What follows belongs to an exercise in optimizing a design on an open flow for small area and a short achievable clock period; a production flow would make more cautious choices.
Function was checked by simulation only, so behaviour that the tests miss may differ from the original.
Not every run is shown, and edits may drop behaviour that the tests do not exercise.
Power figures rest on the tool's default switching activity, not on a simulated workload.

**flow/config.mk**
```make
export PLATFORM = sky130hd
export DESIGN_NAME = divider_unsigned
export DESIGN_NICKNAME = divider_unsigned
export VERILOG_FILES = /design/flow/design.v
export SDC_FILE = /design/flow/constraint.sdc
export NUM_CORES = 4
export LEC_CHECK = 0
export CAP_MARGIN = 20
export CORE_MARGIN = 2
export CORE_UTILIZATION = 45
export PLACE_DENSITY = 0.6
export SETUP_SLACK_MARGIN = 3.0
export SLEW_MARGIN = 20
```
**flow/constraint.sdc**
```tcl
create_clock -name core_clock -period 7.5 [get_ports {clk}]
set_input_delay 1.5000 -clock core_clock [delete_from_list [all_inputs] [get_ports {clk}]]
set_output_delay 1.5000 -clock core_clock [all_outputs]
set_load 0.01 [all_outputs]
```
**flow/design.v**
```verilog
module divider_unsigned (
	input  wire        clk,
	input  wire        reset,
	input  wire        flush,
	input  wire [31:0] beichu,
	input  wire [31:0] chushu,
	output reg  [31:0] quotient,
	output reg  [31:0] remainder
);
	wire [0:0] i1_c = beichu[31];
	wire [1:0] i1_s = {1'b0, i1_c} - {1'b0, chushu[0:0]};
	wire i1_g = ~i1_s[1] & ~|chushu[31:1];
	wire [0:0] i1_r = i1_g ? i1_s[0:0] : i1_c;
	wire [1:0] i2_c = {i1_r, beichu[30]};
	wire [2:0] i2_s = {1'b0, i2_c} - {1'b0, chushu[1:0]};
	wire i2_g = ~i2_s[2] & ~|chushu[31:2];
	wire [1:0] i2_r = i2_g ? i2_s[1:0] : i2_c;
	reg  [1:0] s0_r;
	reg  [29:0] s0_n;
	reg  [1:0] s0_q;
	reg  [31:0] s0_d;
	reg         s0_v;
	always @(posedge clk) begin
		s0_r <= i2_r;
		s0_q <= {i1_g, i2_g};
		s0_n <= beichu[29:0];
		s0_d <= chushu;
	end
	always @(posedge clk or negedge reset) begin
		if (!reset) s0_v <= 1'b0;
		else s0_v <= ~flush & 1'b1;
	end
	wire [2:0] i3_c = {s0_r, s0_n[29]};
	wire [3:0] i3_s = {1'b0, i3_c} - {1'b0, s0_d[2:0]};
	wire i3_g = ~i3_s[3] & ~|s0_d[31:3];
	wire [2:0] i3_r = i3_g ? i3_s[2:0] : i3_c;
	wire [3:0] i4_c = {i3_r, s0_n[28]};
	wire [4:0] i4_s = {1'b0, i4_c} - {1'b0, s0_d[3:0]};
	wire i4_g = ~i4_s[4] & ~|s0_d[31:4];
	wire [3:0] i4_r = i4_g ? i4_s[3:0] : i4_c;
	reg  [3:0] s1_r;
	reg  [27:0] s1_n;
	reg  [3:0] s1_q;
	reg  [31:0] s1_d;
	reg         s1_v;
	always @(posedge clk) begin
		s1_r <= i4_r;
		s1_q <= {{s0_q, i3_g}, i4_g};
		s1_n <= s0_n[27:0];
		s1_d <= s0_d;
	end
	always @(posedge clk or negedge reset) begin
		if (!reset) s1_v <= 1'b0;
		else s1_v <= ~flush & s0_v & (|s0_d);
	end
	wire [4:0] i5_c = {s1_r, s1_n[27]};
	wire [5:0] i5_s = {1'b0, i5_c} - {1'b0, s1_d[4:0]};
	wire i5_g = ~i5_s[5] & ~|s1_d[31:5];
	wire [4:0] i5_r = i5_g ? i5_s[4:0] : i5_c;
	wire [5:0] i6_c = {i5_r, s1_n[26]};
	wire [6:0] i6_s = {1'b0, i6_c} - {1'b0, s1_d[5:0]};
	wire i6_g = ~i6_s[6] & ~|s1_d[31:6];
	wire [5:0] i6_r = i6_g ? i6_s[5:0] : i6_c;
	reg  [5:0] s2_r;
	reg  [25:0] s2_n;
	reg  [5:0] s2_q;
	reg  [31:0] s2_d;
	reg         s2_v;
	always @(posedge clk) begin
		s2_r <= i6_r;
		s2_q <= {{s1_q, i5_g}, i6_g};
		s2_n <= s1_n[25:0];
		s2_d <= s1_d;
	end
	always @(posedge clk or negedge reset) begin
		if (!reset) s2_v <= 1'b0;
		else s2_v <= ~flush & s1_v;
	end
	wire [6:0] i7_c = {s2_r, s2_n[25]};
	wire [7:0] i7_s = {1'b0, i7_c} - {1'b0, s2_d[6:0]};
	wire i7_g = ~i7_s[7] & ~|s2_d[31:7];
	wire [6:0] i7_r = i7_g ? i7_s[6:0] : i7_c;
	wire [7:0] i8_c = {i7_r, s2_n[24]};
	wire [8:0] i8_s = {1'b0, i8_c} - {1'b0, s2_d[7:0]};
	wire i8_g = ~i8_s[8] & ~|s2_d[31:8];
	wire [7:0] i8_r = i8_g ? i8_s[7:0] : i8_c;
	reg  [7:0] s3_r;
	reg  [23:0] s3_n;
	reg  [7:0] s3_q;
	reg  [31:0] s3_d;
	reg         s3_v;
	always @(posedge clk) begin
		s3_r <= i8_r;
		s3_q <= {{s2_q, i7_g}, i8_g};
		s3_n <= s2_n[23:0];
		s3_d <= s2_d;
	end
	always @(posedge clk or negedge reset) begin
		if (!reset) s3_v <= 1'b0;
		else s3_v <= ~flush & s2_v;
	end
	wire [8:0] i9_c = {s3_r, s3_n[23]};
	wire [9:0] i9_s = {1'b0, i9_c} - {1'b0, s3_d[8:0]};
	wire i9_g = ~i9_s[9] & ~|s3_d[31:9];
	wire [8:0] i9_r = i9_g ? i9_s[8:0] : i9_c;
	wire [9:0] i10_c = {i9_r, s3_n[22]};
	wire [10:0] i10_s = {1'b0, i10_c} - {1'b0, s3_d[9:0]};
	wire i10_g = ~i10_s[10] & ~|s3_d[31:10];
	wire [9:0] i10_r = i10_g ? i10_s[9:0] : i10_c;
	reg  [9:0] s4_r;
	reg  [21:0] s4_n;
	reg  [9:0] s4_q;
	reg  [31:0] s4_d;
	reg         s4_v;
	always @(posedge clk) begin
		s4_r <= i10_r;
		s4_q <= {{s3_q, i9_g}, i10_g};
		s4_n <= s3_n[21:0];
		s4_d <= s3_d;
	end
	always @(posedge clk or negedge reset) begin
		if (!reset) s4_v <= 1'b0;
		else s4_v <= ~flush & s3_v;
	end
	wire [10:0] i11_c = {s4_r, s4_n[21]};
	wire [11:0] i11_s = {1'b0, i11_c} - {1'b0, s4_d[10:0]};
	wire i11_g = ~i11_s[11] & ~|s4_d[31:11];
	wire [10:0] i11_r = i11_g ? i11_s[10:0] : i11_c;
	wire [11:0] i12_c = {i11_r, s4_n[20]};
	wire [12:0] i12_s = {1'b0, i12_c} - {1'b0, s4_d[11:0]};
	wire i12_g = ~i12_s[12] & ~|s4_d[31:12];
	wire [11:0] i12_r = i12_g ? i12_s[11:0] : i12_c;
	reg  [11:0] s5_r;
	reg  [19:0] s5_n;
	reg  [11:0] s5_q;
	reg  [31:0] s5_d;
	reg         s5_v;
	always @(posedge clk) begin
		s5_r <= i12_r;
		s5_q <= {{s4_q, i11_g}, i12_g};
		s5_n <= s4_n[19:0];
		s5_d <= s4_d;
	end
	always @(posedge clk or negedge reset) begin
		if (!reset) s5_v <= 1'b0;
		else s5_v <= ~flush & s4_v;
	end
	wire [12:0] i13_c = {s5_r, s5_n[19]};
	wire [13:0] i13_s = {1'b0, i13_c} - {1'b0, s5_d[12:0]};
	wire i13_g = ~i13_s[13] & ~|s5_d[31:13];
	wire [12:0] i13_r = i13_g ? i13_s[12:0] : i13_c;
	wire [13:0] i14_c = {i13_r, s5_n[18]};
	wire [14:0] i14_s = {1'b0, i14_c} - {1'b0, s5_d[13:0]};
	wire i14_g = ~i14_s[14] & ~|s5_d[31:14];
	wire [13:0] i14_r = i14_g ? i14_s[13:0] : i14_c;
	reg  [13:0] s6_r;
	reg  [17:0] s6_n;
	reg  [13:0] s6_q;
	reg  [31:0] s6_d;
	reg         s6_v;
	always @(posedge clk) begin
		s6_r <= i14_r;
		s6_q <= {{s5_q, i13_g}, i14_g};
		s6_n <= s5_n[17:0];
		s6_d <= s5_d;
	end
	always @(posedge clk or negedge reset) begin
		if (!reset) s6_v <= 1'b0;
		else s6_v <= ~flush & s5_v;
	end
	wire [14:0] i15_c = {s6_r, s6_n[17]};
	wire [15:0] i15_s = {1'b0, i15_c} - {1'b0, s6_d[14:0]};
	wire i15_g = ~i15_s[15] & ~|s6_d[31:15];
	wire [14:0] i15_r = i15_g ? i15_s[14:0] : i15_c;
	wire [15:0] i16_c = {i15_r, s6_n[16]};
	wire [16:0] i16_s = {1'b0, i16_c} - {1'b0, s6_d[15:0]};
	wire i16_g = ~i16_s[16] & ~|s6_d[31:16];
	wire [15:0] i16_r = i16_g ? i16_s[15:0] : i16_c;
	reg  [15:0] s7_r;
	reg  [15:0] s7_n;
	reg  [15:0] s7_q;
	reg  [31:0] s7_d;
	reg         s7_v;
	always @(posedge clk) begin
		s7_r <= i16_r;
		s7_q <= {{s6_q, i15_g}, i16_g};
		s7_n <= s6_n[15:0];
		s7_d <= s6_d;
	end
	always @(posedge clk or negedge reset) begin
		if (!reset) s7_v <= 1'b0;
		else s7_v <= ~flush & s6_v;
	end
	wire [16:0] i17_c = {s7_r, s7_n[15]};
	wire [17:0] i17_s = {1'b0, i17_c} - {1'b0, s7_d[16:0]};
	wire i17_g = ~i17_s[17] & ~|s7_d[31:17];
	wire [16:0] i17_r = i17_g ? i17_s[16:0] : i17_c;
	wire [17:0] i18_c = {i17_r, s7_n[14]};
	wire [18:0] i18_s = {1'b0, i18_c} - {1'b0, s7_d[17:0]};
	wire i18_g = ~i18_s[18] & ~|s7_d[31:18];
	wire [17:0] i18_r = i18_g ? i18_s[17:0] : i18_c;
	reg  [17:0] s8_r;
	reg  [13:0] s8_n;
	reg  [17:0] s8_q;
	reg  [31:0] s8_d;
	reg         s8_v;
	always @(posedge clk) begin
		s8_r <= i18_r;
		s8_q <= {{s7_q, i17_g}, i18_g};
		s8_n <= s7_n[13:0];
		s8_d <= s7_d;
	end
	always @(posedge clk or negedge reset) begin
		if (!reset) s8_v <= 1'b0;
		else s8_v <= ~flush & s7_v;
	end
	wire [18:0] i19_c = {s8_r, s8_n[13]};
	wire [19:0] i19_s = {1'b0, i19_c} - {1'b0, s8_d[18:0]};
	wire i19_g = ~i19_s[19] & ~|s8_d[31:19];
	wire [18:0] i19_r = i19_g ? i19_s[18:0] : i19_c;
	wire [19:0] i20_c = {i19_r, s8_n[12]};
	wire [20:0] i20_s = {1'b0, i20_c} - {1'b0, s8_d[19:0]};
	wire i20_g = ~i20_s[20] & ~|s8_d[31:20];
	wire [19:0] i20_r = i20_g ? i20_s[19:0] : i20_c;
	reg  [19:0] s9_r;
	reg  [11:0] s9_n;
	reg  [19:0] s9_q;
	reg  [31:0] s9_d;
	reg         s9_v;
	always @(posedge clk) begin
		s9_r <= i20_r;
		s9_q <= {{s8_q, i19_g}, i20_g};
		s9_n <= s8_n[11:0];
		s9_d <= s8_d;
	end
	always @(posedge clk or negedge reset) begin
		if (!reset) s9_v <= 1'b0;
		else s9_v <= ~flush & s8_v;
	end
	wire [20:0] i21_c = {s9_r, s9_n[11]};
	wire [21:0] i21_s = {1'b0, i21_c} - {1'b0, s9_d[20:0]};
	wire i21_g = ~i21_s[21] & ~|s9_d[31:21];
	wire [20:0] i21_r = i21_g ? i21_s[20:0] : i21_c;
	wire [21:0] i22_c = {i21_r, s9_n[10]};
	wire [22:0] i22_s = {1'b0, i22_c} - {1'b0, s9_d[21:0]};
	wire i22_g = ~i22_s[22] & ~|s9_d[31:22];
	wire [21:0] i22_r = i22_g ? i22_s[21:0] : i22_c;
	reg  [21:0] s10_r;
	reg  [9:0] s10_n;
	reg  [21:0] s10_q;
	reg  [31:0] s10_d;
	reg         s10_v;
	always @(posedge clk) begin
		s10_r <= i22_r;
		s10_q <= {{s9_q, i21_g}, i22_g};
		s10_n <= s9_n[9:0];
		s10_d <= s9_d;
	end
	always @(posedge clk or negedge reset) begin
		if (!reset) s10_v <= 1'b0;
		else s10_v <= ~flush & s9_v;
	end
	wire [22:0] i23_c = {s10_r, s10_n[9]};
	wire [23:0] i23_s = {1'b0, i23_c} - {1'b0, s10_d[22:0]};
	wire i23_g = ~i23_s[23] & ~|s10_d[31:23];
	wire [22:0] i23_r = i23_g ? i23_s[22:0] : i23_c;
	wire [23:0] i24_c = {i23_r, s10_n[8]};
	wire [24:0] i24_s = {1'b0, i24_c} - {1'b0, s10_d[23:0]};
	wire i24_g = ~i24_s[24] & ~|s10_d[31:24];
	wire [23:0] i24_r = i24_g ? i24_s[23:0] : i24_c;
	reg  [23:0] s11_r;
	reg  [7:0] s11_n;
	reg  [23:0] s11_q;
	reg  [31:0] s11_d;
	reg         s11_v;
	always @(posedge clk) begin
		s11_r <= i24_r;
		s11_q <= {{s10_q, i23_g}, i24_g};
		s11_n <= s10_n[7:0];
		s11_d <= s10_d;
	end
	always @(posedge clk or negedge reset) begin
		if (!reset) s11_v <= 1'b0;
		else s11_v <= ~flush & s10_v;
	end
	wire [24:0] i25_c = {s11_r, s11_n[7]};
	wire [25:0] i25_s = {1'b0, i25_c} - {1'b0, s11_d[24:0]};
	wire i25_g = ~i25_s[25] & ~|s11_d[31:25];
	wire [24:0] i25_r = i25_g ? i25_s[24:0] : i25_c;
	wire [25:0] i26_c = {i25_r, s11_n[6]};
	wire [26:0] i26_s = {1'b0, i26_c} - {1'b0, s11_d[25:0]};
	wire i26_g = ~i26_s[26] & ~|s11_d[31:26];
	wire [25:0] i26_r = i26_g ? i26_s[25:0] : i26_c;
	reg  [25:0] s12_r;
	reg  [5:0] s12_n;
	reg  [25:0] s12_q;
	reg  [31:0] s12_d;
	reg         s12_v;
	always @(posedge clk) begin
		s12_r <= i26_r;
		s12_q <= {{s11_q, i25_g}, i26_g};
		s12_n <= s11_n[5:0];
		s12_d <= s11_d;
	end
	always @(posedge clk or negedge reset) begin
		if (!reset) s12_v <= 1'b0;
		else s12_v <= ~flush & s11_v;
	end
	wire [26:0] i27_c = {s12_r, s12_n[5]};
	wire [27:0] i27_s = {1'b0, i27_c} - {1'b0, s12_d[26:0]};
	wire i27_g = ~i27_s[27] & ~|s12_d[31:27];
	wire [26:0] i27_r = i27_g ? i27_s[26:0] : i27_c;
	wire [27:0] i28_c = {i27_r, s12_n[4]};
	wire [28:0] i28_s = {1'b0, i28_c} - {1'b0, s12_d[27:0]};
	wire i28_g = ~i28_s[28] & ~|s12_d[31:28];
	wire [27:0] i28_r = i28_g ? i28_s[27:0] : i28_c;
	reg  [27:0] s13_r;
	reg  [3:0] s13_n;
	reg  [27:0] s13_q;
	reg  [31:0] s13_d;
	reg         s13_v;
	always @(posedge clk) begin
		s13_r <= i28_r;
		s13_q <= {{s12_q, i27_g}, i28_g};
		s13_n <= s12_n[3:0];
		s13_d <= s12_d;
	end
	always @(posedge clk or negedge reset) begin
		if (!reset) s13_v <= 1'b0;
		else s13_v <= ~flush & s12_v;
	end
	wire [28:0] i29_c = {s13_r, s13_n[3]};
	wire [29:0] i29_s = {1'b0, i29_c} - {1'b0, s13_d[28:0]};
	wire i29_g = ~i29_s[29] & ~|s13_d[31:29];
	wire [28:0] i29_r = i29_g ? i29_s[28:0] : i29_c;
	wire [29:0] i30_c = {i29_r, s13_n[2]};
	wire [30:0] i30_s = {1'b0, i30_c} - {1'b0, s13_d[29:0]};
	wire i30_g = ~i30_s[30] & ~|s13_d[31:30];
	wire [29:0] i30_r = i30_g ? i30_s[29:0] : i30_c;
	reg  [29:0] s14_r;
	reg  [1:0] s14_n;
	reg  [29:0] s14_q;
	reg  [31:0] s14_d;
	reg         s14_v;
	always @(posedge clk) begin
		s14_r <= i30_r;
		s14_q <= {{s13_q, i29_g}, i30_g};
		s14_n <= s13_n[1:0];
		s14_d <= s13_d;
	end
	always @(posedge clk or negedge reset) begin
		if (!reset) s14_v <= 1'b0;
		else s14_v <= ~flush & s13_v;
	end
	wire [30:0] i31_c = {s14_r, s14_n[1]};
	wire [31:0] i31_s = {1'b0, i31_c} - {1'b0, s14_d[30:0]};
	wire i31_g = ~i31_s[31] & ~|s14_d[31:31];
	wire [30:0] i31_r = i31_g ? i31_s[30:0] : i31_c;
	wire [31:0] i32_c = {i31_r, s14_n[0]};
	wire [32:0] i32_s = {1'b0, i32_c} - {1'b0, s14_d[31:0]};
	wire i32_g = ~i32_s[32];
	wire [31:0] i32_r = i32_g ? i32_s[31:0] : i32_c;
	wire ok = ~flush & s14_v;
	always @(posedge clk or negedge reset) begin
		if (!reset) begin
			quotient  <= 32'd0;
			remainder <= 32'd0;
		end else begin
			quotient  <= ok ? {{s14_q, i31_g}, i32_g} : 32'd0;
			remainder <= ok ? i32_r : 32'd0;
		end
	end
endmodule
```
**flow/run.sh**
```bash
#!/bin/bash
# synth_recipe.tcl (not shown) runs the flow's synth.tcl, then flattens the netlist and writes it again
# the make line also repeats each setting of config.mk as NAME=value (left out here)
make -C /OpenROAD-flow-scripts/flow DESIGN_CONFIG=/design/flow/config.mk WORK_HOME=/design/flow/orfs CLKGATE_MAP_FILE= SYNTH_SCRIPT=/design/flow/synth_recipe.tcl finish
```
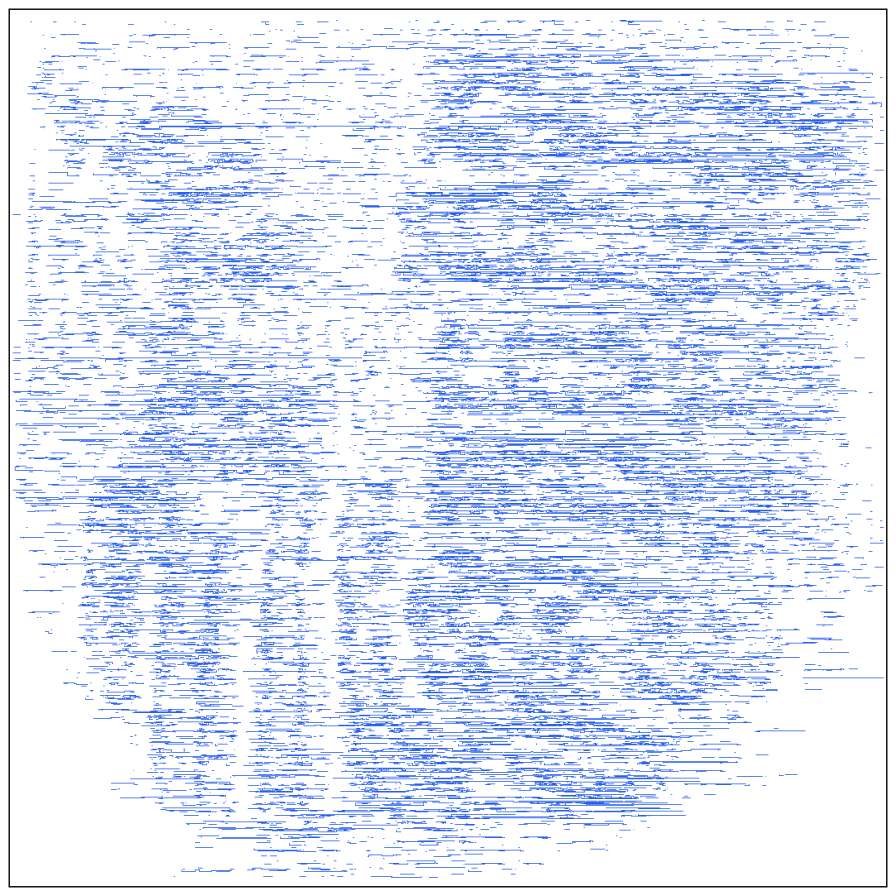
(run_1/met1.png)
longest straight run: 98.0 µm
main direction: horizontal
share of all routed wire: 44%
total via count in the routed design: 43000
global routing usage on met1: 27.0%

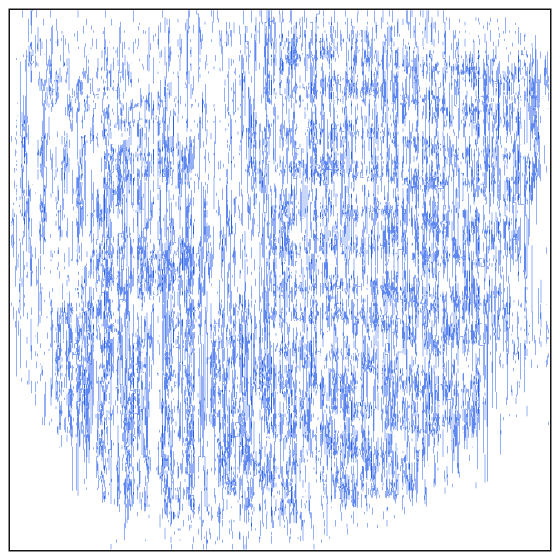
(run_1/met2.png)
wire length on this layer: 70.4 mm
main direction: vertical
Total Routed Length: 145000 µm
met2 usage: 37.3%

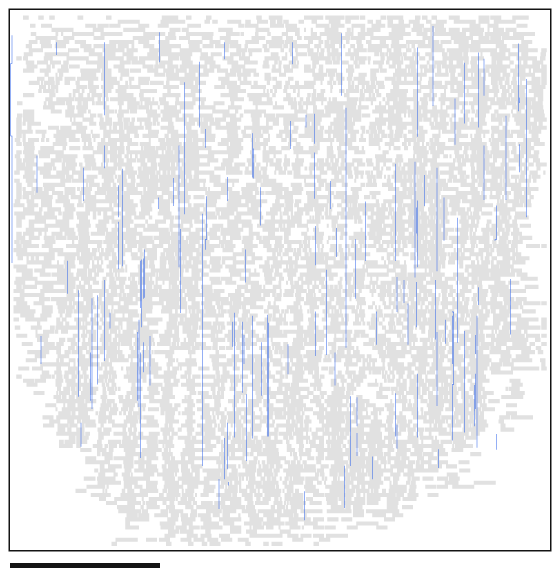
(run_1/met4.png)
Bar = 100 µm.
nets with wire on the layer: 97
longest straight run: 168 µm

-- run 1: final cells by class --
cell class	count	share of cell area, %
Timing Repair inverter	11	0.257
Timing Repair Buffer	656	8.42
Clock buffer	178	4.91
Inverter	463	2.44
Tap cell	1650	2.70
Antenna cell	1	0.00327
Sequential cell	1279	34.2
Clock inverter	67	1.40
Multi-Input combinational cell	3854	45.7
-- run 1: kinds of logic after synthesis --
kind of cell / count (synthesis) / share of synthesized area [%]
AOI/OAI and AO/OA: 1338 / 15.1
xor gates and xnor gates: 377 / 5.79
adders and majority gates: 558 / 12.6
buffers and inverters: 542 / 3.68
DFF: 1279 / 45.6
muxes: 347 / 6.80
and+or+nand+nor: 1226 / 10.4
-- run 1: sequential cells by signal, summed over array words and instances (netlist names), 30 cells and up --
register and count:
s13_d 32, s9_d 32, s12_d 32, s14_q 30, s0_d 32, s6_d 32
s0_n 30, s4_d 32, s8_d 32, s10_d 32, quotient 32, s2_d 32
s5_d 32, s3_d 32, s1_d 32, s7_d 32, s14_d 32, s11_d 32
remainder 32, s14_r 30
-- run 1: repair_timing --
action	in CTS	in global routing
endpoints found under the setup margin	273	277
pin swaps	261	275
gates resized for setup	793	402
buffers inserted	357	132
endpoints found under the hold margin	0	0
cloned	34	1
-- run 1: worst max path at each step --
stage	startpoint	to
2_1_floorplan	s7_d[1]$_DFF_P_	s8_r[10]$_DFF_P_
3_3_place_gp	s13_d[1]$_DFF_P_	s14_r[11]$_DFF_P_
3_5_place_dp	s13_d[1]$_DFF_P_	s14_r[11]$_DFF_P_
4_1_cts	s13_d[5]$_DFF_P_	s14_r[11]$_DFF_P_
5_1_grt	s13_d[1]$_DFF_P_	s14_r[15]$_DFF_P_
6_report	s13_d[5]$_DFF_P_	s14_r[11]$_DFF_P_
-- run 1: where the power goes --
part / switching (µW) / internal, µW / leakage (µW)
registers: 215 / 7110 / 0.0111
logic: 2250 / 2250 / 0.0200
clock network: 2900 / 4070 / 0.00231
total: 5370 / 13400 / 0.0334
-- run 1: cell usage in the layout, fill, tap and decap left out, types with 35 or more instances in the layout --
cell / synthesis / layout
sky130_fd_sc_hd__dfxtp_1: 1200 / 1120
sky130_fd_sc_hd__nor2b_1: 90 / 67
sky130_fd_sc_hd__xor2_1: 139 / 138
sky130_fd_sc_hd__nand3_1: 79 / 69
sky130_fd_sc_hd__dfrtp_1: 79 / 79
sky130_fd_sc_hd__buf_4: 6 / 374
sky130_fd_sc_hd__mux2i_1: 49 / 36
sky130_fd_sc_hd__a21o_1: 161 / 161
sky130_fd_sc_hd__nor3_1: 80 / 65
sky130_fd_sc_hd__clkbuf_16: 0 / 136
sky130_fd_sc_hd__a21oi_1: 384 / 295
sky130_fd_sc_hd__mux2_4: 8 / 174
sky130_fd_sc_hd__mux2_2: 283 / 119
sky130_fd_sc_hd__xnor2_1: 238 / 237
sky130_fd_sc_hd__a21oi_2: 2 / 73
sky130_fd_sc_hd__o21ai_1: 28 / 55
sky130_fd_sc_hd__buf_12: 0 / 35
sky130_fd_sc_hd__and2_1: 55 / 53
sky130_fd_sc_hd__o21ai_0: 277 / 164
sky130_fd_sc_hd__ha_1: 527 / 343
sky130_fd_sc_hd__o21bai_1: 45 / 45
sky130_fd_sc_hd__dfxtp_2: 0 / 59
sky130_fd_sc_hd__o21a_1: 81 / 78
sky130_fd_sc_hd__nor4_1: 62 / 56
sky130_fd_sc_hd__inv_2: 1 / 37
sky130_fd_sc_hd__buf_6: 1 / 90
sky130_fd_sc_hd__nor2_1: 343 / 284
sky130_fd_sc_hd__inv_1: 458 / 404
sky130_fd_sc_hd__nand2b_1: 63 / 62
sky130_fd_sc_hd__nand2_1: 295 / 255
sky130_fd_sc_hd__o21ai_2: 2 / 62
sky130_fd_sc_hd__ha_4: 0 / 157
sky130_fd_sc_hd__clkdlybuf4s50_1: 0 / 129
-- run 1: metrics by stage --
step / util [%] / hold WS, ns
global placement: 49.1 / 0.310
finish: 60.8 / 0.284
floorplan: - / 0.310
CTS: 58.6 / 0.279
detailed placement: 49.1 / 0.312
global route: 60.8 / 0.286
-- run 1: metal layers --
metal | routed length [µm] | vias to the layer above | GRT usage (%)
met5 | 0 | - | 0
met3 | 5720 | 273 | 3.48
met4 | 4670 | 0 | 6.99
li1 | - | 21400 | -
met2 | 70400 | 856 | 37.3
met1 | 63800 | 20500 | 27.0
==> impl_metrics.ini, run 1 <==
[run_status]
run_status = no timing/DRC/antenna violations

[yosys]
post_synth_num_cell_types = 90
postSynthAreaPerCell_um2 = 10.1
yosys.area.top_type_share_pct = 42.1
synth.most_common_cell = sky130_fd_sc_hd__dfxtp_1
synthTopCellsByArea = sky130_fd_sc_hd__dfxtp_1 (42%), sky130_fd_sc_hd__ha_1 (12%), sky130_fd_sc_hd__mux2_2 (5.6%)
ys_seq_elements = 1279

[clock_network]
clockRootBuffer = sky130_fd_sc_hd__clkbuf_16
ctsHtreeMaxLevel = 4
clkSlewWorstSetupHoldPaths_ns = 0.06
clock_tree_from_tritoncts = done
cts.path.max_buffers = 3

[critical_path]
required_ns = 8.16
cp_delay_by_family_top = compound AO/OA/AOI/OAI gates
rrSetupSlack_ns = 1.98
worstRegToRegCells = 24
critical_path_depth = 24
timing.critical_path.cells = inv_2 > ha_4 > or4_4 > o211a_1 > nand4_1 > a21oi_2 > o31ai_2 > o211ai_1 > a22oi_2 > buf_6 > buf_16 > mux2_4 > fa_2 > nor2b_4 > o31ai_4 > a21oi_4 > a21boi_2 > a21bo_2 > o21ai_4 > nand3b_1 > a2111o_2 > buf_12 > inv_16 > mux2_4
path_class = flip-flop to flip-flop
rr_startpoint = s13_d[5]$_DFF_P_
worstPathMaxFanout = 7
worst_setup_path_end_kind = flip-flop
max_stage_delay_on_crit_path_ns = 0.48

[hold_path]
min_path_type = flip-flop to flip-flop
hold-path-endpoint = s9_q[7]$_DFF_P_
timing.hold.worst_path_depth = 0
hold_path_startpoint = s8_q[5]$_DFF_P_

[pwr]
total_power_uw = 18800
power-per-cell-area_nw_per_um2 = 246
p_leak_uw = 0.0334

[cells_and_area]
drive_above_1_share_pct = 29.6
nets = 7024
final_area_um2 = 76500
flow.area_growth_from_synthesis_pct = 34.1

[drt]
detailedRoute.firstPassIterationCount = 5
detailedRoute.firstIterationViolations = 2322

[floorplanning]
die_height_um = 360
fp.dieArea_um2 = 130000
initial_utilization_pct = 45.4
coreArea_um2 = 126000
die_w_um = 360

[placement]
detailedPlacementHpwl_um = 96500
routabilityCongestion = 0.880
place_area_um2 = 61800

[grt]
antenna_found_initial = 2
grt_pass1_wl_um = 224000
gr-total-overflow = 0

[sta]
final_min_period_over_clock_period_pct = 73.7
fmax_ghz = 0.181
grt_setup_unrepaired = true
skew_ns = 0.0511
timing.final.max_slew_violations = 0
finalWorstSetupSlack_ns = 1.98
layout_min_cycle_time_ns = 5.52
==> run_1/met3.png <==
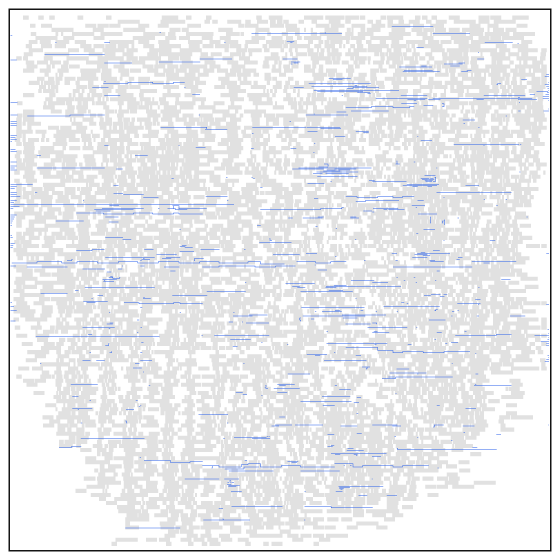

--- run 2 (changed files replaced; the others as in run 1) ---
==> flow/design.v <==
module divider_unsigned (
	input  wire        clk,
	input  wire        reset,
	input  wire        flush,
	input  wire [31:0] beichu,
	input  wire [31:0] chushu,
	output reg  [31:0] quotient,
	output reg  [31:0] remainder
);
	wire [0:0] i1_c = beichu[31];
	wire [1:0] i1_x = {1'b0, i1_c} - {1'b0, chushu[0:0]};
	wire i1_b = ~i1_x[1];
	wire [0:0] i1_s = i1_x[0:0];
	wire i1_g = i1_b & ~|chushu[31:1];
	wire [0:0] i1_r = i1_g ? i1_s : i1_c;
	wire [1:0] i2_c = {i1_r, beichu[30]};
	wire [2:0] i2_x = {1'b0, i2_c} - {1'b0, chushu[1:0]};
	wire i2_b = ~i2_x[2];
	wire [1:0] i2_s = i2_x[1:0];
	wire i2_g = i2_b & ~|chushu[31:2];
	wire [1:0] i2_r = i2_g ? i2_s : i2_c;
	reg  [1:0] s0_r;
	reg  [29:0] s0_n;
	reg  [1:0] s0_q;
	reg  [31:0] s0_d;
	reg         s0_v;
	always @(posedge clk) begin
		s0_r <= i2_r;
		s0_q <= {i1_g, i2_g};
		s0_n <= beichu[29:0];
		s0_d <= chushu;
	end
	always @(posedge clk or negedge reset) begin
		if (!reset) s0_v <= 1'b0;
		else s0_v <= ~flush & 1'b1;
	end
	wire [2:0] i3_c = {s0_r, s0_n[29]};
	wire [3:0] i3_x = {1'b0, i3_c} - {1'b0, s0_d[2:0]};
	wire i3_b = ~i3_x[3];
	wire [2:0] i3_s = i3_x[2:0];
	wire i3_g = i3_b & ~|s0_d[31:3];
	wire [2:0] i3_r = i3_g ? i3_s : i3_c;
	wire [3:0] i4_c = {i3_r, s0_n[28]};
	wire [4:0] i4_x = {1'b0, i4_c} - {1'b0, s0_d[3:0]};
	wire i4_b = ~i4_x[4];
	wire [3:0] i4_s = i4_x[3:0];
	wire i4_g = i4_b & ~|s0_d[31:4];
	wire [3:0] i4_r = i4_g ? i4_s : i4_c;
	reg  [3:0] s1_r;
	reg  [27:0] s1_n;
	reg  [3:0] s1_q;
	reg  [31:0] s1_d;
	reg         s1_v;
	always @(posedge clk) begin
		s1_r <= i4_r;
		s1_q <= {{s0_q, i3_g}, i4_g};
		s1_n <= s0_n[27:0];
		s1_d <= s0_d;
	end
	always @(posedge clk or negedge reset) begin
		if (!reset) s1_v <= 1'b0;
		else s1_v <= ~flush & s0_v & (|s0_d);
	end
	wire [4:0] i5_c = {s1_r, s1_n[27]};
	wire [5:0] i5_x = {1'b0, i5_c} - {1'b0, s1_d[4:0]};
	wire i5_b = ~i5_x[5];
	wire [4:0] i5_s = i5_x[4:0];
	wire i5_g = i5_b & ~|s1_d[31:5];
	wire [4:0] i5_r = i5_g ? i5_s : i5_c;
	wire [5:0] i6_c = {i5_r, s1_n[26]};
	wire [6:0] i6_x = {1'b0, i6_c} - {1'b0, s1_d[5:0]};
	wire i6_b = ~i6_x[6];
	wire [5:0] i6_s = i6_x[5:0];
	wire i6_g = i6_b & ~|s1_d[31:6];
	wire [5:0] i6_r = i6_g ? i6_s : i6_c;
	reg  [5:0] s2_r;
	reg  [25:0] s2_n;
	reg  [5:0] s2_q;
	reg  [31:0] s2_d;
	reg         s2_v;
	always @(posedge clk) begin
		s2_r <= i6_r;
		s2_q <= {{s1_q, i5_g}, i6_g};
		s2_n <= s1_n[25:0];
		s2_d <= s1_d;
	end
	always @(posedge clk or negedge reset) begin
		if (!reset) s2_v <= 1'b0;
		else s2_v <= ~flush & s1_v;
	end
	wire [6:0] i7_c = {s2_r, s2_n[25]};
	wire [7:0] i7_x = {1'b0, i7_c} - {1'b0, s2_d[6:0]};
	wire i7_b = ~i7_x[7];
	wire [6:0] i7_s = i7_x[6:0];
	wire i7_g = i7_b & ~|s2_d[31:7];
	wire [6:0] i7_r = i7_g ? i7_s : i7_c;
	wire [7:0] i8_c = {i7_r, s2_n[24]};
	wire [8:0] i8_x = {1'b0, i8_c} - {1'b0, s2_d[7:0]};
	wire i8_b = ~i8_x[8];
	wire [7:0] i8_s = i8_x[7:0];
	wire i8_g = i8_b & ~|s2_d[31:8];
	wire [7:0] i8_r = i8_g ? i8_s : i8_c;
	reg  [7:0] s3_r;
	reg  [23:0] s3_n;
	reg  [7:0] s3_q;
	reg  [31:0] s3_d;
	reg         s3_v;
	always @(posedge clk) begin
		s3_r <= i8_r;
		s3_q <= {{s2_q, i7_g}, i8_g};
		s3_n <= s2_n[23:0];
		s3_d <= s2_d;
	end
	always @(posedge clk or negedge reset) begin
		if (!reset) s3_v <= 1'b0;
		else s3_v <= ~flush & s2_v;
	end
	wire [8:0] i9_c = {s3_r, s3_n[23]};
	wire [9:0] i9_x = {1'b0, i9_c} - {1'b0, s3_d[8:0]};
	wire i9_b = ~i9_x[9];
	wire [8:0] i9_s = i9_x[8:0];
	wire i9_g = i9_b & ~|s3_d[31:9];
	wire [8:0] i9_r = i9_g ? i9_s : i9_c;
	wire [9:0] i10_c = {i9_r, s3_n[22]};
	wire [10:0] i10_x = {1'b0, i10_c} - {1'b0, s3_d[9:0]};
	wire i10_b = ~i10_x[10];
	wire [9:0] i10_s = i10_x[9:0];
	wire i10_g = i10_b & ~|s3_d[31:10];
	wire [9:0] i10_r = i10_g ? i10_s : i10_c;
	reg  [9:0] s4_r;
	reg  [21:0] s4_n;
	reg  [9:0] s4_q;
	reg  [31:0] s4_d;
	reg         s4_v;
	always @(posedge clk) begin
		s4_r <= i10_r;
		s4_q <= {{s3_q, i9_g}, i10_g};
		s4_n <= s3_n[21:0];
		s4_d <= s3_d;
	end
	always @(posedge clk or negedge reset) begin
		if (!reset) s4_v <= 1'b0;
		else s4_v <= ~flush & s3_v;
	end
	wire [10:0] i11_c = {s4_r, s4_n[21]};
	wire [11:0] i11_x = {1'b0, i11_c} - {1'b0, s4_d[10:0]};
	wire i11_b = ~i11_x[11];
	wire [10:0] i11_s = i11_x[10:0];
	wire i11_g = i11_b & ~|s4_d[31:11];
	wire [10:0] i11_r = i11_g ? i11_s : i11_c;
	wire [11:0] i12_c = {i11_r, s4_n[20]};
	wire [12:0] i12_x = {1'b0, i12_c} - {1'b0, s4_d[11:0]};
	wire i12_b = ~i12_x[12];
	wire [11:0] i12_s = i12_x[11:0];
	wire i12_g = i12_b & ~|s4_d[31:12];
	wire [11:0] i12_r = i12_g ? i12_s : i12_c;
	reg  [11:0] s5_r;
	reg  [19:0] s5_n;
	reg  [11:0] s5_q;
	reg  [31:0] s5_d;
	reg         s5_v;
	always @(posedge clk) begin
		s5_r <= i12_r;
		s5_q <= {{s4_q, i11_g}, i12_g};
		s5_n <= s4_n[19:0];
		s5_d <= s4_d;
	end
	always @(posedge clk or negedge reset) begin
		if (!reset) s5_v <= 1'b0;
		else s5_v <= ~flush & s4_v;
	end
	wire [12:0] i13_c = {s5_r, s5_n[19]};
	wire [13:0] i13_x = {1'b0, i13_c} - {1'b0, s5_d[12:0]};
	wire i13_b = ~i13_x[13];
	wire [12:0] i13_s = i13_x[12:0];
	wire i13_g = i13_b & ~|s5_d[31:13];
	wire [12:0] i13_r = i13_g ? i13_s : i13_c;
	wire [13:0] i14_c = {i13_r, s5_n[18]};
	wire [14:0] i14_x = {1'b0, i14_c} - {1'b0, s5_d[13:0]};
	wire i14_b = ~i14_x[14];
	wire [13:0] i14_s = i14_x[13:0];
	wire i14_g = i14_b & ~|s5_d[31:14];
	wire [13:0] i14_r = i14_g ? i14_s : i14_c;
	reg  [13:0] s6_r;
	reg  [17:0] s6_n;
	reg  [13:0] s6_q;
	reg  [31:0] s6_d;
	reg         s6_v;
	always @(posedge clk) begin
		s6_r <= i14_r;
		s6_q <= {{s5_q, i13_g}, i14_g};
		s6_n <= s5_n[17:0];
		s6_d <= s5_d;
	end
	always @(posedge clk or negedge reset) begin
		if (!reset) s6_v <= 1'b0;
		else s6_v <= ~flush & s5_v;
	end
	wire [14:0] i15_c = {s6_r, s6_n[17]};
	wire [15:0] i15_x = {1'b0, i15_c} - {1'b0, s6_d[14:0]};
	wire i15_b = ~i15_x[15];
	wire [14:0] i15_s = i15_x[14:0];
	wire i15_g = i15_b & ~|s6_d[31:15];
	wire [14:0] i15_r = i15_g ? i15_s : i15_c;
	wire [15:0] i16_c = {i15_r, s6_n[16]};
	wire [16:0] i16_x = {1'b0, i16_c} - {1'b0, s6_d[15:0]};
	wire i16_b = ~i16_x[16];
	wire [15:0] i16_s = i16_x[15:0];
	wire i16_g = i16_b & ~|s6_d[31:16];
	wire [15:0] i16_r = i16_g ? i16_s : i16_c;
	reg  [15:0] s7_r;
	reg  [15:0] s7_n;
	reg  [15:0] s7_q;
	reg  [31:0] s7_d;
	reg         s7_v;
	always @(posedge clk) begin
		s7_r <= i16_r;
		s7_q <= {{s6_q, i15_g}, i16_g};
		s7_n <= s6_n[15:0];
		s7_d <= s6_d;
	end
	always @(posedge clk or negedge reset) begin
		if (!reset) s7_v <= 1'b0;
		else s7_v <= ~flush & s6_v;
	end
	wire [16:0] i17_c = {s7_r, s7_n[15]};
	wire [17:0] i17_x = {1'b0, i17_c} - {1'b0, s7_d[16:0]};
	wire i17_b = ~i17_x[17];
	wire [16:0] i17_s = i17_x[16:0];
	wire i17_g = i17_b & ~|s7_d[31:17];
	wire [16:0] i17_r = i17_g ? i17_s : i17_c;
	wire [17:0] i18_c = {i17_r, s7_n[14]};
	wire [18:0] i18_x = {1'b0, i18_c} - {1'b0, s7_d[17:0]};
	wire i18_b = ~i18_x[18];
	wire [17:0] i18_s = i18_x[17:0];
	wire i18_g = i18_b & ~|s7_d[31:18];
	wire [17:0] i18_r = i18_g ? i18_s : i18_c;
	reg  [17:0] s8_r;
	reg  [13:0] s8_n;
	reg  [17:0] s8_q;
	reg  [31:0] s8_d;
	reg         s8_v;
	always @(posedge clk) begin
		s8_r <= i18_r;
		s8_q <= {{s7_q, i17_g}, i18_g};
		s8_n <= s7_n[13:0];
		s8_d <= s7_d;
	end
	always @(posedge clk or negedge reset) begin
		if (!reset) s8_v <= 1'b0;
		else s8_v <= ~flush & s7_v;
	end
	wire [18:0] i19_c = {s8_r, s8_n[13]};
	wire [19:0] i19_x = {1'b0, i19_c} - {1'b0, s8_d[18:0]};
	wire i19_b = ~i19_x[19];
	wire [18:0] i19_s = i19_x[18:0];
	wire i19_g = i19_b & ~|s8_d[31:19];
	wire [18:0] i19_r = i19_g ? i19_s : i19_c;
	wire [19:0] i20_c = {i19_r, s8_n[12]};
	wire [20:0] i20_x = {1'b0, i20_c} - {1'b0, s8_d[19:0]};
	wire i20_b = ~i20_x[20];
	wire [19:0] i20_s = i20_x[19:0];
	wire i20_g = i20_b & ~|s8_d[31:20];
	wire [19:0] i20_r = i20_g ? i20_s : i20_c;
	reg  [19:0] s9_r;
	reg  [11:0] s9_n;
	reg  [19:0] s9_q;
	reg  [31:0] s9_d;
	reg         s9_v;
	always @(posedge clk) begin
		s9_r <= i20_r;
		s9_q <= {{s8_q, i19_g}, i20_g};
		s9_n <= s8_n[11:0];
		s9_d <= s8_d;
	end
	always @(posedge clk or negedge reset) begin
		if (!reset) s9_v <= 1'b0;
		else s9_v <= ~flush & s8_v;
	end
	wire [20:0] i21_c = {s9_r, s9_n[11]};
	wire [21:0] i21_x = {1'b0, i21_c} - {1'b0, s9_d[20:0]};
	wire i21_b = ~i21_x[21];
	wire [20:0] i21_s = i21_x[20:0];
	wire i21_g = i21_b & ~|s9_d[31:21];
	wire [20:0] i21_r = i21_g ? i21_s : i21_c;
	wire [21:0] i22_c = {i21_r, s9_n[10]};
	wire [22:0] i22_x = {1'b0, i22_c} - {1'b0, s9_d[21:0]};
	wire i22_b = ~i22_x[22];
	wire [21:0] i22_s = i22_x[21:0];
	wire i22_g = i22_b & ~|s9_d[31:22];
	wire [21:0] i22_r = i22_g ? i22_s : i22_c;
	reg  [21:0] s10_r;
	reg  [9:0] s10_n;
	reg  [21:0] s10_q;
	reg  [31:0] s10_d;
	reg         s10_v;
	always @(posedge clk) begin
		s10_r <= i22_r;
		s10_q <= {{s9_q, i21_g}, i22_g};
		s10_n <= s9_n[9:0];
		s10_d <= s9_d;
	end
	always @(posedge clk or negedge reset) begin
		if (!reset) s10_v <= 1'b0;
		else s10_v <= ~flush & s9_v;
	end
	wire [22:0] i23_c = {s10_r, s10_n[9]};
	wire [23:0] i23_x = {1'b0, i23_c} - {1'b0, s10_d[22:0]};
	wire i23_b = ~i23_x[23];
	wire [22:0] i23_s = i23_x[22:0];
	wire i23_g = i23_b & ~|s10_d[31:23];
	wire [22:0] i23_r = i23_g ? i23_s : i23_c;
	wire [23:0] i24_c = {i23_r, s10_n[8]};
	wire [24:0] i24_x = {1'b0, i24_c} - {1'b0, s10_d[23:0]};
	wire i24_b = ~i24_x[24];
	wire [23:0] i24_s = i24_x[23:0];
	wire i24_g = i24_b & ~|s10_d[31:24];
	wire [23:0] i24_r = i24_g ? i24_s : i24_c;
	reg  [23:0] s11_r;
	reg  [7:0] s11_n;
	reg  [23:0] s11_q;
	reg  [31:0] s11_d;
	reg         s11_v;
	always @(posedge clk) begin
		s11_r <= i24_r;
		s11_q <= {{s10_q, i23_g}, i24_g};
		s11_n <= s10_n[7:0];
		s11_d <= s10_d;
	end
	always @(posedge clk or negedge reset) begin
		if (!reset) s11_v <= 1'b0;
		else s11_v <= ~flush & s10_v;
	end
	wire [24:0] i25_c = {s11_r, s11_n[7]};
	wire [25:0] i25_x = {1'b0, i25_c} - {1'b0, s11_d[24:0]};
	wire i25_b = ~i25_x[25];
	wire [24:0] i25_s = i25_x[24:0];
	wire i25_g = i25_b & ~|s11_d[31:25];
	wire [24:0] i25_r = i25_g ? i25_s : i25_c;
	wire [25:0] i26_c = {i25_r, s11_n[6]};
	wire [26:0] i26_x = {1'b0, i26_c} - {1'b0, s11_d[25:0]};
	wire i26_b = ~i26_x[26];
	wire [25:0] i26_s = i26_x[25:0];
	wire i26_g = i26_b & ~|s11_d[31:26];
	wire [25:0] i26_r = i26_g ? i26_s : i26_c;
	reg  [25:0] s12_r;
	reg  [5:0] s12_n;
	reg  [25:0] s12_q;
	reg  [31:0] s12_d;
	reg         s12_v;
	always @(posedge clk) begin
		s12_r <= i26_r;
		s12_q <= {{s11_q, i25_g}, i26_g};
		s12_n <= s11_n[5:0];
		s12_d <= s11_d;
	end
	always @(posedge clk or negedge reset) begin
		if (!reset) s12_v <= 1'b0;
		else s12_v <= ~flush & s11_v;
	end
	wire [26:0] i27_c = {s12_r, s12_n[5]};
	wire [27:0] i27_x = {1'b0, i27_c} - {1'b0, s12_d[26:0]};
	wire i27_b = ~i27_x[27];
	wire [26:0] i27_s = i27_x[26:0];
	wire i27_g = i27_b & ~|s12_d[31:27];
	wire [26:0] i27_r = i27_g ? i27_s : i27_c;
	wire [27:0] i28_c = {i27_r, s12_n[4]};
	wire [28:0] i28_x = {1'b0, i28_c} - {1'b0, s12_d[27:0]};
	wire i28_b = ~i28_x[28];
	wire [27:0] i28_s = i28_x[27:0];
	wire i28_g = i28_b & ~|s12_d[31:28];
	wire [27:0] i28_r = i28_g ? i28_s : i28_c;
	reg  [27:0] s13_r;
	reg  [3:0] s13_n;
	reg  [27:0] s13_q;
	reg  [31:0] s13_d;
	reg         s13_v;
	always @(posedge clk) begin
		s13_r <= i28_r;
		s13_q <= {{s12_q, i27_g}, i28_g};
		s13_n <= s12_n[3:0];
		s13_d <= s12_d;
	end
	always @(posedge clk or negedge reset) begin
		if (!reset) s13_v <= 1'b0;
		else s13_v <= ~flush & s12_v;
	end
	wire [28:0] i29_c = {s13_r, s13_n[3]};
	wire [29:0] i29_x = {1'b0, i29_c} - {1'b0, s13_d[28:0]};
	wire i29_b = ~i29_x[29];
	wire [28:0] i29_s = i29_x[28:0];
	wire i29_g = i29_b & ~|s13_d[31:29];
	wire [28:0] i29_r = i29_g ? i29_s : i29_c;
	wire [29:0] i30_c = {i29_r, s13_n[2]};
	wire [30:0] i30_x = {1'b0, i30_c} - {1'b0, s13_d[29:0]};
	wire i30_b = ~i30_x[30];
	wire [29:0] i30_s = i30_x[29:0];
	wire i30_g = i30_b & ~|s13_d[31:30];
	wire [29:0] i30_r = i30_g ? i30_s : i30_c;
	reg  [29:0] s14_r;
	reg  [1:0] s14_n;
	reg  [29:0] s14_q;
	reg  [31:0] s14_d;
	reg         s14_v;
	always @(posedge clk) begin
		s14_r <= i30_r;
		s14_q <= {{s13_q, i29_g}, i30_g};
		s14_n <= s13_n[1:0];
		s14_d <= s13_d;
	end
	always @(posedge clk or negedge reset) begin
		if (!reset) s14_v <= 1'b0;
		else s14_v <= ~flush & s13_v;
	end
	wire [30:0] i31_c = {s14_r, s14_n[1]};
	wire [31:0] i31_x = {1'b0, i31_c} - {1'b0, s14_d[30:0]};
	wire i31_b = ~i31_x[31];
	wire [30:0] i31_s = i31_x[30:0];
	wire i31_g = i31_b & ~|s14_d[31:31];
	wire [30:0] i31_r = i31_g ? i31_s : i31_c;
	wire [31:0] i32_c = {i31_r, s14_n[0]};
	wire [32:0] i32_x = {1'b0, i32_c} - {1'b0, s14_d[31:0]};
	wire i32_b = ~i32_x[32];
	wire [31:0] i32_s = i32_x[31:0];
	wire i32_g = i32_b;
	wire [31:0] i32_r = i32_g ? i32_s : i32_c;
	wire ok = ~flush & s14_v;
	always @(posedge clk or negedge reset) begin
		if (!reset) begin
			quotient  <= 32'd0;
			remainder <= 32'd0;
		end else begin
			quotient  <= ok ? {{s14_q, i31_g}, i32_g} : 32'd0;
			remainder <= ok ? i32_r : 32'd0;
		end
	end
endmodule
==> flow/config.mk <==
export PLATFORM = sky130hd
export DESIGN_NAME = divider_unsigned
export DESIGN_NICKNAME = divider_unsigned
export VERILOG_FILES = /design/flow/design.v
export SDC_FILE = /design/flow/constraint.sdc
export NUM_CORES = 4
export LEC_CHECK = 0
export ABC_AREA = 1
export CAP_MARGIN = 20
export CORE_MARGIN = 2
export CORE_UTILIZATION = 45
export PLACE_DENSITY = 0.6
export SLEW_MARGIN = 20
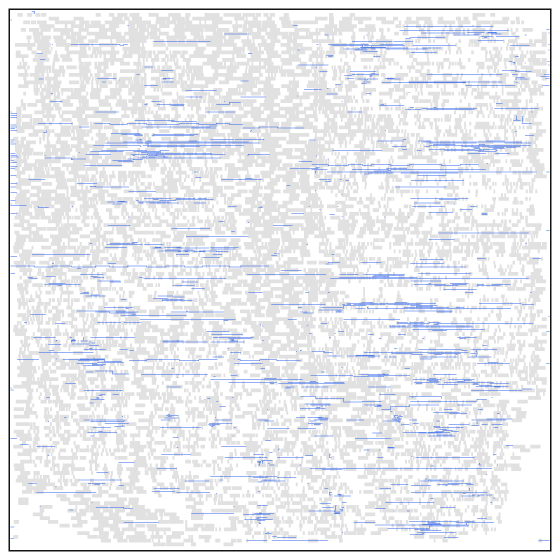
(run_2/met3.png)
share of all routed wire: 5.7%
longest straight run: 151 µm
wire length on this layer: 11900 µm
main direction: horizontal
nets with wire on the layer: 675

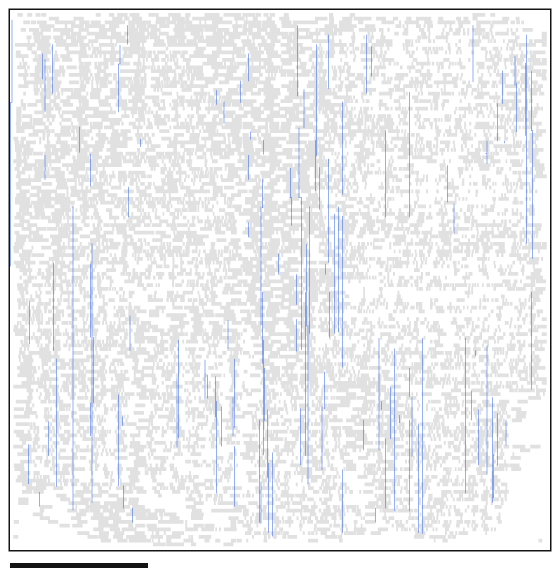
(run_2/met4.png)
Bar = 100 µm.
longest straight run: 220 µm
share of all routed wire: 2.8%
main direction: vertical
nets with wire on the layer: 81
wire length on this layer: 5900 µm

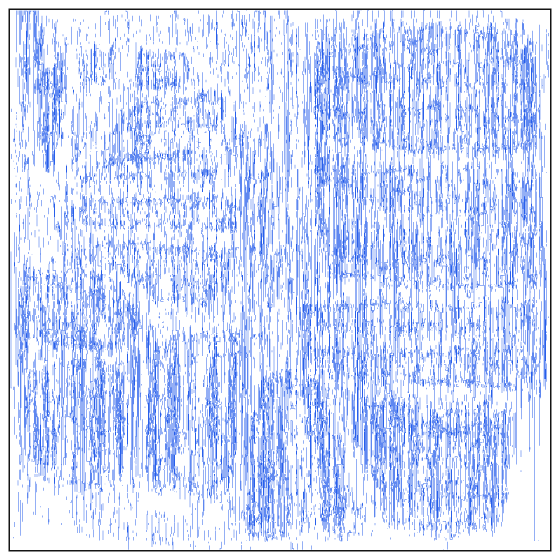
(run_2/met2.png)
wire length on this layer: 92.7 mm
nets with wire on the layer: 8284
main direction: vertical
longest straight run: 124 µm
total via count in the routed design: 58900
Total Routed Length: 208000 µm

==> impl_metrics.ini, run 2 <==
[grt]
antenna_found_initial = 15

[floorplanning]
fp.dieArea_um2 = 153000
die_w_um = 391
die_height_um = 391

[cells_and_area]
final_common_cell = sky130_fd_sc_hd__nand2_1
drive_above_1_share_pct = 4.17
mostFrequentLayoutCells = sky130_fd_sc_hd__nand2_1 (2858), sky130_fd_sc_hd__inv_1 (1374), sky130_fd_sc_hd__dfxtp_1 (1200)
nets = 10200
final_area_um2 = 75500
flow.area_growth_from_synthesis_pct = 12.0

[critical_path]
worst_setup_path_end_kind = flip-flop
timing.critical_path.cells = inv_1 > ha_1 > nand2_1 > nor2_2 > nand2_1 > nor2_1 > nand2_1 > nand3_1 > nand2_1 > inv_2 > nand2_1 > and2_1 > ha_1 > nand2_1 > o21ai_0 > a21oi_1 > o21ai_1 > nand2_1 > nand2_1 > nand2_1 > buf_4 > inv_1 > nand2_1 > nand2_1
rrSetupSlack_ns = 1.97
required_ns = 8.19
crit_end = s10_r[16]$_DFF_P_
rr_startpoint = s9_d[8]$_DFF_P_
path_class = flip-flop to flip-flop

[placement]
place_area_um2 = 70600
routabilityCongestion = 0.989
detailedPlacementHpwl_um = 173000

[pwr]
p_leak_uw = 0.0389
power-per-cell-area_nw_per_um2 = 244

[yosys]
ys_seq_elements = 1279
synth.most_common_cell = sky130_fd_sc_hd__nand2_1
synthTopCellsByArea = sky130_fd_sc_hd__dfxtp_1 (36%), sky130_fd_sc_hd__nand2_1 (16%), sky130_fd_sc_hd__ha_1 (9.8%)
post_synth_num_cell_types = 58
postSynthAreaPerCell_um2 = 7.21

[sta]
final_min_period_over_clock_period_pct = 73.7
timing.final.max_slew_violations = 0
grt_setup_unrepaired = false
fmax_ghz = 0.181

[clock_network]
post_cts_resized = 0
clock_tree_from_tritoncts = done
ctsHtreeMaxLevel = 4
cts.path.max_buffers = 3
clkSlewWorstSetupHoldPaths_ns = 0.06

[hold_path]
min_path_type = flip-flop to flip-flop

[drt]
detailedRoute.firstIterationViolations = 4637

[run_status]
run_status = no timing/DRC/antenna violations
run 2: power breakdown:
group          internal (µW)  switching (µW)
Clock                   4160            2920
Sequential              7110             251
Combinational           1380            2630
run 2: logic make-up (layout without fill, tap and decap cells):
| group | after synthesis | after routing | share of synthesized area [%] |
|---|---|---|---|
| compound gates | 934 | 934 | 7.72 |
| xor+xnor | 281 | 281 | 3.65 |
| fa+ha+maj | 558 | 558 | 10.7 |
| buf+inv | 1485 | 1786 | 8.66 |
| flops | 1279 | 1279 | 38.6 |
| other cells | 0 | 6 | 0 |
| simple gates | 4818 | 4818 | 30.7 |
run 2: worst min path at each step:
stage / to / slack (ns) / cells after the start
floorplan: s10_n[0]$_DFF_P_ / 0.31 / 0
global placement: s14_q[28]$_DFF_P_ / 0.31 / 0
detailed placement: s4_n[15]$_DFF_P_ / 0.31 / 0
CTS: s7_q[2]$_DFF_P_ / 0.31 / 0
global route: s7_q[2]$_DFF_P_ / 0.32 / 0
finish: s7_q[2]$_DFF_P_ / 0.30 / 0
run 2: through the flow:
stage | util (%) | worst slack (ns) | instances | hold slack [ns]
floorplan | - | 3.80 | 9355 | 0.310
finish | 50.6 | 1.97 | 11600 | 0.302
CTS | 50.6 | 1.91 | 11600 | 0.311
global placement | 47.3 | 1.94 | 11300 | 0.310
global route | 50.6 | 1.31 | 11600 | 0.321
detailed placement | 47.3 | 1.95 | 11300 | 0.312
run 2: worst max-delay path: cells and delay by family (launching register included):
family,cells,cell delay [ns]
flops,1,0.48
compound gates,3,0.54
buf+inv,4,1.22
fa+ha+maj,2,0.75
simple gates,15,2.45
run 2: layout make-up:
cell class	count	share of cell area, %
inverters	1391	6.92
diodes	6	0.0199
well taps	1944	3.22
clock buffers	190	5.20
flip-flops and latches	1279	34.4
multi-input cells	6591	47.1
clock inverters	61	1.24
repair buffers	144	1.87
run 2: per-layer routing:
metal	up-vias	GRT usage [%]	wire [µm]
li1	30000	-	-
met5	-	0	0
met1	27000	37.0	97100
met3	270	4.03	11900
met2	1605	42.9	92700
met4	0	8.00	5900
==> run_2/met1.png <==
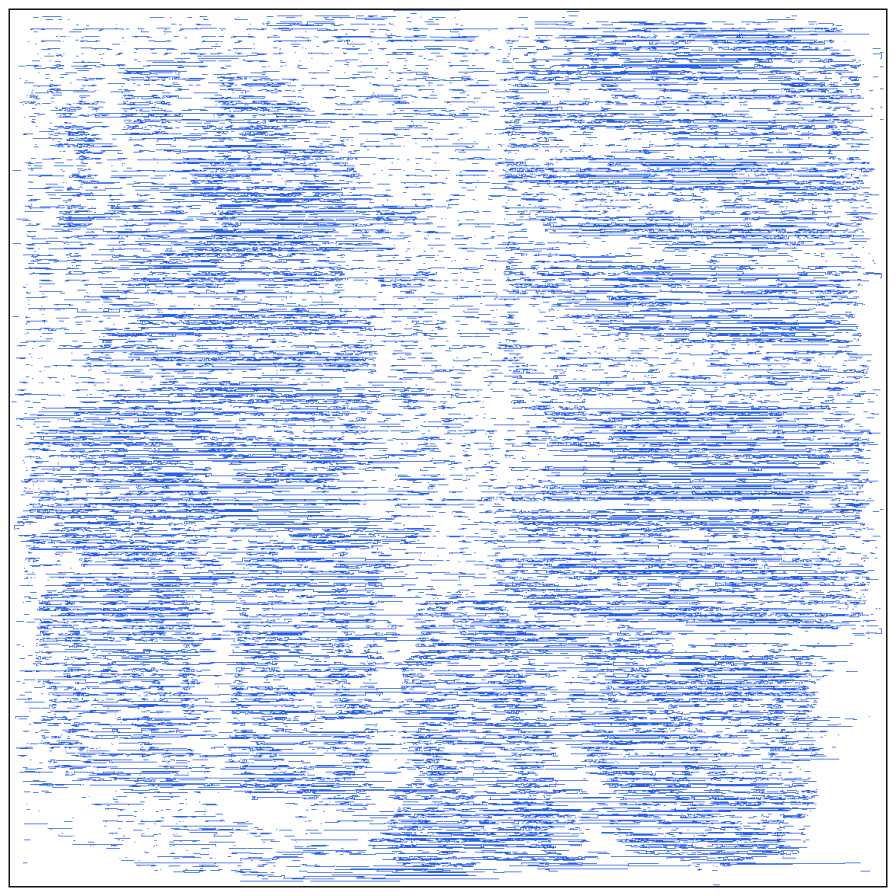

==> run 3: a larger rewrite; changed files in full <==
==> flow/design.v <==
module divider_unsigned (
	input  wire        clk,
	input  wire        reset,
	input  wire        flush,
	input  wire [31:0] beichu,
	input  wire [31:0] chushu,
	output reg  [31:0] quotient,
	output reg  [31:0] remainder
);
	wire [1:0] x0 = beichu[31:30];
	wire x0_h1 = ~|chushu[31:1];
	wire x0_h2 = ~|chushu[31:2];
	wire [2:0] x0_t1 = {1'b0, x0} - {1'b0, chushu[1:0]};
	wire [1:0] x0_t2h = {1'b0, x0[1:1]} - {1'b0, chushu[0:0]};
	wire [3:0] x0_a = {2'b0, x0};
	wire [3:0] x0_b = ~{3'b0, chushu[0:0]};
	wire [3:0] x0_e = ~{2'b0, chushu[0:0], 1'b0};
	wire [3:0] x0_s = x0_a ^ x0_b ^ x0_e;
	wire [3:0] x0_c = (x0_a & x0_b) | (x0_a & x0_e) | (x0_b & x0_e);
	wire [3:0] x0_t3 = x0_s + {x0_c[2:0], 1'b1} + 4'd1;
	wire x0_g1 = x0_h2 & ~x0_t1[2];
	wire x0_g2 = x0_h1 & ~x0_t2h[1];
	wire x0_g3 = x0_h1 & ~x0_t3[3];
	wire [1:0] x0_r = x0_g3 ? x0_t3[1:0] : x0_g2 ? {x0_t2h[0:0], x0[0]} : x0_g1 ? x0_t1[1:0] : x0;
	wire [1:0] x0_q = {x0_g2, x0_g3 | (x0_g1 & ~x0_g2)};
	reg  [1:0] s0_r;
	reg  [29:0] s0_n;
	reg  [1:0] s0_q;
	reg  [31:0] s0_d;
	reg         s0_v;
	always @(posedge clk) begin
		s0_r <= x0_r;
		s0_q <= x0_q;
		s0_n <= beichu[29:0];
		s0_d <= chushu;
	end
	always @(posedge clk or negedge reset) begin
		if (!reset) s0_v <= 1'b0;
		else s0_v <= ~flush & 1'b1;
	end
	wire [3:0] x1 = {s0_r, s0_n[29:28]};
	wire x1_h1 = ~|s0_d[31:3];
	wire x1_h2 = ~|s0_d[31:4];
	wire [4:0] x1_t1 = {1'b0, x1} - {1'b0, s0_d[3:0]};
	wire [3:0] x1_t2h = {1'b0, x1[3:1]} - {1'b0, s0_d[2:0]};
	wire [5:0] x1_a = {2'b0, x1};
	wire [5:0] x1_b = ~{3'b0, s0_d[2:0]};
	wire [5:0] x1_e = ~{2'b0, s0_d[2:0], 1'b0};
	wire [5:0] x1_s = x1_a ^ x1_b ^ x1_e;
	wire [5:0] x1_c = (x1_a & x1_b) | (x1_a & x1_e) | (x1_b & x1_e);
	wire [5:0] x1_t3 = x1_s + {x1_c[4:0], 1'b1} + 6'd1;
	wire x1_g1 = x1_h2 & ~x1_t1[4];
	wire x1_g2 = x1_h1 & ~x1_t2h[3];
	wire x1_g3 = x1_h1 & ~x1_t3[5];
	wire [3:0] x1_r = x1_g3 ? x1_t3[3:0] : x1_g2 ? {x1_t2h[2:0], x1[0]} : x1_g1 ? x1_t1[3:0] : x1;
	wire [1:0] x1_q = {x1_g2, x1_g3 | (x1_g1 & ~x1_g2)};
	reg  [3:0] s1_r;
	reg  [27:0] s1_n;
	reg  [3:0] s1_q;
	reg  [31:0] s1_d;
	reg         s1_v;
	always @(posedge clk) begin
		s1_r <= x1_r;
		s1_q <= {s0_q, x1_q};
		s1_n <= s0_n[27:0];
		s1_d <= s0_d;
	end
	always @(posedge clk or negedge reset) begin
		if (!reset) s1_v <= 1'b0;
		else s1_v <= ~flush & s0_v & (|s0_d);
	end
	wire [5:0] x2 = {s1_r, s1_n[27:26]};
	wire x2_h1 = ~|s1_d[31:5];
	wire x2_h2 = ~|s1_d[31:6];
	wire [6:0] x2_t1 = {1'b0, x2} - {1'b0, s1_d[5:0]};
	wire [5:0] x2_t2h = {1'b0, x2[5:1]} - {1'b0, s1_d[4:0]};
	wire [7:0] x2_a = {2'b0, x2};
	wire [7:0] x2_b = ~{3'b0, s1_d[4:0]};
	wire [7:0] x2_e = ~{2'b0, s1_d[4:0], 1'b0};
	wire [7:0] x2_s = x2_a ^ x2_b ^ x2_e;
	wire [7:0] x2_c = (x2_a & x2_b) | (x2_a & x2_e) | (x2_b & x2_e);
	wire [7:0] x2_t3 = x2_s + {x2_c[6:0], 1'b1} + 8'd1;
	wire x2_g1 = x2_h2 & ~x2_t1[6];
	wire x2_g2 = x2_h1 & ~x2_t2h[5];
	wire x2_g3 = x2_h1 & ~x2_t3[7];
	wire [5:0] x2_r = x2_g3 ? x2_t3[5:0] : x2_g2 ? {x2_t2h[4:0], x2[0]} : x2_g1 ? x2_t1[5:0] : x2;
	wire [1:0] x2_q = {x2_g2, x2_g3 | (x2_g1 & ~x2_g2)};
	reg  [5:0] s2_r;
	reg  [25:0] s2_n;
	reg  [5:0] s2_q;
	reg  [31:0] s2_d;
	reg         s2_v;
	always @(posedge clk) begin
		s2_r <= x2_r;
		s2_q <= {s1_q, x2_q};
		s2_n <= s1_n[25:0];
		s2_d <= s1_d;
	end
	always @(posedge clk or negedge reset) begin
		if (!reset) s2_v <= 1'b0;
		else s2_v <= ~flush & s1_v;
	end
	wire [7:0] x3 = {s2_r, s2_n[25:24]};
	wire x3_h1 = ~|s2_d[31:7];
	wire x3_h2 = ~|s2_d[31:8];
	wire [8:0] x3_t1 = {1'b0, x3} - {1'b0, s2_d[7:0]};
	wire [7:0] x3_t2h = {1'b0, x3[7:1]} - {1'b0, s2_d[6:0]};
	wire [9:0] x3_a = {2'b0, x3};
	wire [9:0] x3_b = ~{3'b0, s2_d[6:0]};
	wire [9:0] x3_e = ~{2'b0, s2_d[6:0], 1'b0};
	wire [9:0] x3_s = x3_a ^ x3_b ^ x3_e;
	wire [9:0] x3_c = (x3_a & x3_b) | (x3_a & x3_e) | (x3_b & x3_e);
	wire [9:0] x3_t3 = x3_s + {x3_c[8:0], 1'b1} + 10'd1;
	wire x3_g1 = x3_h2 & ~x3_t1[8];
	wire x3_g2 = x3_h1 & ~x3_t2h[7];
	wire x3_g3 = x3_h1 & ~x3_t3[9];
	wire [7:0] x3_r = x3_g3 ? x3_t3[7:0] : x3_g2 ? {x3_t2h[6:0], x3[0]} : x3_g1 ? x3_t1[7:0] : x3;
	wire [1:0] x3_q = {x3_g2, x3_g3 | (x3_g1 & ~x3_g2)};
	reg  [7:0] s3_r;
	reg  [23:0] s3_n;
	reg  [7:0] s3_q;
	reg  [31:0] s3_d;
	reg         s3_v;
	always @(posedge clk) begin
		s3_r <= x3_r;
		s3_q <= {s2_q, x3_q};
		s3_n <= s2_n[23:0];
		s3_d <= s2_d;
	end
	always @(posedge clk or negedge reset) begin
		if (!reset) s3_v <= 1'b0;
		else s3_v <= ~flush & s2_v;
	end
	wire [9:0] x4 = {s3_r, s3_n[23:22]};
	wire x4_h1 = ~|s3_d[31:9];
	wire x4_h2 = ~|s3_d[31:10];
	wire [10:0] x4_t1 = {1'b0, x4} - {1'b0, s3_d[9:0]};
	wire [9:0] x4_t2h = {1'b0, x4[9:1]} - {1'b0, s3_d[8:0]};
	wire [11:0] x4_a = {2'b0, x4};
	wire [11:0] x4_b = ~{3'b0, s3_d[8:0]};
	wire [11:0] x4_e = ~{2'b0, s3_d[8:0], 1'b0};
	wire [11:0] x4_s = x4_a ^ x4_b ^ x4_e;
	wire [11:0] x4_c = (x4_a & x4_b) | (x4_a & x4_e) | (x4_b & x4_e);
	wire [11:0] x4_t3 = x4_s + {x4_c[10:0], 1'b1} + 12'd1;
	wire x4_g1 = x4_h2 & ~x4_t1[10];
	wire x4_g2 = x4_h1 & ~x4_t2h[9];
	wire x4_g3 = x4_h1 & ~x4_t3[11];
	wire [9:0] x4_r = x4_g3 ? x4_t3[9:0] : x4_g2 ? {x4_t2h[8:0], x4[0]} : x4_g1 ? x4_t1[9:0] : x4;
	wire [1:0] x4_q = {x4_g2, x4_g3 | (x4_g1 & ~x4_g2)};
	reg  [9:0] s4_r;
	reg  [21:0] s4_n;
	reg  [9:0] s4_q;
	reg  [31:0] s4_d;
	reg         s4_v;
	always @(posedge clk) begin
		s4_r <= x4_r;
		s4_q <= {s3_q, x4_q};
		s4_n <= s3_n[21:0];
		s4_d <= s3_d;
	end
	always @(posedge clk or negedge reset) begin
		if (!reset) s4_v <= 1'b0;
		else s4_v <= ~flush & s3_v;
	end
	wire [11:0] x5 = {s4_r, s4_n[21:20]};
	wire x5_h1 = ~|s4_d[31:11];
	wire x5_h2 = ~|s4_d[31:12];
	wire [12:0] x5_t1 = {1'b0, x5} - {1'b0, s4_d[11:0]};
	wire [11:0] x5_t2h = {1'b0, x5[11:1]} - {1'b0, s4_d[10:0]};
	wire [13:0] x5_a = {2'b0, x5};
	wire [13:0] x5_b = ~{3'b0, s4_d[10:0]};
	wire [13:0] x5_e = ~{2'b0, s4_d[10:0], 1'b0};
	wire [13:0] x5_s = x5_a ^ x5_b ^ x5_e;
	wire [13:0] x5_c = (x5_a & x5_b) | (x5_a & x5_e) | (x5_b & x5_e);
	wire [13:0] x5_t3 = x5_s + {x5_c[12:0], 1'b1} + 14'd1;
	wire x5_g1 = x5_h2 & ~x5_t1[12];
	wire x5_g2 = x5_h1 & ~x5_t2h[11];
	wire x5_g3 = x5_h1 & ~x5_t3[13];
	wire [11:0] x5_r = x5_g3 ? x5_t3[11:0] : x5_g2 ? {x5_t2h[10:0], x5[0]} : x5_g1 ? x5_t1[11:0] : x5;
	wire [1:0] x5_q = {x5_g2, x5_g3 | (x5_g1 & ~x5_g2)};
	reg  [11:0] s5_r;
	reg  [19:0] s5_n;
	reg  [11:0] s5_q;
	reg  [31:0] s5_d;
	reg         s5_v;
	always @(posedge clk) begin
		s5_r <= x5_r;
		s5_q <= {s4_q, x5_q};
		s5_n <= s4_n[19:0];
		s5_d <= s4_d;
	end
	always @(posedge clk or negedge reset) begin
		if (!reset) s5_v <= 1'b0;
		else s5_v <= ~flush & s4_v;
	end
	wire [13:0] x6 = {s5_r, s5_n[19:18]};
	wire x6_h1 = ~|s5_d[31:13];
	wire x6_h2 = ~|s5_d[31:14];
	wire [14:0] x6_t1 = {1'b0, x6} - {1'b0, s5_d[13:0]};
	wire [13:0] x6_t2h = {1'b0, x6[13:1]} - {1'b0, s5_d[12:0]};
	wire [15:0] x6_a = {2'b0, x6};
	wire [15:0] x6_b = ~{3'b0, s5_d[12:0]};
	wire [15:0] x6_e = ~{2'b0, s5_d[12:0], 1'b0};
	wire [15:0] x6_s = x6_a ^ x6_b ^ x6_e;
	wire [15:0] x6_c = (x6_a & x6_b) | (x6_a & x6_e) | (x6_b & x6_e);
	wire [15:0] x6_t3 = x6_s + {x6_c[14:0], 1'b1} + 16'd1;
	wire x6_g1 = x6_h2 & ~x6_t1[14];
	wire x6_g2 = x6_h1 & ~x6_t2h[13];
	wire x6_g3 = x6_h1 & ~x6_t3[15];
	wire [13:0] x6_r = x6_g3 ? x6_t3[13:0] : x6_g2 ? {x6_t2h[12:0], x6[0]} : x6_g1 ? x6_t1[13:0] : x6;
	wire [1:0] x6_q = {x6_g2, x6_g3 | (x6_g1 & ~x6_g2)};
	reg  [13:0] s6_r;
	reg  [17:0] s6_n;
	reg  [13:0] s6_q;
	reg  [31:0] s6_d;
	reg         s6_v;
	always @(posedge clk) begin
		s6_r <= x6_r;
		s6_q <= {s5_q, x6_q};
		s6_n <= s5_n[17:0];
		s6_d <= s5_d;
	end
	always @(posedge clk or negedge reset) begin
		if (!reset) s6_v <= 1'b0;
		else s6_v <= ~flush & s5_v;
	end
	wire [15:0] x7 = {s6_r, s6_n[17:16]};
	wire x7_h1 = ~|s6_d[31:15];
	wire x7_h2 = ~|s6_d[31:16];
	wire [16:0] x7_t1 = {1'b0, x7} - {1'b0, s6_d[15:0]};
	wire [15:0] x7_t2h = {1'b0, x7[15:1]} - {1'b0, s6_d[14:0]};
	wire [17:0] x7_a = {2'b0, x7};
	wire [17:0] x7_b = ~{3'b0, s6_d[14:0]};
	wire [17:0] x7_e = ~{2'b0, s6_d[14:0], 1'b0};
	wire [17:0] x7_s = x7_a ^ x7_b ^ x7_e;
	wire [17:0] x7_c = (x7_a & x7_b) | (x7_a & x7_e) | (x7_b & x7_e);
	wire [17:0] x7_t3 = x7_s + {x7_c[16:0], 1'b1} + 18'd1;
	wire x7_g1 = x7_h2 & ~x7_t1[16];
	wire x7_g2 = x7_h1 & ~x7_t2h[15];
	wire x7_g3 = x7_h1 & ~x7_t3[17];
	wire [15:0] x7_r = x7_g3 ? x7_t3[15:0] : x7_g2 ? {x7_t2h[14:0], x7[0]} : x7_g1 ? x7_t1[15:0] : x7;
	wire [1:0] x7_q = {x7_g2, x7_g3 | (x7_g1 & ~x7_g2)};
	reg  [15:0] s7_r;
	reg  [15:0] s7_n;
	reg  [15:0] s7_q;
	reg  [31:0] s7_d;
	reg         s7_v;
	always @(posedge clk) begin
		s7_r <= x7_r;
		s7_q <= {s6_q, x7_q};
		s7_n <= s6_n[15:0];
		s7_d <= s6_d;
	end
	always @(posedge clk or negedge reset) begin
		if (!reset) s7_v <= 1'b0;
		else s7_v <= ~flush & s6_v;
	end
	wire [17:0] x8 = {s7_r, s7_n[15:14]};
	wire x8_h1 = ~|s7_d[31:17];
	wire x8_h2 = ~|s7_d[31:18];
	wire [18:0] x8_t1 = {1'b0, x8} - {1'b0, s7_d[17:0]};
	wire [17:0] x8_t2h = {1'b0, x8[17:1]} - {1'b0, s7_d[16:0]};
	wire [19:0] x8_a = {2'b0, x8};
	wire [19:0] x8_b = ~{3'b0, s7_d[16:0]};
	wire [19:0] x8_e = ~{2'b0, s7_d[16:0], 1'b0};
	wire [19:0] x8_s = x8_a ^ x8_b ^ x8_e;
	wire [19:0] x8_c = (x8_a & x8_b) | (x8_a & x8_e) | (x8_b & x8_e);
	wire [19:0] x8_t3 = x8_s + {x8_c[18:0], 1'b1} + 20'd1;
	wire x8_g1 = x8_h2 & ~x8_t1[18];
	wire x8_g2 = x8_h1 & ~x8_t2h[17];
	wire x8_g3 = x8_h1 & ~x8_t3[19];
	wire [17:0] x8_r = x8_g3 ? x8_t3[17:0] : x8_g2 ? {x8_t2h[16:0], x8[0]} : x8_g1 ? x8_t1[17:0] : x8;
	wire [1:0] x8_q = {x8_g2, x8_g3 | (x8_g1 & ~x8_g2)};
	reg  [17:0] s8_r;
	reg  [13:0] s8_n;
	reg  [17:0] s8_q;
	reg  [31:0] s8_d;
	reg         s8_v;
	always @(posedge clk) begin
		s8_r <= x8_r;
		s8_q <= {s7_q, x8_q};
		s8_n <= s7_n[13:0];
		s8_d <= s7_d;
	end
	always @(posedge clk or negedge reset) begin
		if (!reset) s8_v <= 1'b0;
		else s8_v <= ~flush & s7_v;
	end
	wire [19:0] x9 = {s8_r, s8_n[13:12]};
	wire x9_h1 = ~|s8_d[31:19];
	wire x9_h2 = ~|s8_d[31:20];
	wire [20:0] x9_t1 = {1'b0, x9} - {1'b0, s8_d[19:0]};
	wire [19:0] x9_t2h = {1'b0, x9[19:1]} - {1'b0, s8_d[18:0]};
	wire [21:0] x9_a = {2'b0, x9};
	wire [21:0] x9_b = ~{3'b0, s8_d[18:0]};
	wire [21:0] x9_e = ~{2'b0, s8_d[18:0], 1'b0};
	wire [21:0] x9_s = x9_a ^ x9_b ^ x9_e;
	wire [21:0] x9_c = (x9_a & x9_b) | (x9_a & x9_e) | (x9_b & x9_e);
	wire [21:0] x9_t3 = x9_s + {x9_c[20:0], 1'b1} + 22'd1;
	wire x9_g1 = x9_h2 & ~x9_t1[20];
	wire x9_g2 = x9_h1 & ~x9_t2h[19];
	wire x9_g3 = x9_h1 & ~x9_t3[21];
	wire [19:0] x9_r = x9_g3 ? x9_t3[19:0] : x9_g2 ? {x9_t2h[18:0], x9[0]} : x9_g1 ? x9_t1[19:0] : x9;
	wire [1:0] x9_q = {x9_g2, x9_g3 | (x9_g1 & ~x9_g2)};
	reg  [19:0] s9_r;
	reg  [11:0] s9_n;
	reg  [19:0] s9_q;
	reg  [31:0] s9_d;
	reg         s9_v;
	always @(posedge clk) begin
		s9_r <= x9_r;
		s9_q <= {s8_q, x9_q};
		s9_n <= s8_n[11:0];
		s9_d <= s8_d;
	end
	always @(posedge clk or negedge reset) begin
		if (!reset) s9_v <= 1'b0;
		else s9_v <= ~flush & s8_v;
	end
	wire [21:0] x10 = {s9_r, s9_n[11:10]};
	wire x10_h1 = ~|s9_d[31:21];
	wire x10_h2 = ~|s9_d[31:22];
	wire [22:0] x10_t1 = {1'b0, x10} - {1'b0, s9_d[21:0]};
	wire [21:0] x10_t2h = {1'b0, x10[21:1]} - {1'b0, s9_d[20:0]};
	wire [23:0] x10_a = {2'b0, x10};
	wire [23:0] x10_b = ~{3'b0, s9_d[20:0]};
	wire [23:0] x10_e = ~{2'b0, s9_d[20:0], 1'b0};
	wire [23:0] x10_s = x10_a ^ x10_b ^ x10_e;
	wire [23:0] x10_c = (x10_a & x10_b) | (x10_a & x10_e) | (x10_b & x10_e);
	wire [23:0] x10_t3 = x10_s + {x10_c[22:0], 1'b1} + 24'd1;
	wire x10_g1 = x10_h2 & ~x10_t1[22];
	wire x10_g2 = x10_h1 & ~x10_t2h[21];
	wire x10_g3 = x10_h1 & ~x10_t3[23];
	wire [21:0] x10_r = x10_g3 ? x10_t3[21:0] : x10_g2 ? {x10_t2h[20:0], x10[0]} : x10_g1 ? x10_t1[21:0] : x10;
	wire [1:0] x10_q = {x10_g2, x10_g3 | (x10_g1 & ~x10_g2)};
	reg  [21:0] s10_r;
	reg  [9:0] s10_n;
	reg  [21:0] s10_q;
	reg  [31:0] s10_d;
	reg         s10_v;
	always @(posedge clk) begin
		s10_r <= x10_r;
		s10_q <= {s9_q, x10_q};
		s10_n <= s9_n[9:0];
		s10_d <= s9_d;
	end
	always @(posedge clk or negedge reset) begin
		if (!reset) s10_v <= 1'b0;
		else s10_v <= ~flush & s9_v;
	end
	wire [23:0] x11 = {s10_r, s10_n[9:8]};
	wire x11_h1 = ~|s10_d[31:23];
	wire x11_h2 = ~|s10_d[31:24];
	wire [24:0] x11_t1 = {1'b0, x11} - {1'b0, s10_d[23:0]};
	wire [23:0] x11_t2h = {1'b0, x11[23:1]} - {1'b0, s10_d[22:0]};
	wire [25:0] x11_a = {2'b0, x11};
	wire [25:0] x11_b = ~{3'b0, s10_d[22:0]};
	wire [25:0] x11_e = ~{2'b0, s10_d[22:0], 1'b0};
	wire [25:0] x11_s = x11_a ^ x11_b ^ x11_e;
	wire [25:0] x11_c = (x11_a & x11_b) | (x11_a & x11_e) | (x11_b & x11_e);
	wire [25:0] x11_t3 = x11_s + {x11_c[24:0], 1'b1} + 26'd1;
	wire x11_g1 = x11_h2 & ~x11_t1[24];
	wire x11_g2 = x11_h1 & ~x11_t2h[23];
	wire x11_g3 = x11_h1 & ~x11_t3[25];
	wire [23:0] x11_r = x11_g3 ? x11_t3[23:0] : x11_g2 ? {x11_t2h[22:0], x11[0]} : x11_g1 ? x11_t1[23:0] : x11;
	wire [1:0] x11_q = {x11_g2, x11_g3 | (x11_g1 & ~x11_g2)};
	reg  [23:0] s11_r;
	reg  [7:0] s11_n;
	reg  [23:0] s11_q;
	reg  [31:0] s11_d;
	reg         s11_v;
	always @(posedge clk) begin
		s11_r <= x11_r;
		s11_q <= {s10_q, x11_q};
		s11_n <= s10_n[7:0];
		s11_d <= s10_d;
	end
	always @(posedge clk or negedge reset) begin
		if (!reset) s11_v <= 1'b0;
		else s11_v <= ~flush & s10_v;
	end
	wire [25:0] x12 = {s11_r, s11_n[7:6]};
	wire x12_h1 = ~|s11_d[31:25];
	wire x12_h2 = ~|s11_d[31:26];
	wire [26:0] x12_t1 = {1'b0, x12} - {1'b0, s11_d[25:0]};
	wire [25:0] x12_t2h = {1'b0, x12[25:1]} - {1'b0, s11_d[24:0]};
	wire [27:0] x12_a = {2'b0, x12};
	wire [27:0] x12_b = ~{3'b0, s11_d[24:0]};
	wire [27:0] x12_e = ~{2'b0, s11_d[24:0], 1'b0};
	wire [27:0] x12_s = x12_a ^ x12_b ^ x12_e;
	wire [27:0] x12_c = (x12_a & x12_b) | (x12_a & x12_e) | (x12_b & x12_e);
	wire [27:0] x12_t3 = x12_s + {x12_c[26:0], 1'b1} + 28'd1;
	wire x12_g1 = x12_h2 & ~x12_t1[26];
	wire x12_g2 = x12_h1 & ~x12_t2h[25];
	wire x12_g3 = x12_h1 & ~x12_t3[27];
	wire [25:0] x12_r = x12_g3 ? x12_t3[25:0] : x12_g2 ? {x12_t2h[24:0], x12[0]} : x12_g1 ? x12_t1[25:0] : x12;
	wire [1:0] x12_q = {x12_g2, x12_g3 | (x12_g1 & ~x12_g2)};
	reg  [25:0] s12_r;
	reg  [5:0] s12_n;
	reg  [25:0] s12_q;
	reg  [31:0] s12_d;
	reg         s12_v;
	always @(posedge clk) begin
		s12_r <= x12_r;
		s12_q <= {s11_q, x12_q};
		s12_n <= s11_n[5:0];
		s12_d <= s11_d;
	end
	always @(posedge clk or negedge reset) begin
		if (!reset) s12_v <= 1'b0;
		else s12_v <= ~flush & s11_v;
	end
	wire [27:0] x13 = {s12_r, s12_n[5:4]};
	wire x13_h1 = ~|s12_d[31:27];
	wire x13_h2 = ~|s12_d[31:28];
	wire [28:0] x13_t1 = {1'b0, x13} - {1'b0, s12_d[27:0]};
	wire [27:0] x13_t2h = {1'b0, x13[27:1]} - {1'b0, s12_d[26:0]};
	wire [29:0] x13_a = {2'b0, x13};
	wire [29:0] x13_b = ~{3'b0, s12_d[26:0]};
	wire [29:0] x13_e = ~{2'b0, s12_d[26:0], 1'b0};
	wire [29:0] x13_s = x13_a ^ x13_b ^ x13_e;
	wire [29:0] x13_c = (x13_a & x13_b) | (x13_a & x13_e) | (x13_b & x13_e);
	wire [29:0] x13_t3 = x13_s + {x13_c[28:0], 1'b1} + 30'd1;
	wire x13_g1 = x13_h2 & ~x13_t1[28];
	wire x13_g2 = x13_h1 & ~x13_t2h[27];
	wire x13_g3 = x13_h1 & ~x13_t3[29];
	wire [27:0] x13_r = x13_g3 ? x13_t3[27:0] : x13_g2 ? {x13_t2h[26:0], x13[0]} : x13_g1 ? x13_t1[27:0] : x13;
	wire [1:0] x13_q = {x13_g2, x13_g3 | (x13_g1 & ~x13_g2)};
	reg  [27:0] s13_r;
	reg  [3:0] s13_n;
	reg  [27:0] s13_q;
	reg  [31:0] s13_d;
	reg         s13_v;
	always @(posedge clk) begin
		s13_r <= x13_r;
		s13_q <= {s12_q, x13_q};
		s13_n <= s12_n[3:0];
		s13_d <= s12_d;
	end
	always @(posedge clk or negedge reset) begin
		if (!reset) s13_v <= 1'b0;
		else s13_v <= ~flush & s12_v;
	end
	wire [29:0] x14 = {s13_r, s13_n[3:2]};
	wire x14_h1 = ~|s13_d[31:29];
	wire x14_h2 = ~|s13_d[31:30];
	wire [30:0] x14_t1 = {1'b0, x14} - {1'b0, s13_d[29:0]};
	wire [29:0] x14_t2h = {1'b0, x14[29:1]} - {1'b0, s13_d[28:0]};
	wire [31:0] x14_a = {2'b0, x14};
	wire [31:0] x14_b = ~{3'b0, s13_d[28:0]};
	wire [31:0] x14_e = ~{2'b0, s13_d[28:0], 1'b0};
	wire [31:0] x14_s = x14_a ^ x14_b ^ x14_e;
	wire [31:0] x14_c = (x14_a & x14_b) | (x14_a & x14_e) | (x14_b & x14_e);
	wire [31:0] x14_t3 = x14_s + {x14_c[30:0], 1'b1} + 32'd1;
	wire x14_g1 = x14_h2 & ~x14_t1[30];
	wire x14_g2 = x14_h1 & ~x14_t2h[29];
	wire x14_g3 = x14_h1 & ~x14_t3[31];
	wire [29:0] x14_r = x14_g3 ? x14_t3[29:0] : x14_g2 ? {x14_t2h[28:0], x14[0]} : x14_g1 ? x14_t1[29:0] : x14;
	wire [1:0] x14_q = {x14_g2, x14_g3 | (x14_g1 & ~x14_g2)};
	reg  [29:0] s14_r;
	reg  [1:0] s14_n;
	reg  [29:0] s14_q;
	reg  [31:0] s14_d;
	reg         s14_v;
	always @(posedge clk) begin
		s14_r <= x14_r;
		s14_q <= {s13_q, x14_q};
		s14_n <= s13_n[1:0];
		s14_d <= s13_d;
	end
	always @(posedge clk or negedge reset) begin
		if (!reset) s14_v <= 1'b0;
		else s14_v <= ~flush & s13_v;
	end
	wire [31:0] x15 = {s14_r, s14_n[1:0]};
	wire x15_h1 = ~|s14_d[31:31];
	wire x15_h2 = 1'b1;
	wire [32:0] x15_t1 = {1'b0, x15} - {1'b0, s14_d[31:0]};
	wire [31:0] x15_t2h = {1'b0, x15[31:1]} - {1'b0, s14_d[30:0]};
	wire [33:0] x15_a = {2'b0, x15};
	wire [33:0] x15_b = ~{3'b0, s14_d[30:0]};
	wire [33:0] x15_e = ~{2'b0, s14_d[30:0], 1'b0};
	wire [33:0] x15_s = x15_a ^ x15_b ^ x15_e;
	wire [33:0] x15_c = (x15_a & x15_b) | (x15_a & x15_e) | (x15_b & x15_e);
	wire [33:0] x15_t3 = x15_s + {x15_c[32:0], 1'b1} + 34'd1;
	wire x15_g1 = x15_h2 & ~x15_t1[32];
	wire x15_g2 = x15_h1 & ~x15_t2h[31];
	wire x15_g3 = x15_h1 & ~x15_t3[33];
	wire [31:0] x15_r = x15_g3 ? x15_t3[31:0] : x15_g2 ? {x15_t2h[30:0], x15[0]} : x15_g1 ? x15_t1[31:0] : x15;
	wire [1:0] x15_q = {x15_g2, x15_g3 | (x15_g1 & ~x15_g2)};
	wire ok = ~flush & s14_v;
	always @(posedge clk or negedge reset) begin
		if (!reset) begin
			quotient  <= 32'd0;
			remainder <= 32'd0;
		end else begin
			quotient  <= ok ? {s14_q, x15_q} : 32'd0;
			remainder <= ok ? x15_r : 32'd0;
		end
	end
endmodule
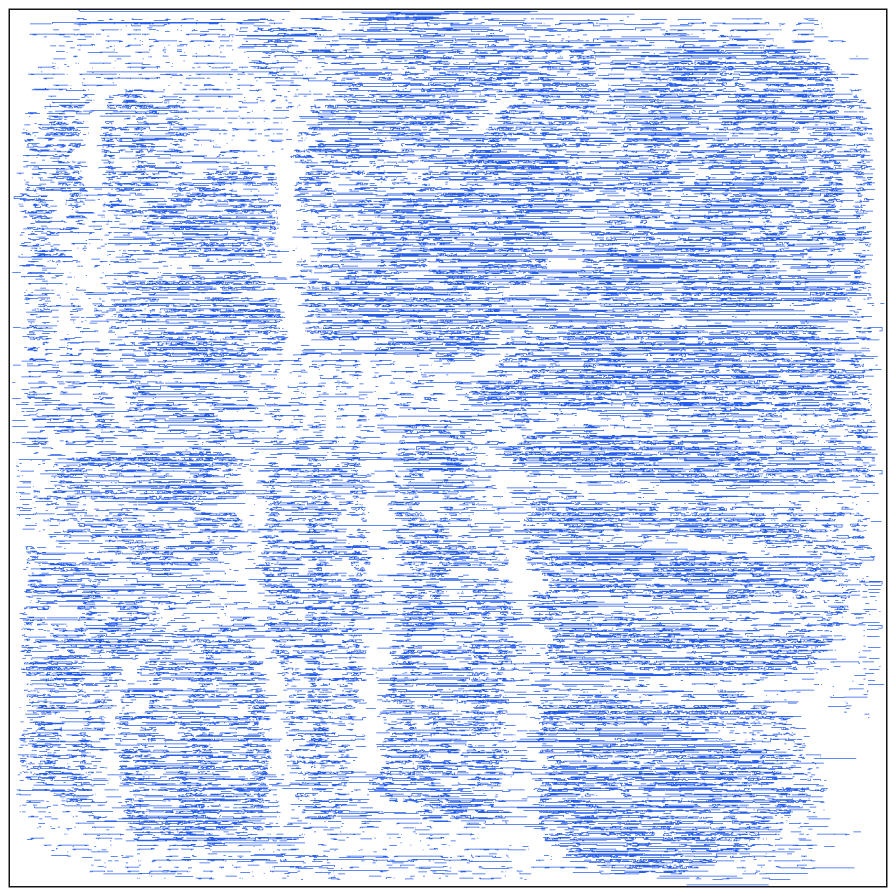
(run_3/met1.png)
Total Routed Length: 277000 µm
total via count in the routed design: 74600
global routing usage on met1: 38.7%

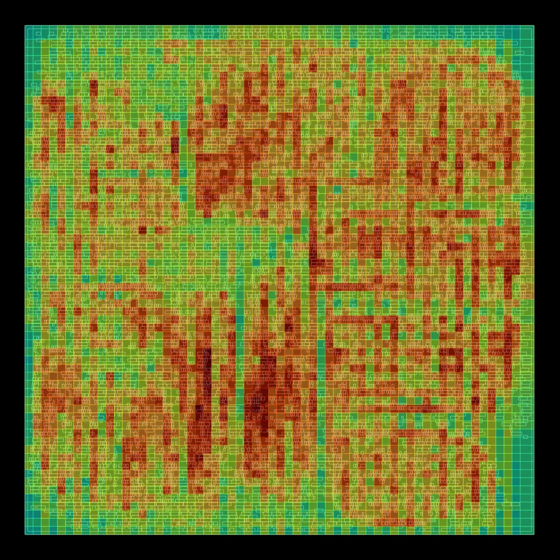
(run_3/final_congestion.png)
global router's overall resource usage: 29.1%
fin util: 50.1%
detail-routed net length per standard cell: 20.0 µm

==> impl_metrics.ini, run 3 <==
[critical_path]
rr_startpoint = s11_n[7]$_DFF_P_
critical_path.n_buffers_inverters = 4
cp_delay_by_family_top = simple AND/OR/NAND/NOR gates
worst_setup_path_end_kind = flip-flop
worstRegToRegCells = 16
max_stage_delay_on_crit_path_ns = 0.58
timing.critical_path.cells = inv_1 > fa_1 > ha_1 > inv_1 > fa_1 > nand3_1 > nand2_1 > a21oi_1 > o21ai_1 > nand4_1 > nand2_1 > nand2_1 > buf_4 > clkinv_1 > nand3_1 > nand2_1
path_class = flip-flop to flip-flop

[pwr]
power-per-cell-area_nw_per_um2 = 245
total_power_uw = 22500
p_leak_uw = 0.0441

[floorplanning]
coreArea_um2 = 183000
die_height_um = 433
die_w_um = 433
fp.dieArea_um2 = 187000
initial_utilization_pct = 45.2

[clock_network]
post_cts_resized = 0
clockRootBuffer = sky130_fd_sc_hd__clkbuf_16
cts.path.max_buffers = 3
postCtsSetupBuffers = 0
clock_tree_from_tritoncts = done
clkSlewWorstSetupHoldPaths_ns = 0.06

[yosys]
post_synth_num_cell_types = 68
postSynthAreaPerCell_um2 = 7.45
yosys.area.top_type_share_pct = 29.1

[sta]
fmax_ghz = 0.231
timing.final.max_slew_violations = 0
grt_setup_unrepaired = false
skew_ns = 0.0578

[cells_and_area]
nets = 12400
drive_above_1_share_pct = 3.51
flow.area_growth_from_synthesis_pct = 10.8
mostFrequentLayoutCells = sky130_fd_sc_hd__nand2_1 (2752), sky130_fd_sc_hd__inv_1 (1211), sky130_fd_sc_hd__dfxtp_1 (1200)
final_common_cell = sky130_fd_sc_hd__nand2_1

[grt]
antenna_found_initial = 10
gr-total-overflow = 0

[run_status]
run_status = no timing/DRC/antenna violations

[placement]
routabilityCongestion = 1.03

[drt]
routed.top_layer = met5
detailedRoute.firstIterationViolations = 5840

[hold_path]
timing.hold.worst_path_depth = 0
min_path_type = flip-flop to flip-flop
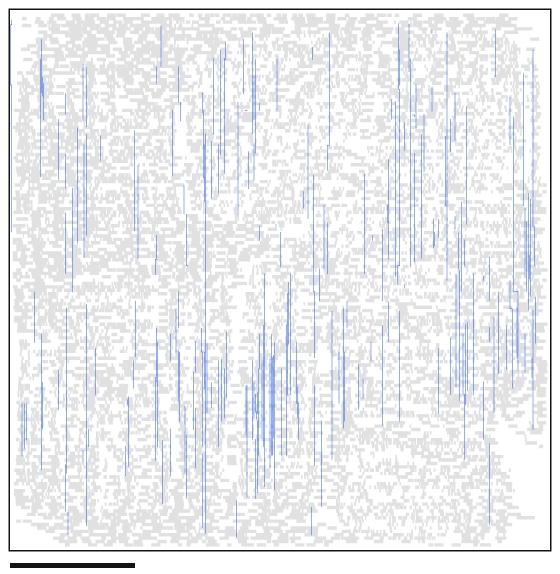
(run_3/met4.png)
Bar = 100 µm.

==> run 3: cell types whose count changed after synthesis, sizes merged, moves of 40 or more <==
cell and change:
a21o +57, a21oi +447, and2 -190, fa +256
ha +269, inv -159, nand2 -101, nand3 +62
nor2 +374, o211ai +72, o21ai +306, xnor2 +40
xor2 +146
==> run 3: layout make-up <==
cell class	count	area, µm²
multi-input cells	8455	51300
flip-flops and latches	1279	26000
clock buffers	192	4040
diodes	5	12.5
repair buffers	141	1380
inverters	1237	4650
fillers	18100	91300
clock inverters	66	1180
well taps	2464	3080
==> run 3: worst max path at each step <==
stage / to / cells after the start / slack (ns) / startpoint
final: s12_r[20]$_DFF_P_ / 16 / 3.18 / s11_n[7]$_DFF_P_
after global routing: s12_r[20]$_DFF_P_ / 16 / 2.84 / s11_n[7]$_DFF_P_
after CTS: s12_r[20]$_DFF_P_ / 16 / 3.18 / s11_n[7]$_DFF_P_
after detailed placement: remainder[2]$_DFF_PN0_ / 9 / 2.85 / flush
after global placement: remainder[2]$_DFF_PN0_ / 9 / 2.71 / flush
after floorplan: s0_r[1]$_DFF_P_ / 11 / 4.54 / beichu[30]
==> run 3: per-stage QoR <==
stage | util, % | instance area (µm²) | hold slack, ns | setup WS (ns)
2_1_floorplan | - | 82700 | 0.310 | 4.54
3_3_place_gp | 47.2 | 86400 | 0.310 | 2.71
3_5_place_dp | 47.2 | 86400 | 0.312 | 2.85
4_1_cts | 50.1 | 91600 | 0.275 | 3.18
5_1_grt | 50.1 | 91600 | 0.276 | 2.84
6_report | 50.1 | 91600 | 0.279 | 3.18
==> run 3: kinds of logic after synthesis <==
logic type | synth area share (%)
and+or+nand+nor | 25.2
AOI/OAI and AO/OA | 12.9
buffers and inverters | 6.57
xor gates and xnor gates | 4.95
DFF | 31.4
adders and majority gates | 19.0
==> run 3: routing by layer <==
layer  track usage, %  vias to the layer above
li1                 -                    36900
met1             38.7                    35000
met2             47.3                     2249
met3             4.51                      448
met4             11.4                       10
met5                0                        -
==> run 3: where the power goes <==
group / switching [µW] / internal, µW
registers: 435 / 7120
logic: 4790 / 2530
clock network: 3060 / 4520

==> separate check: timing with driven ports <==
In the flow no input, the clock included, has a driving cell. The finished layouts below were timed again as built, in two steps. Step 1 sets driving cells, clkbuf_16 on the clock port and buf_2 on the other inputs (assumed; they add their load-dependent delay and slew). Step 2, shift: input delay + t, output delay - t, t = (earliest + latest rising clock arrival at the registers) / 2. This alone moves slack from input paths to output paths. a / b / c = no drivers / after step 1 / after step 2; a / b = the first two.
| run | t (ns) | setup WS [ns] | hold WS [ns] | worst setup path after step 2 | cell pins on the clock port's net |
|---|---|---|---|---|---|
| run 1 | 0.855 | 1.975 / 1.975 / 1.975 | 0.284 / 0.284 / 0.284 | register to register | 1 |
| run 2 | 0.839 | 1.972 / 1.972 / 1.972 | 0.302 / 0.302 / 0.302 | register to register | 1 |
| run 3 | 0.881 | 3.176 / 3.176 / 2.878 | 0.279 / 0.279 / 0.279 | input to register | 1 |
After both steps setup and hold are still met in every run listed. For run 3, which loses most, drivers alone change the setup slack by 0.000 ns; drivers and shift together by -0.298 ns.
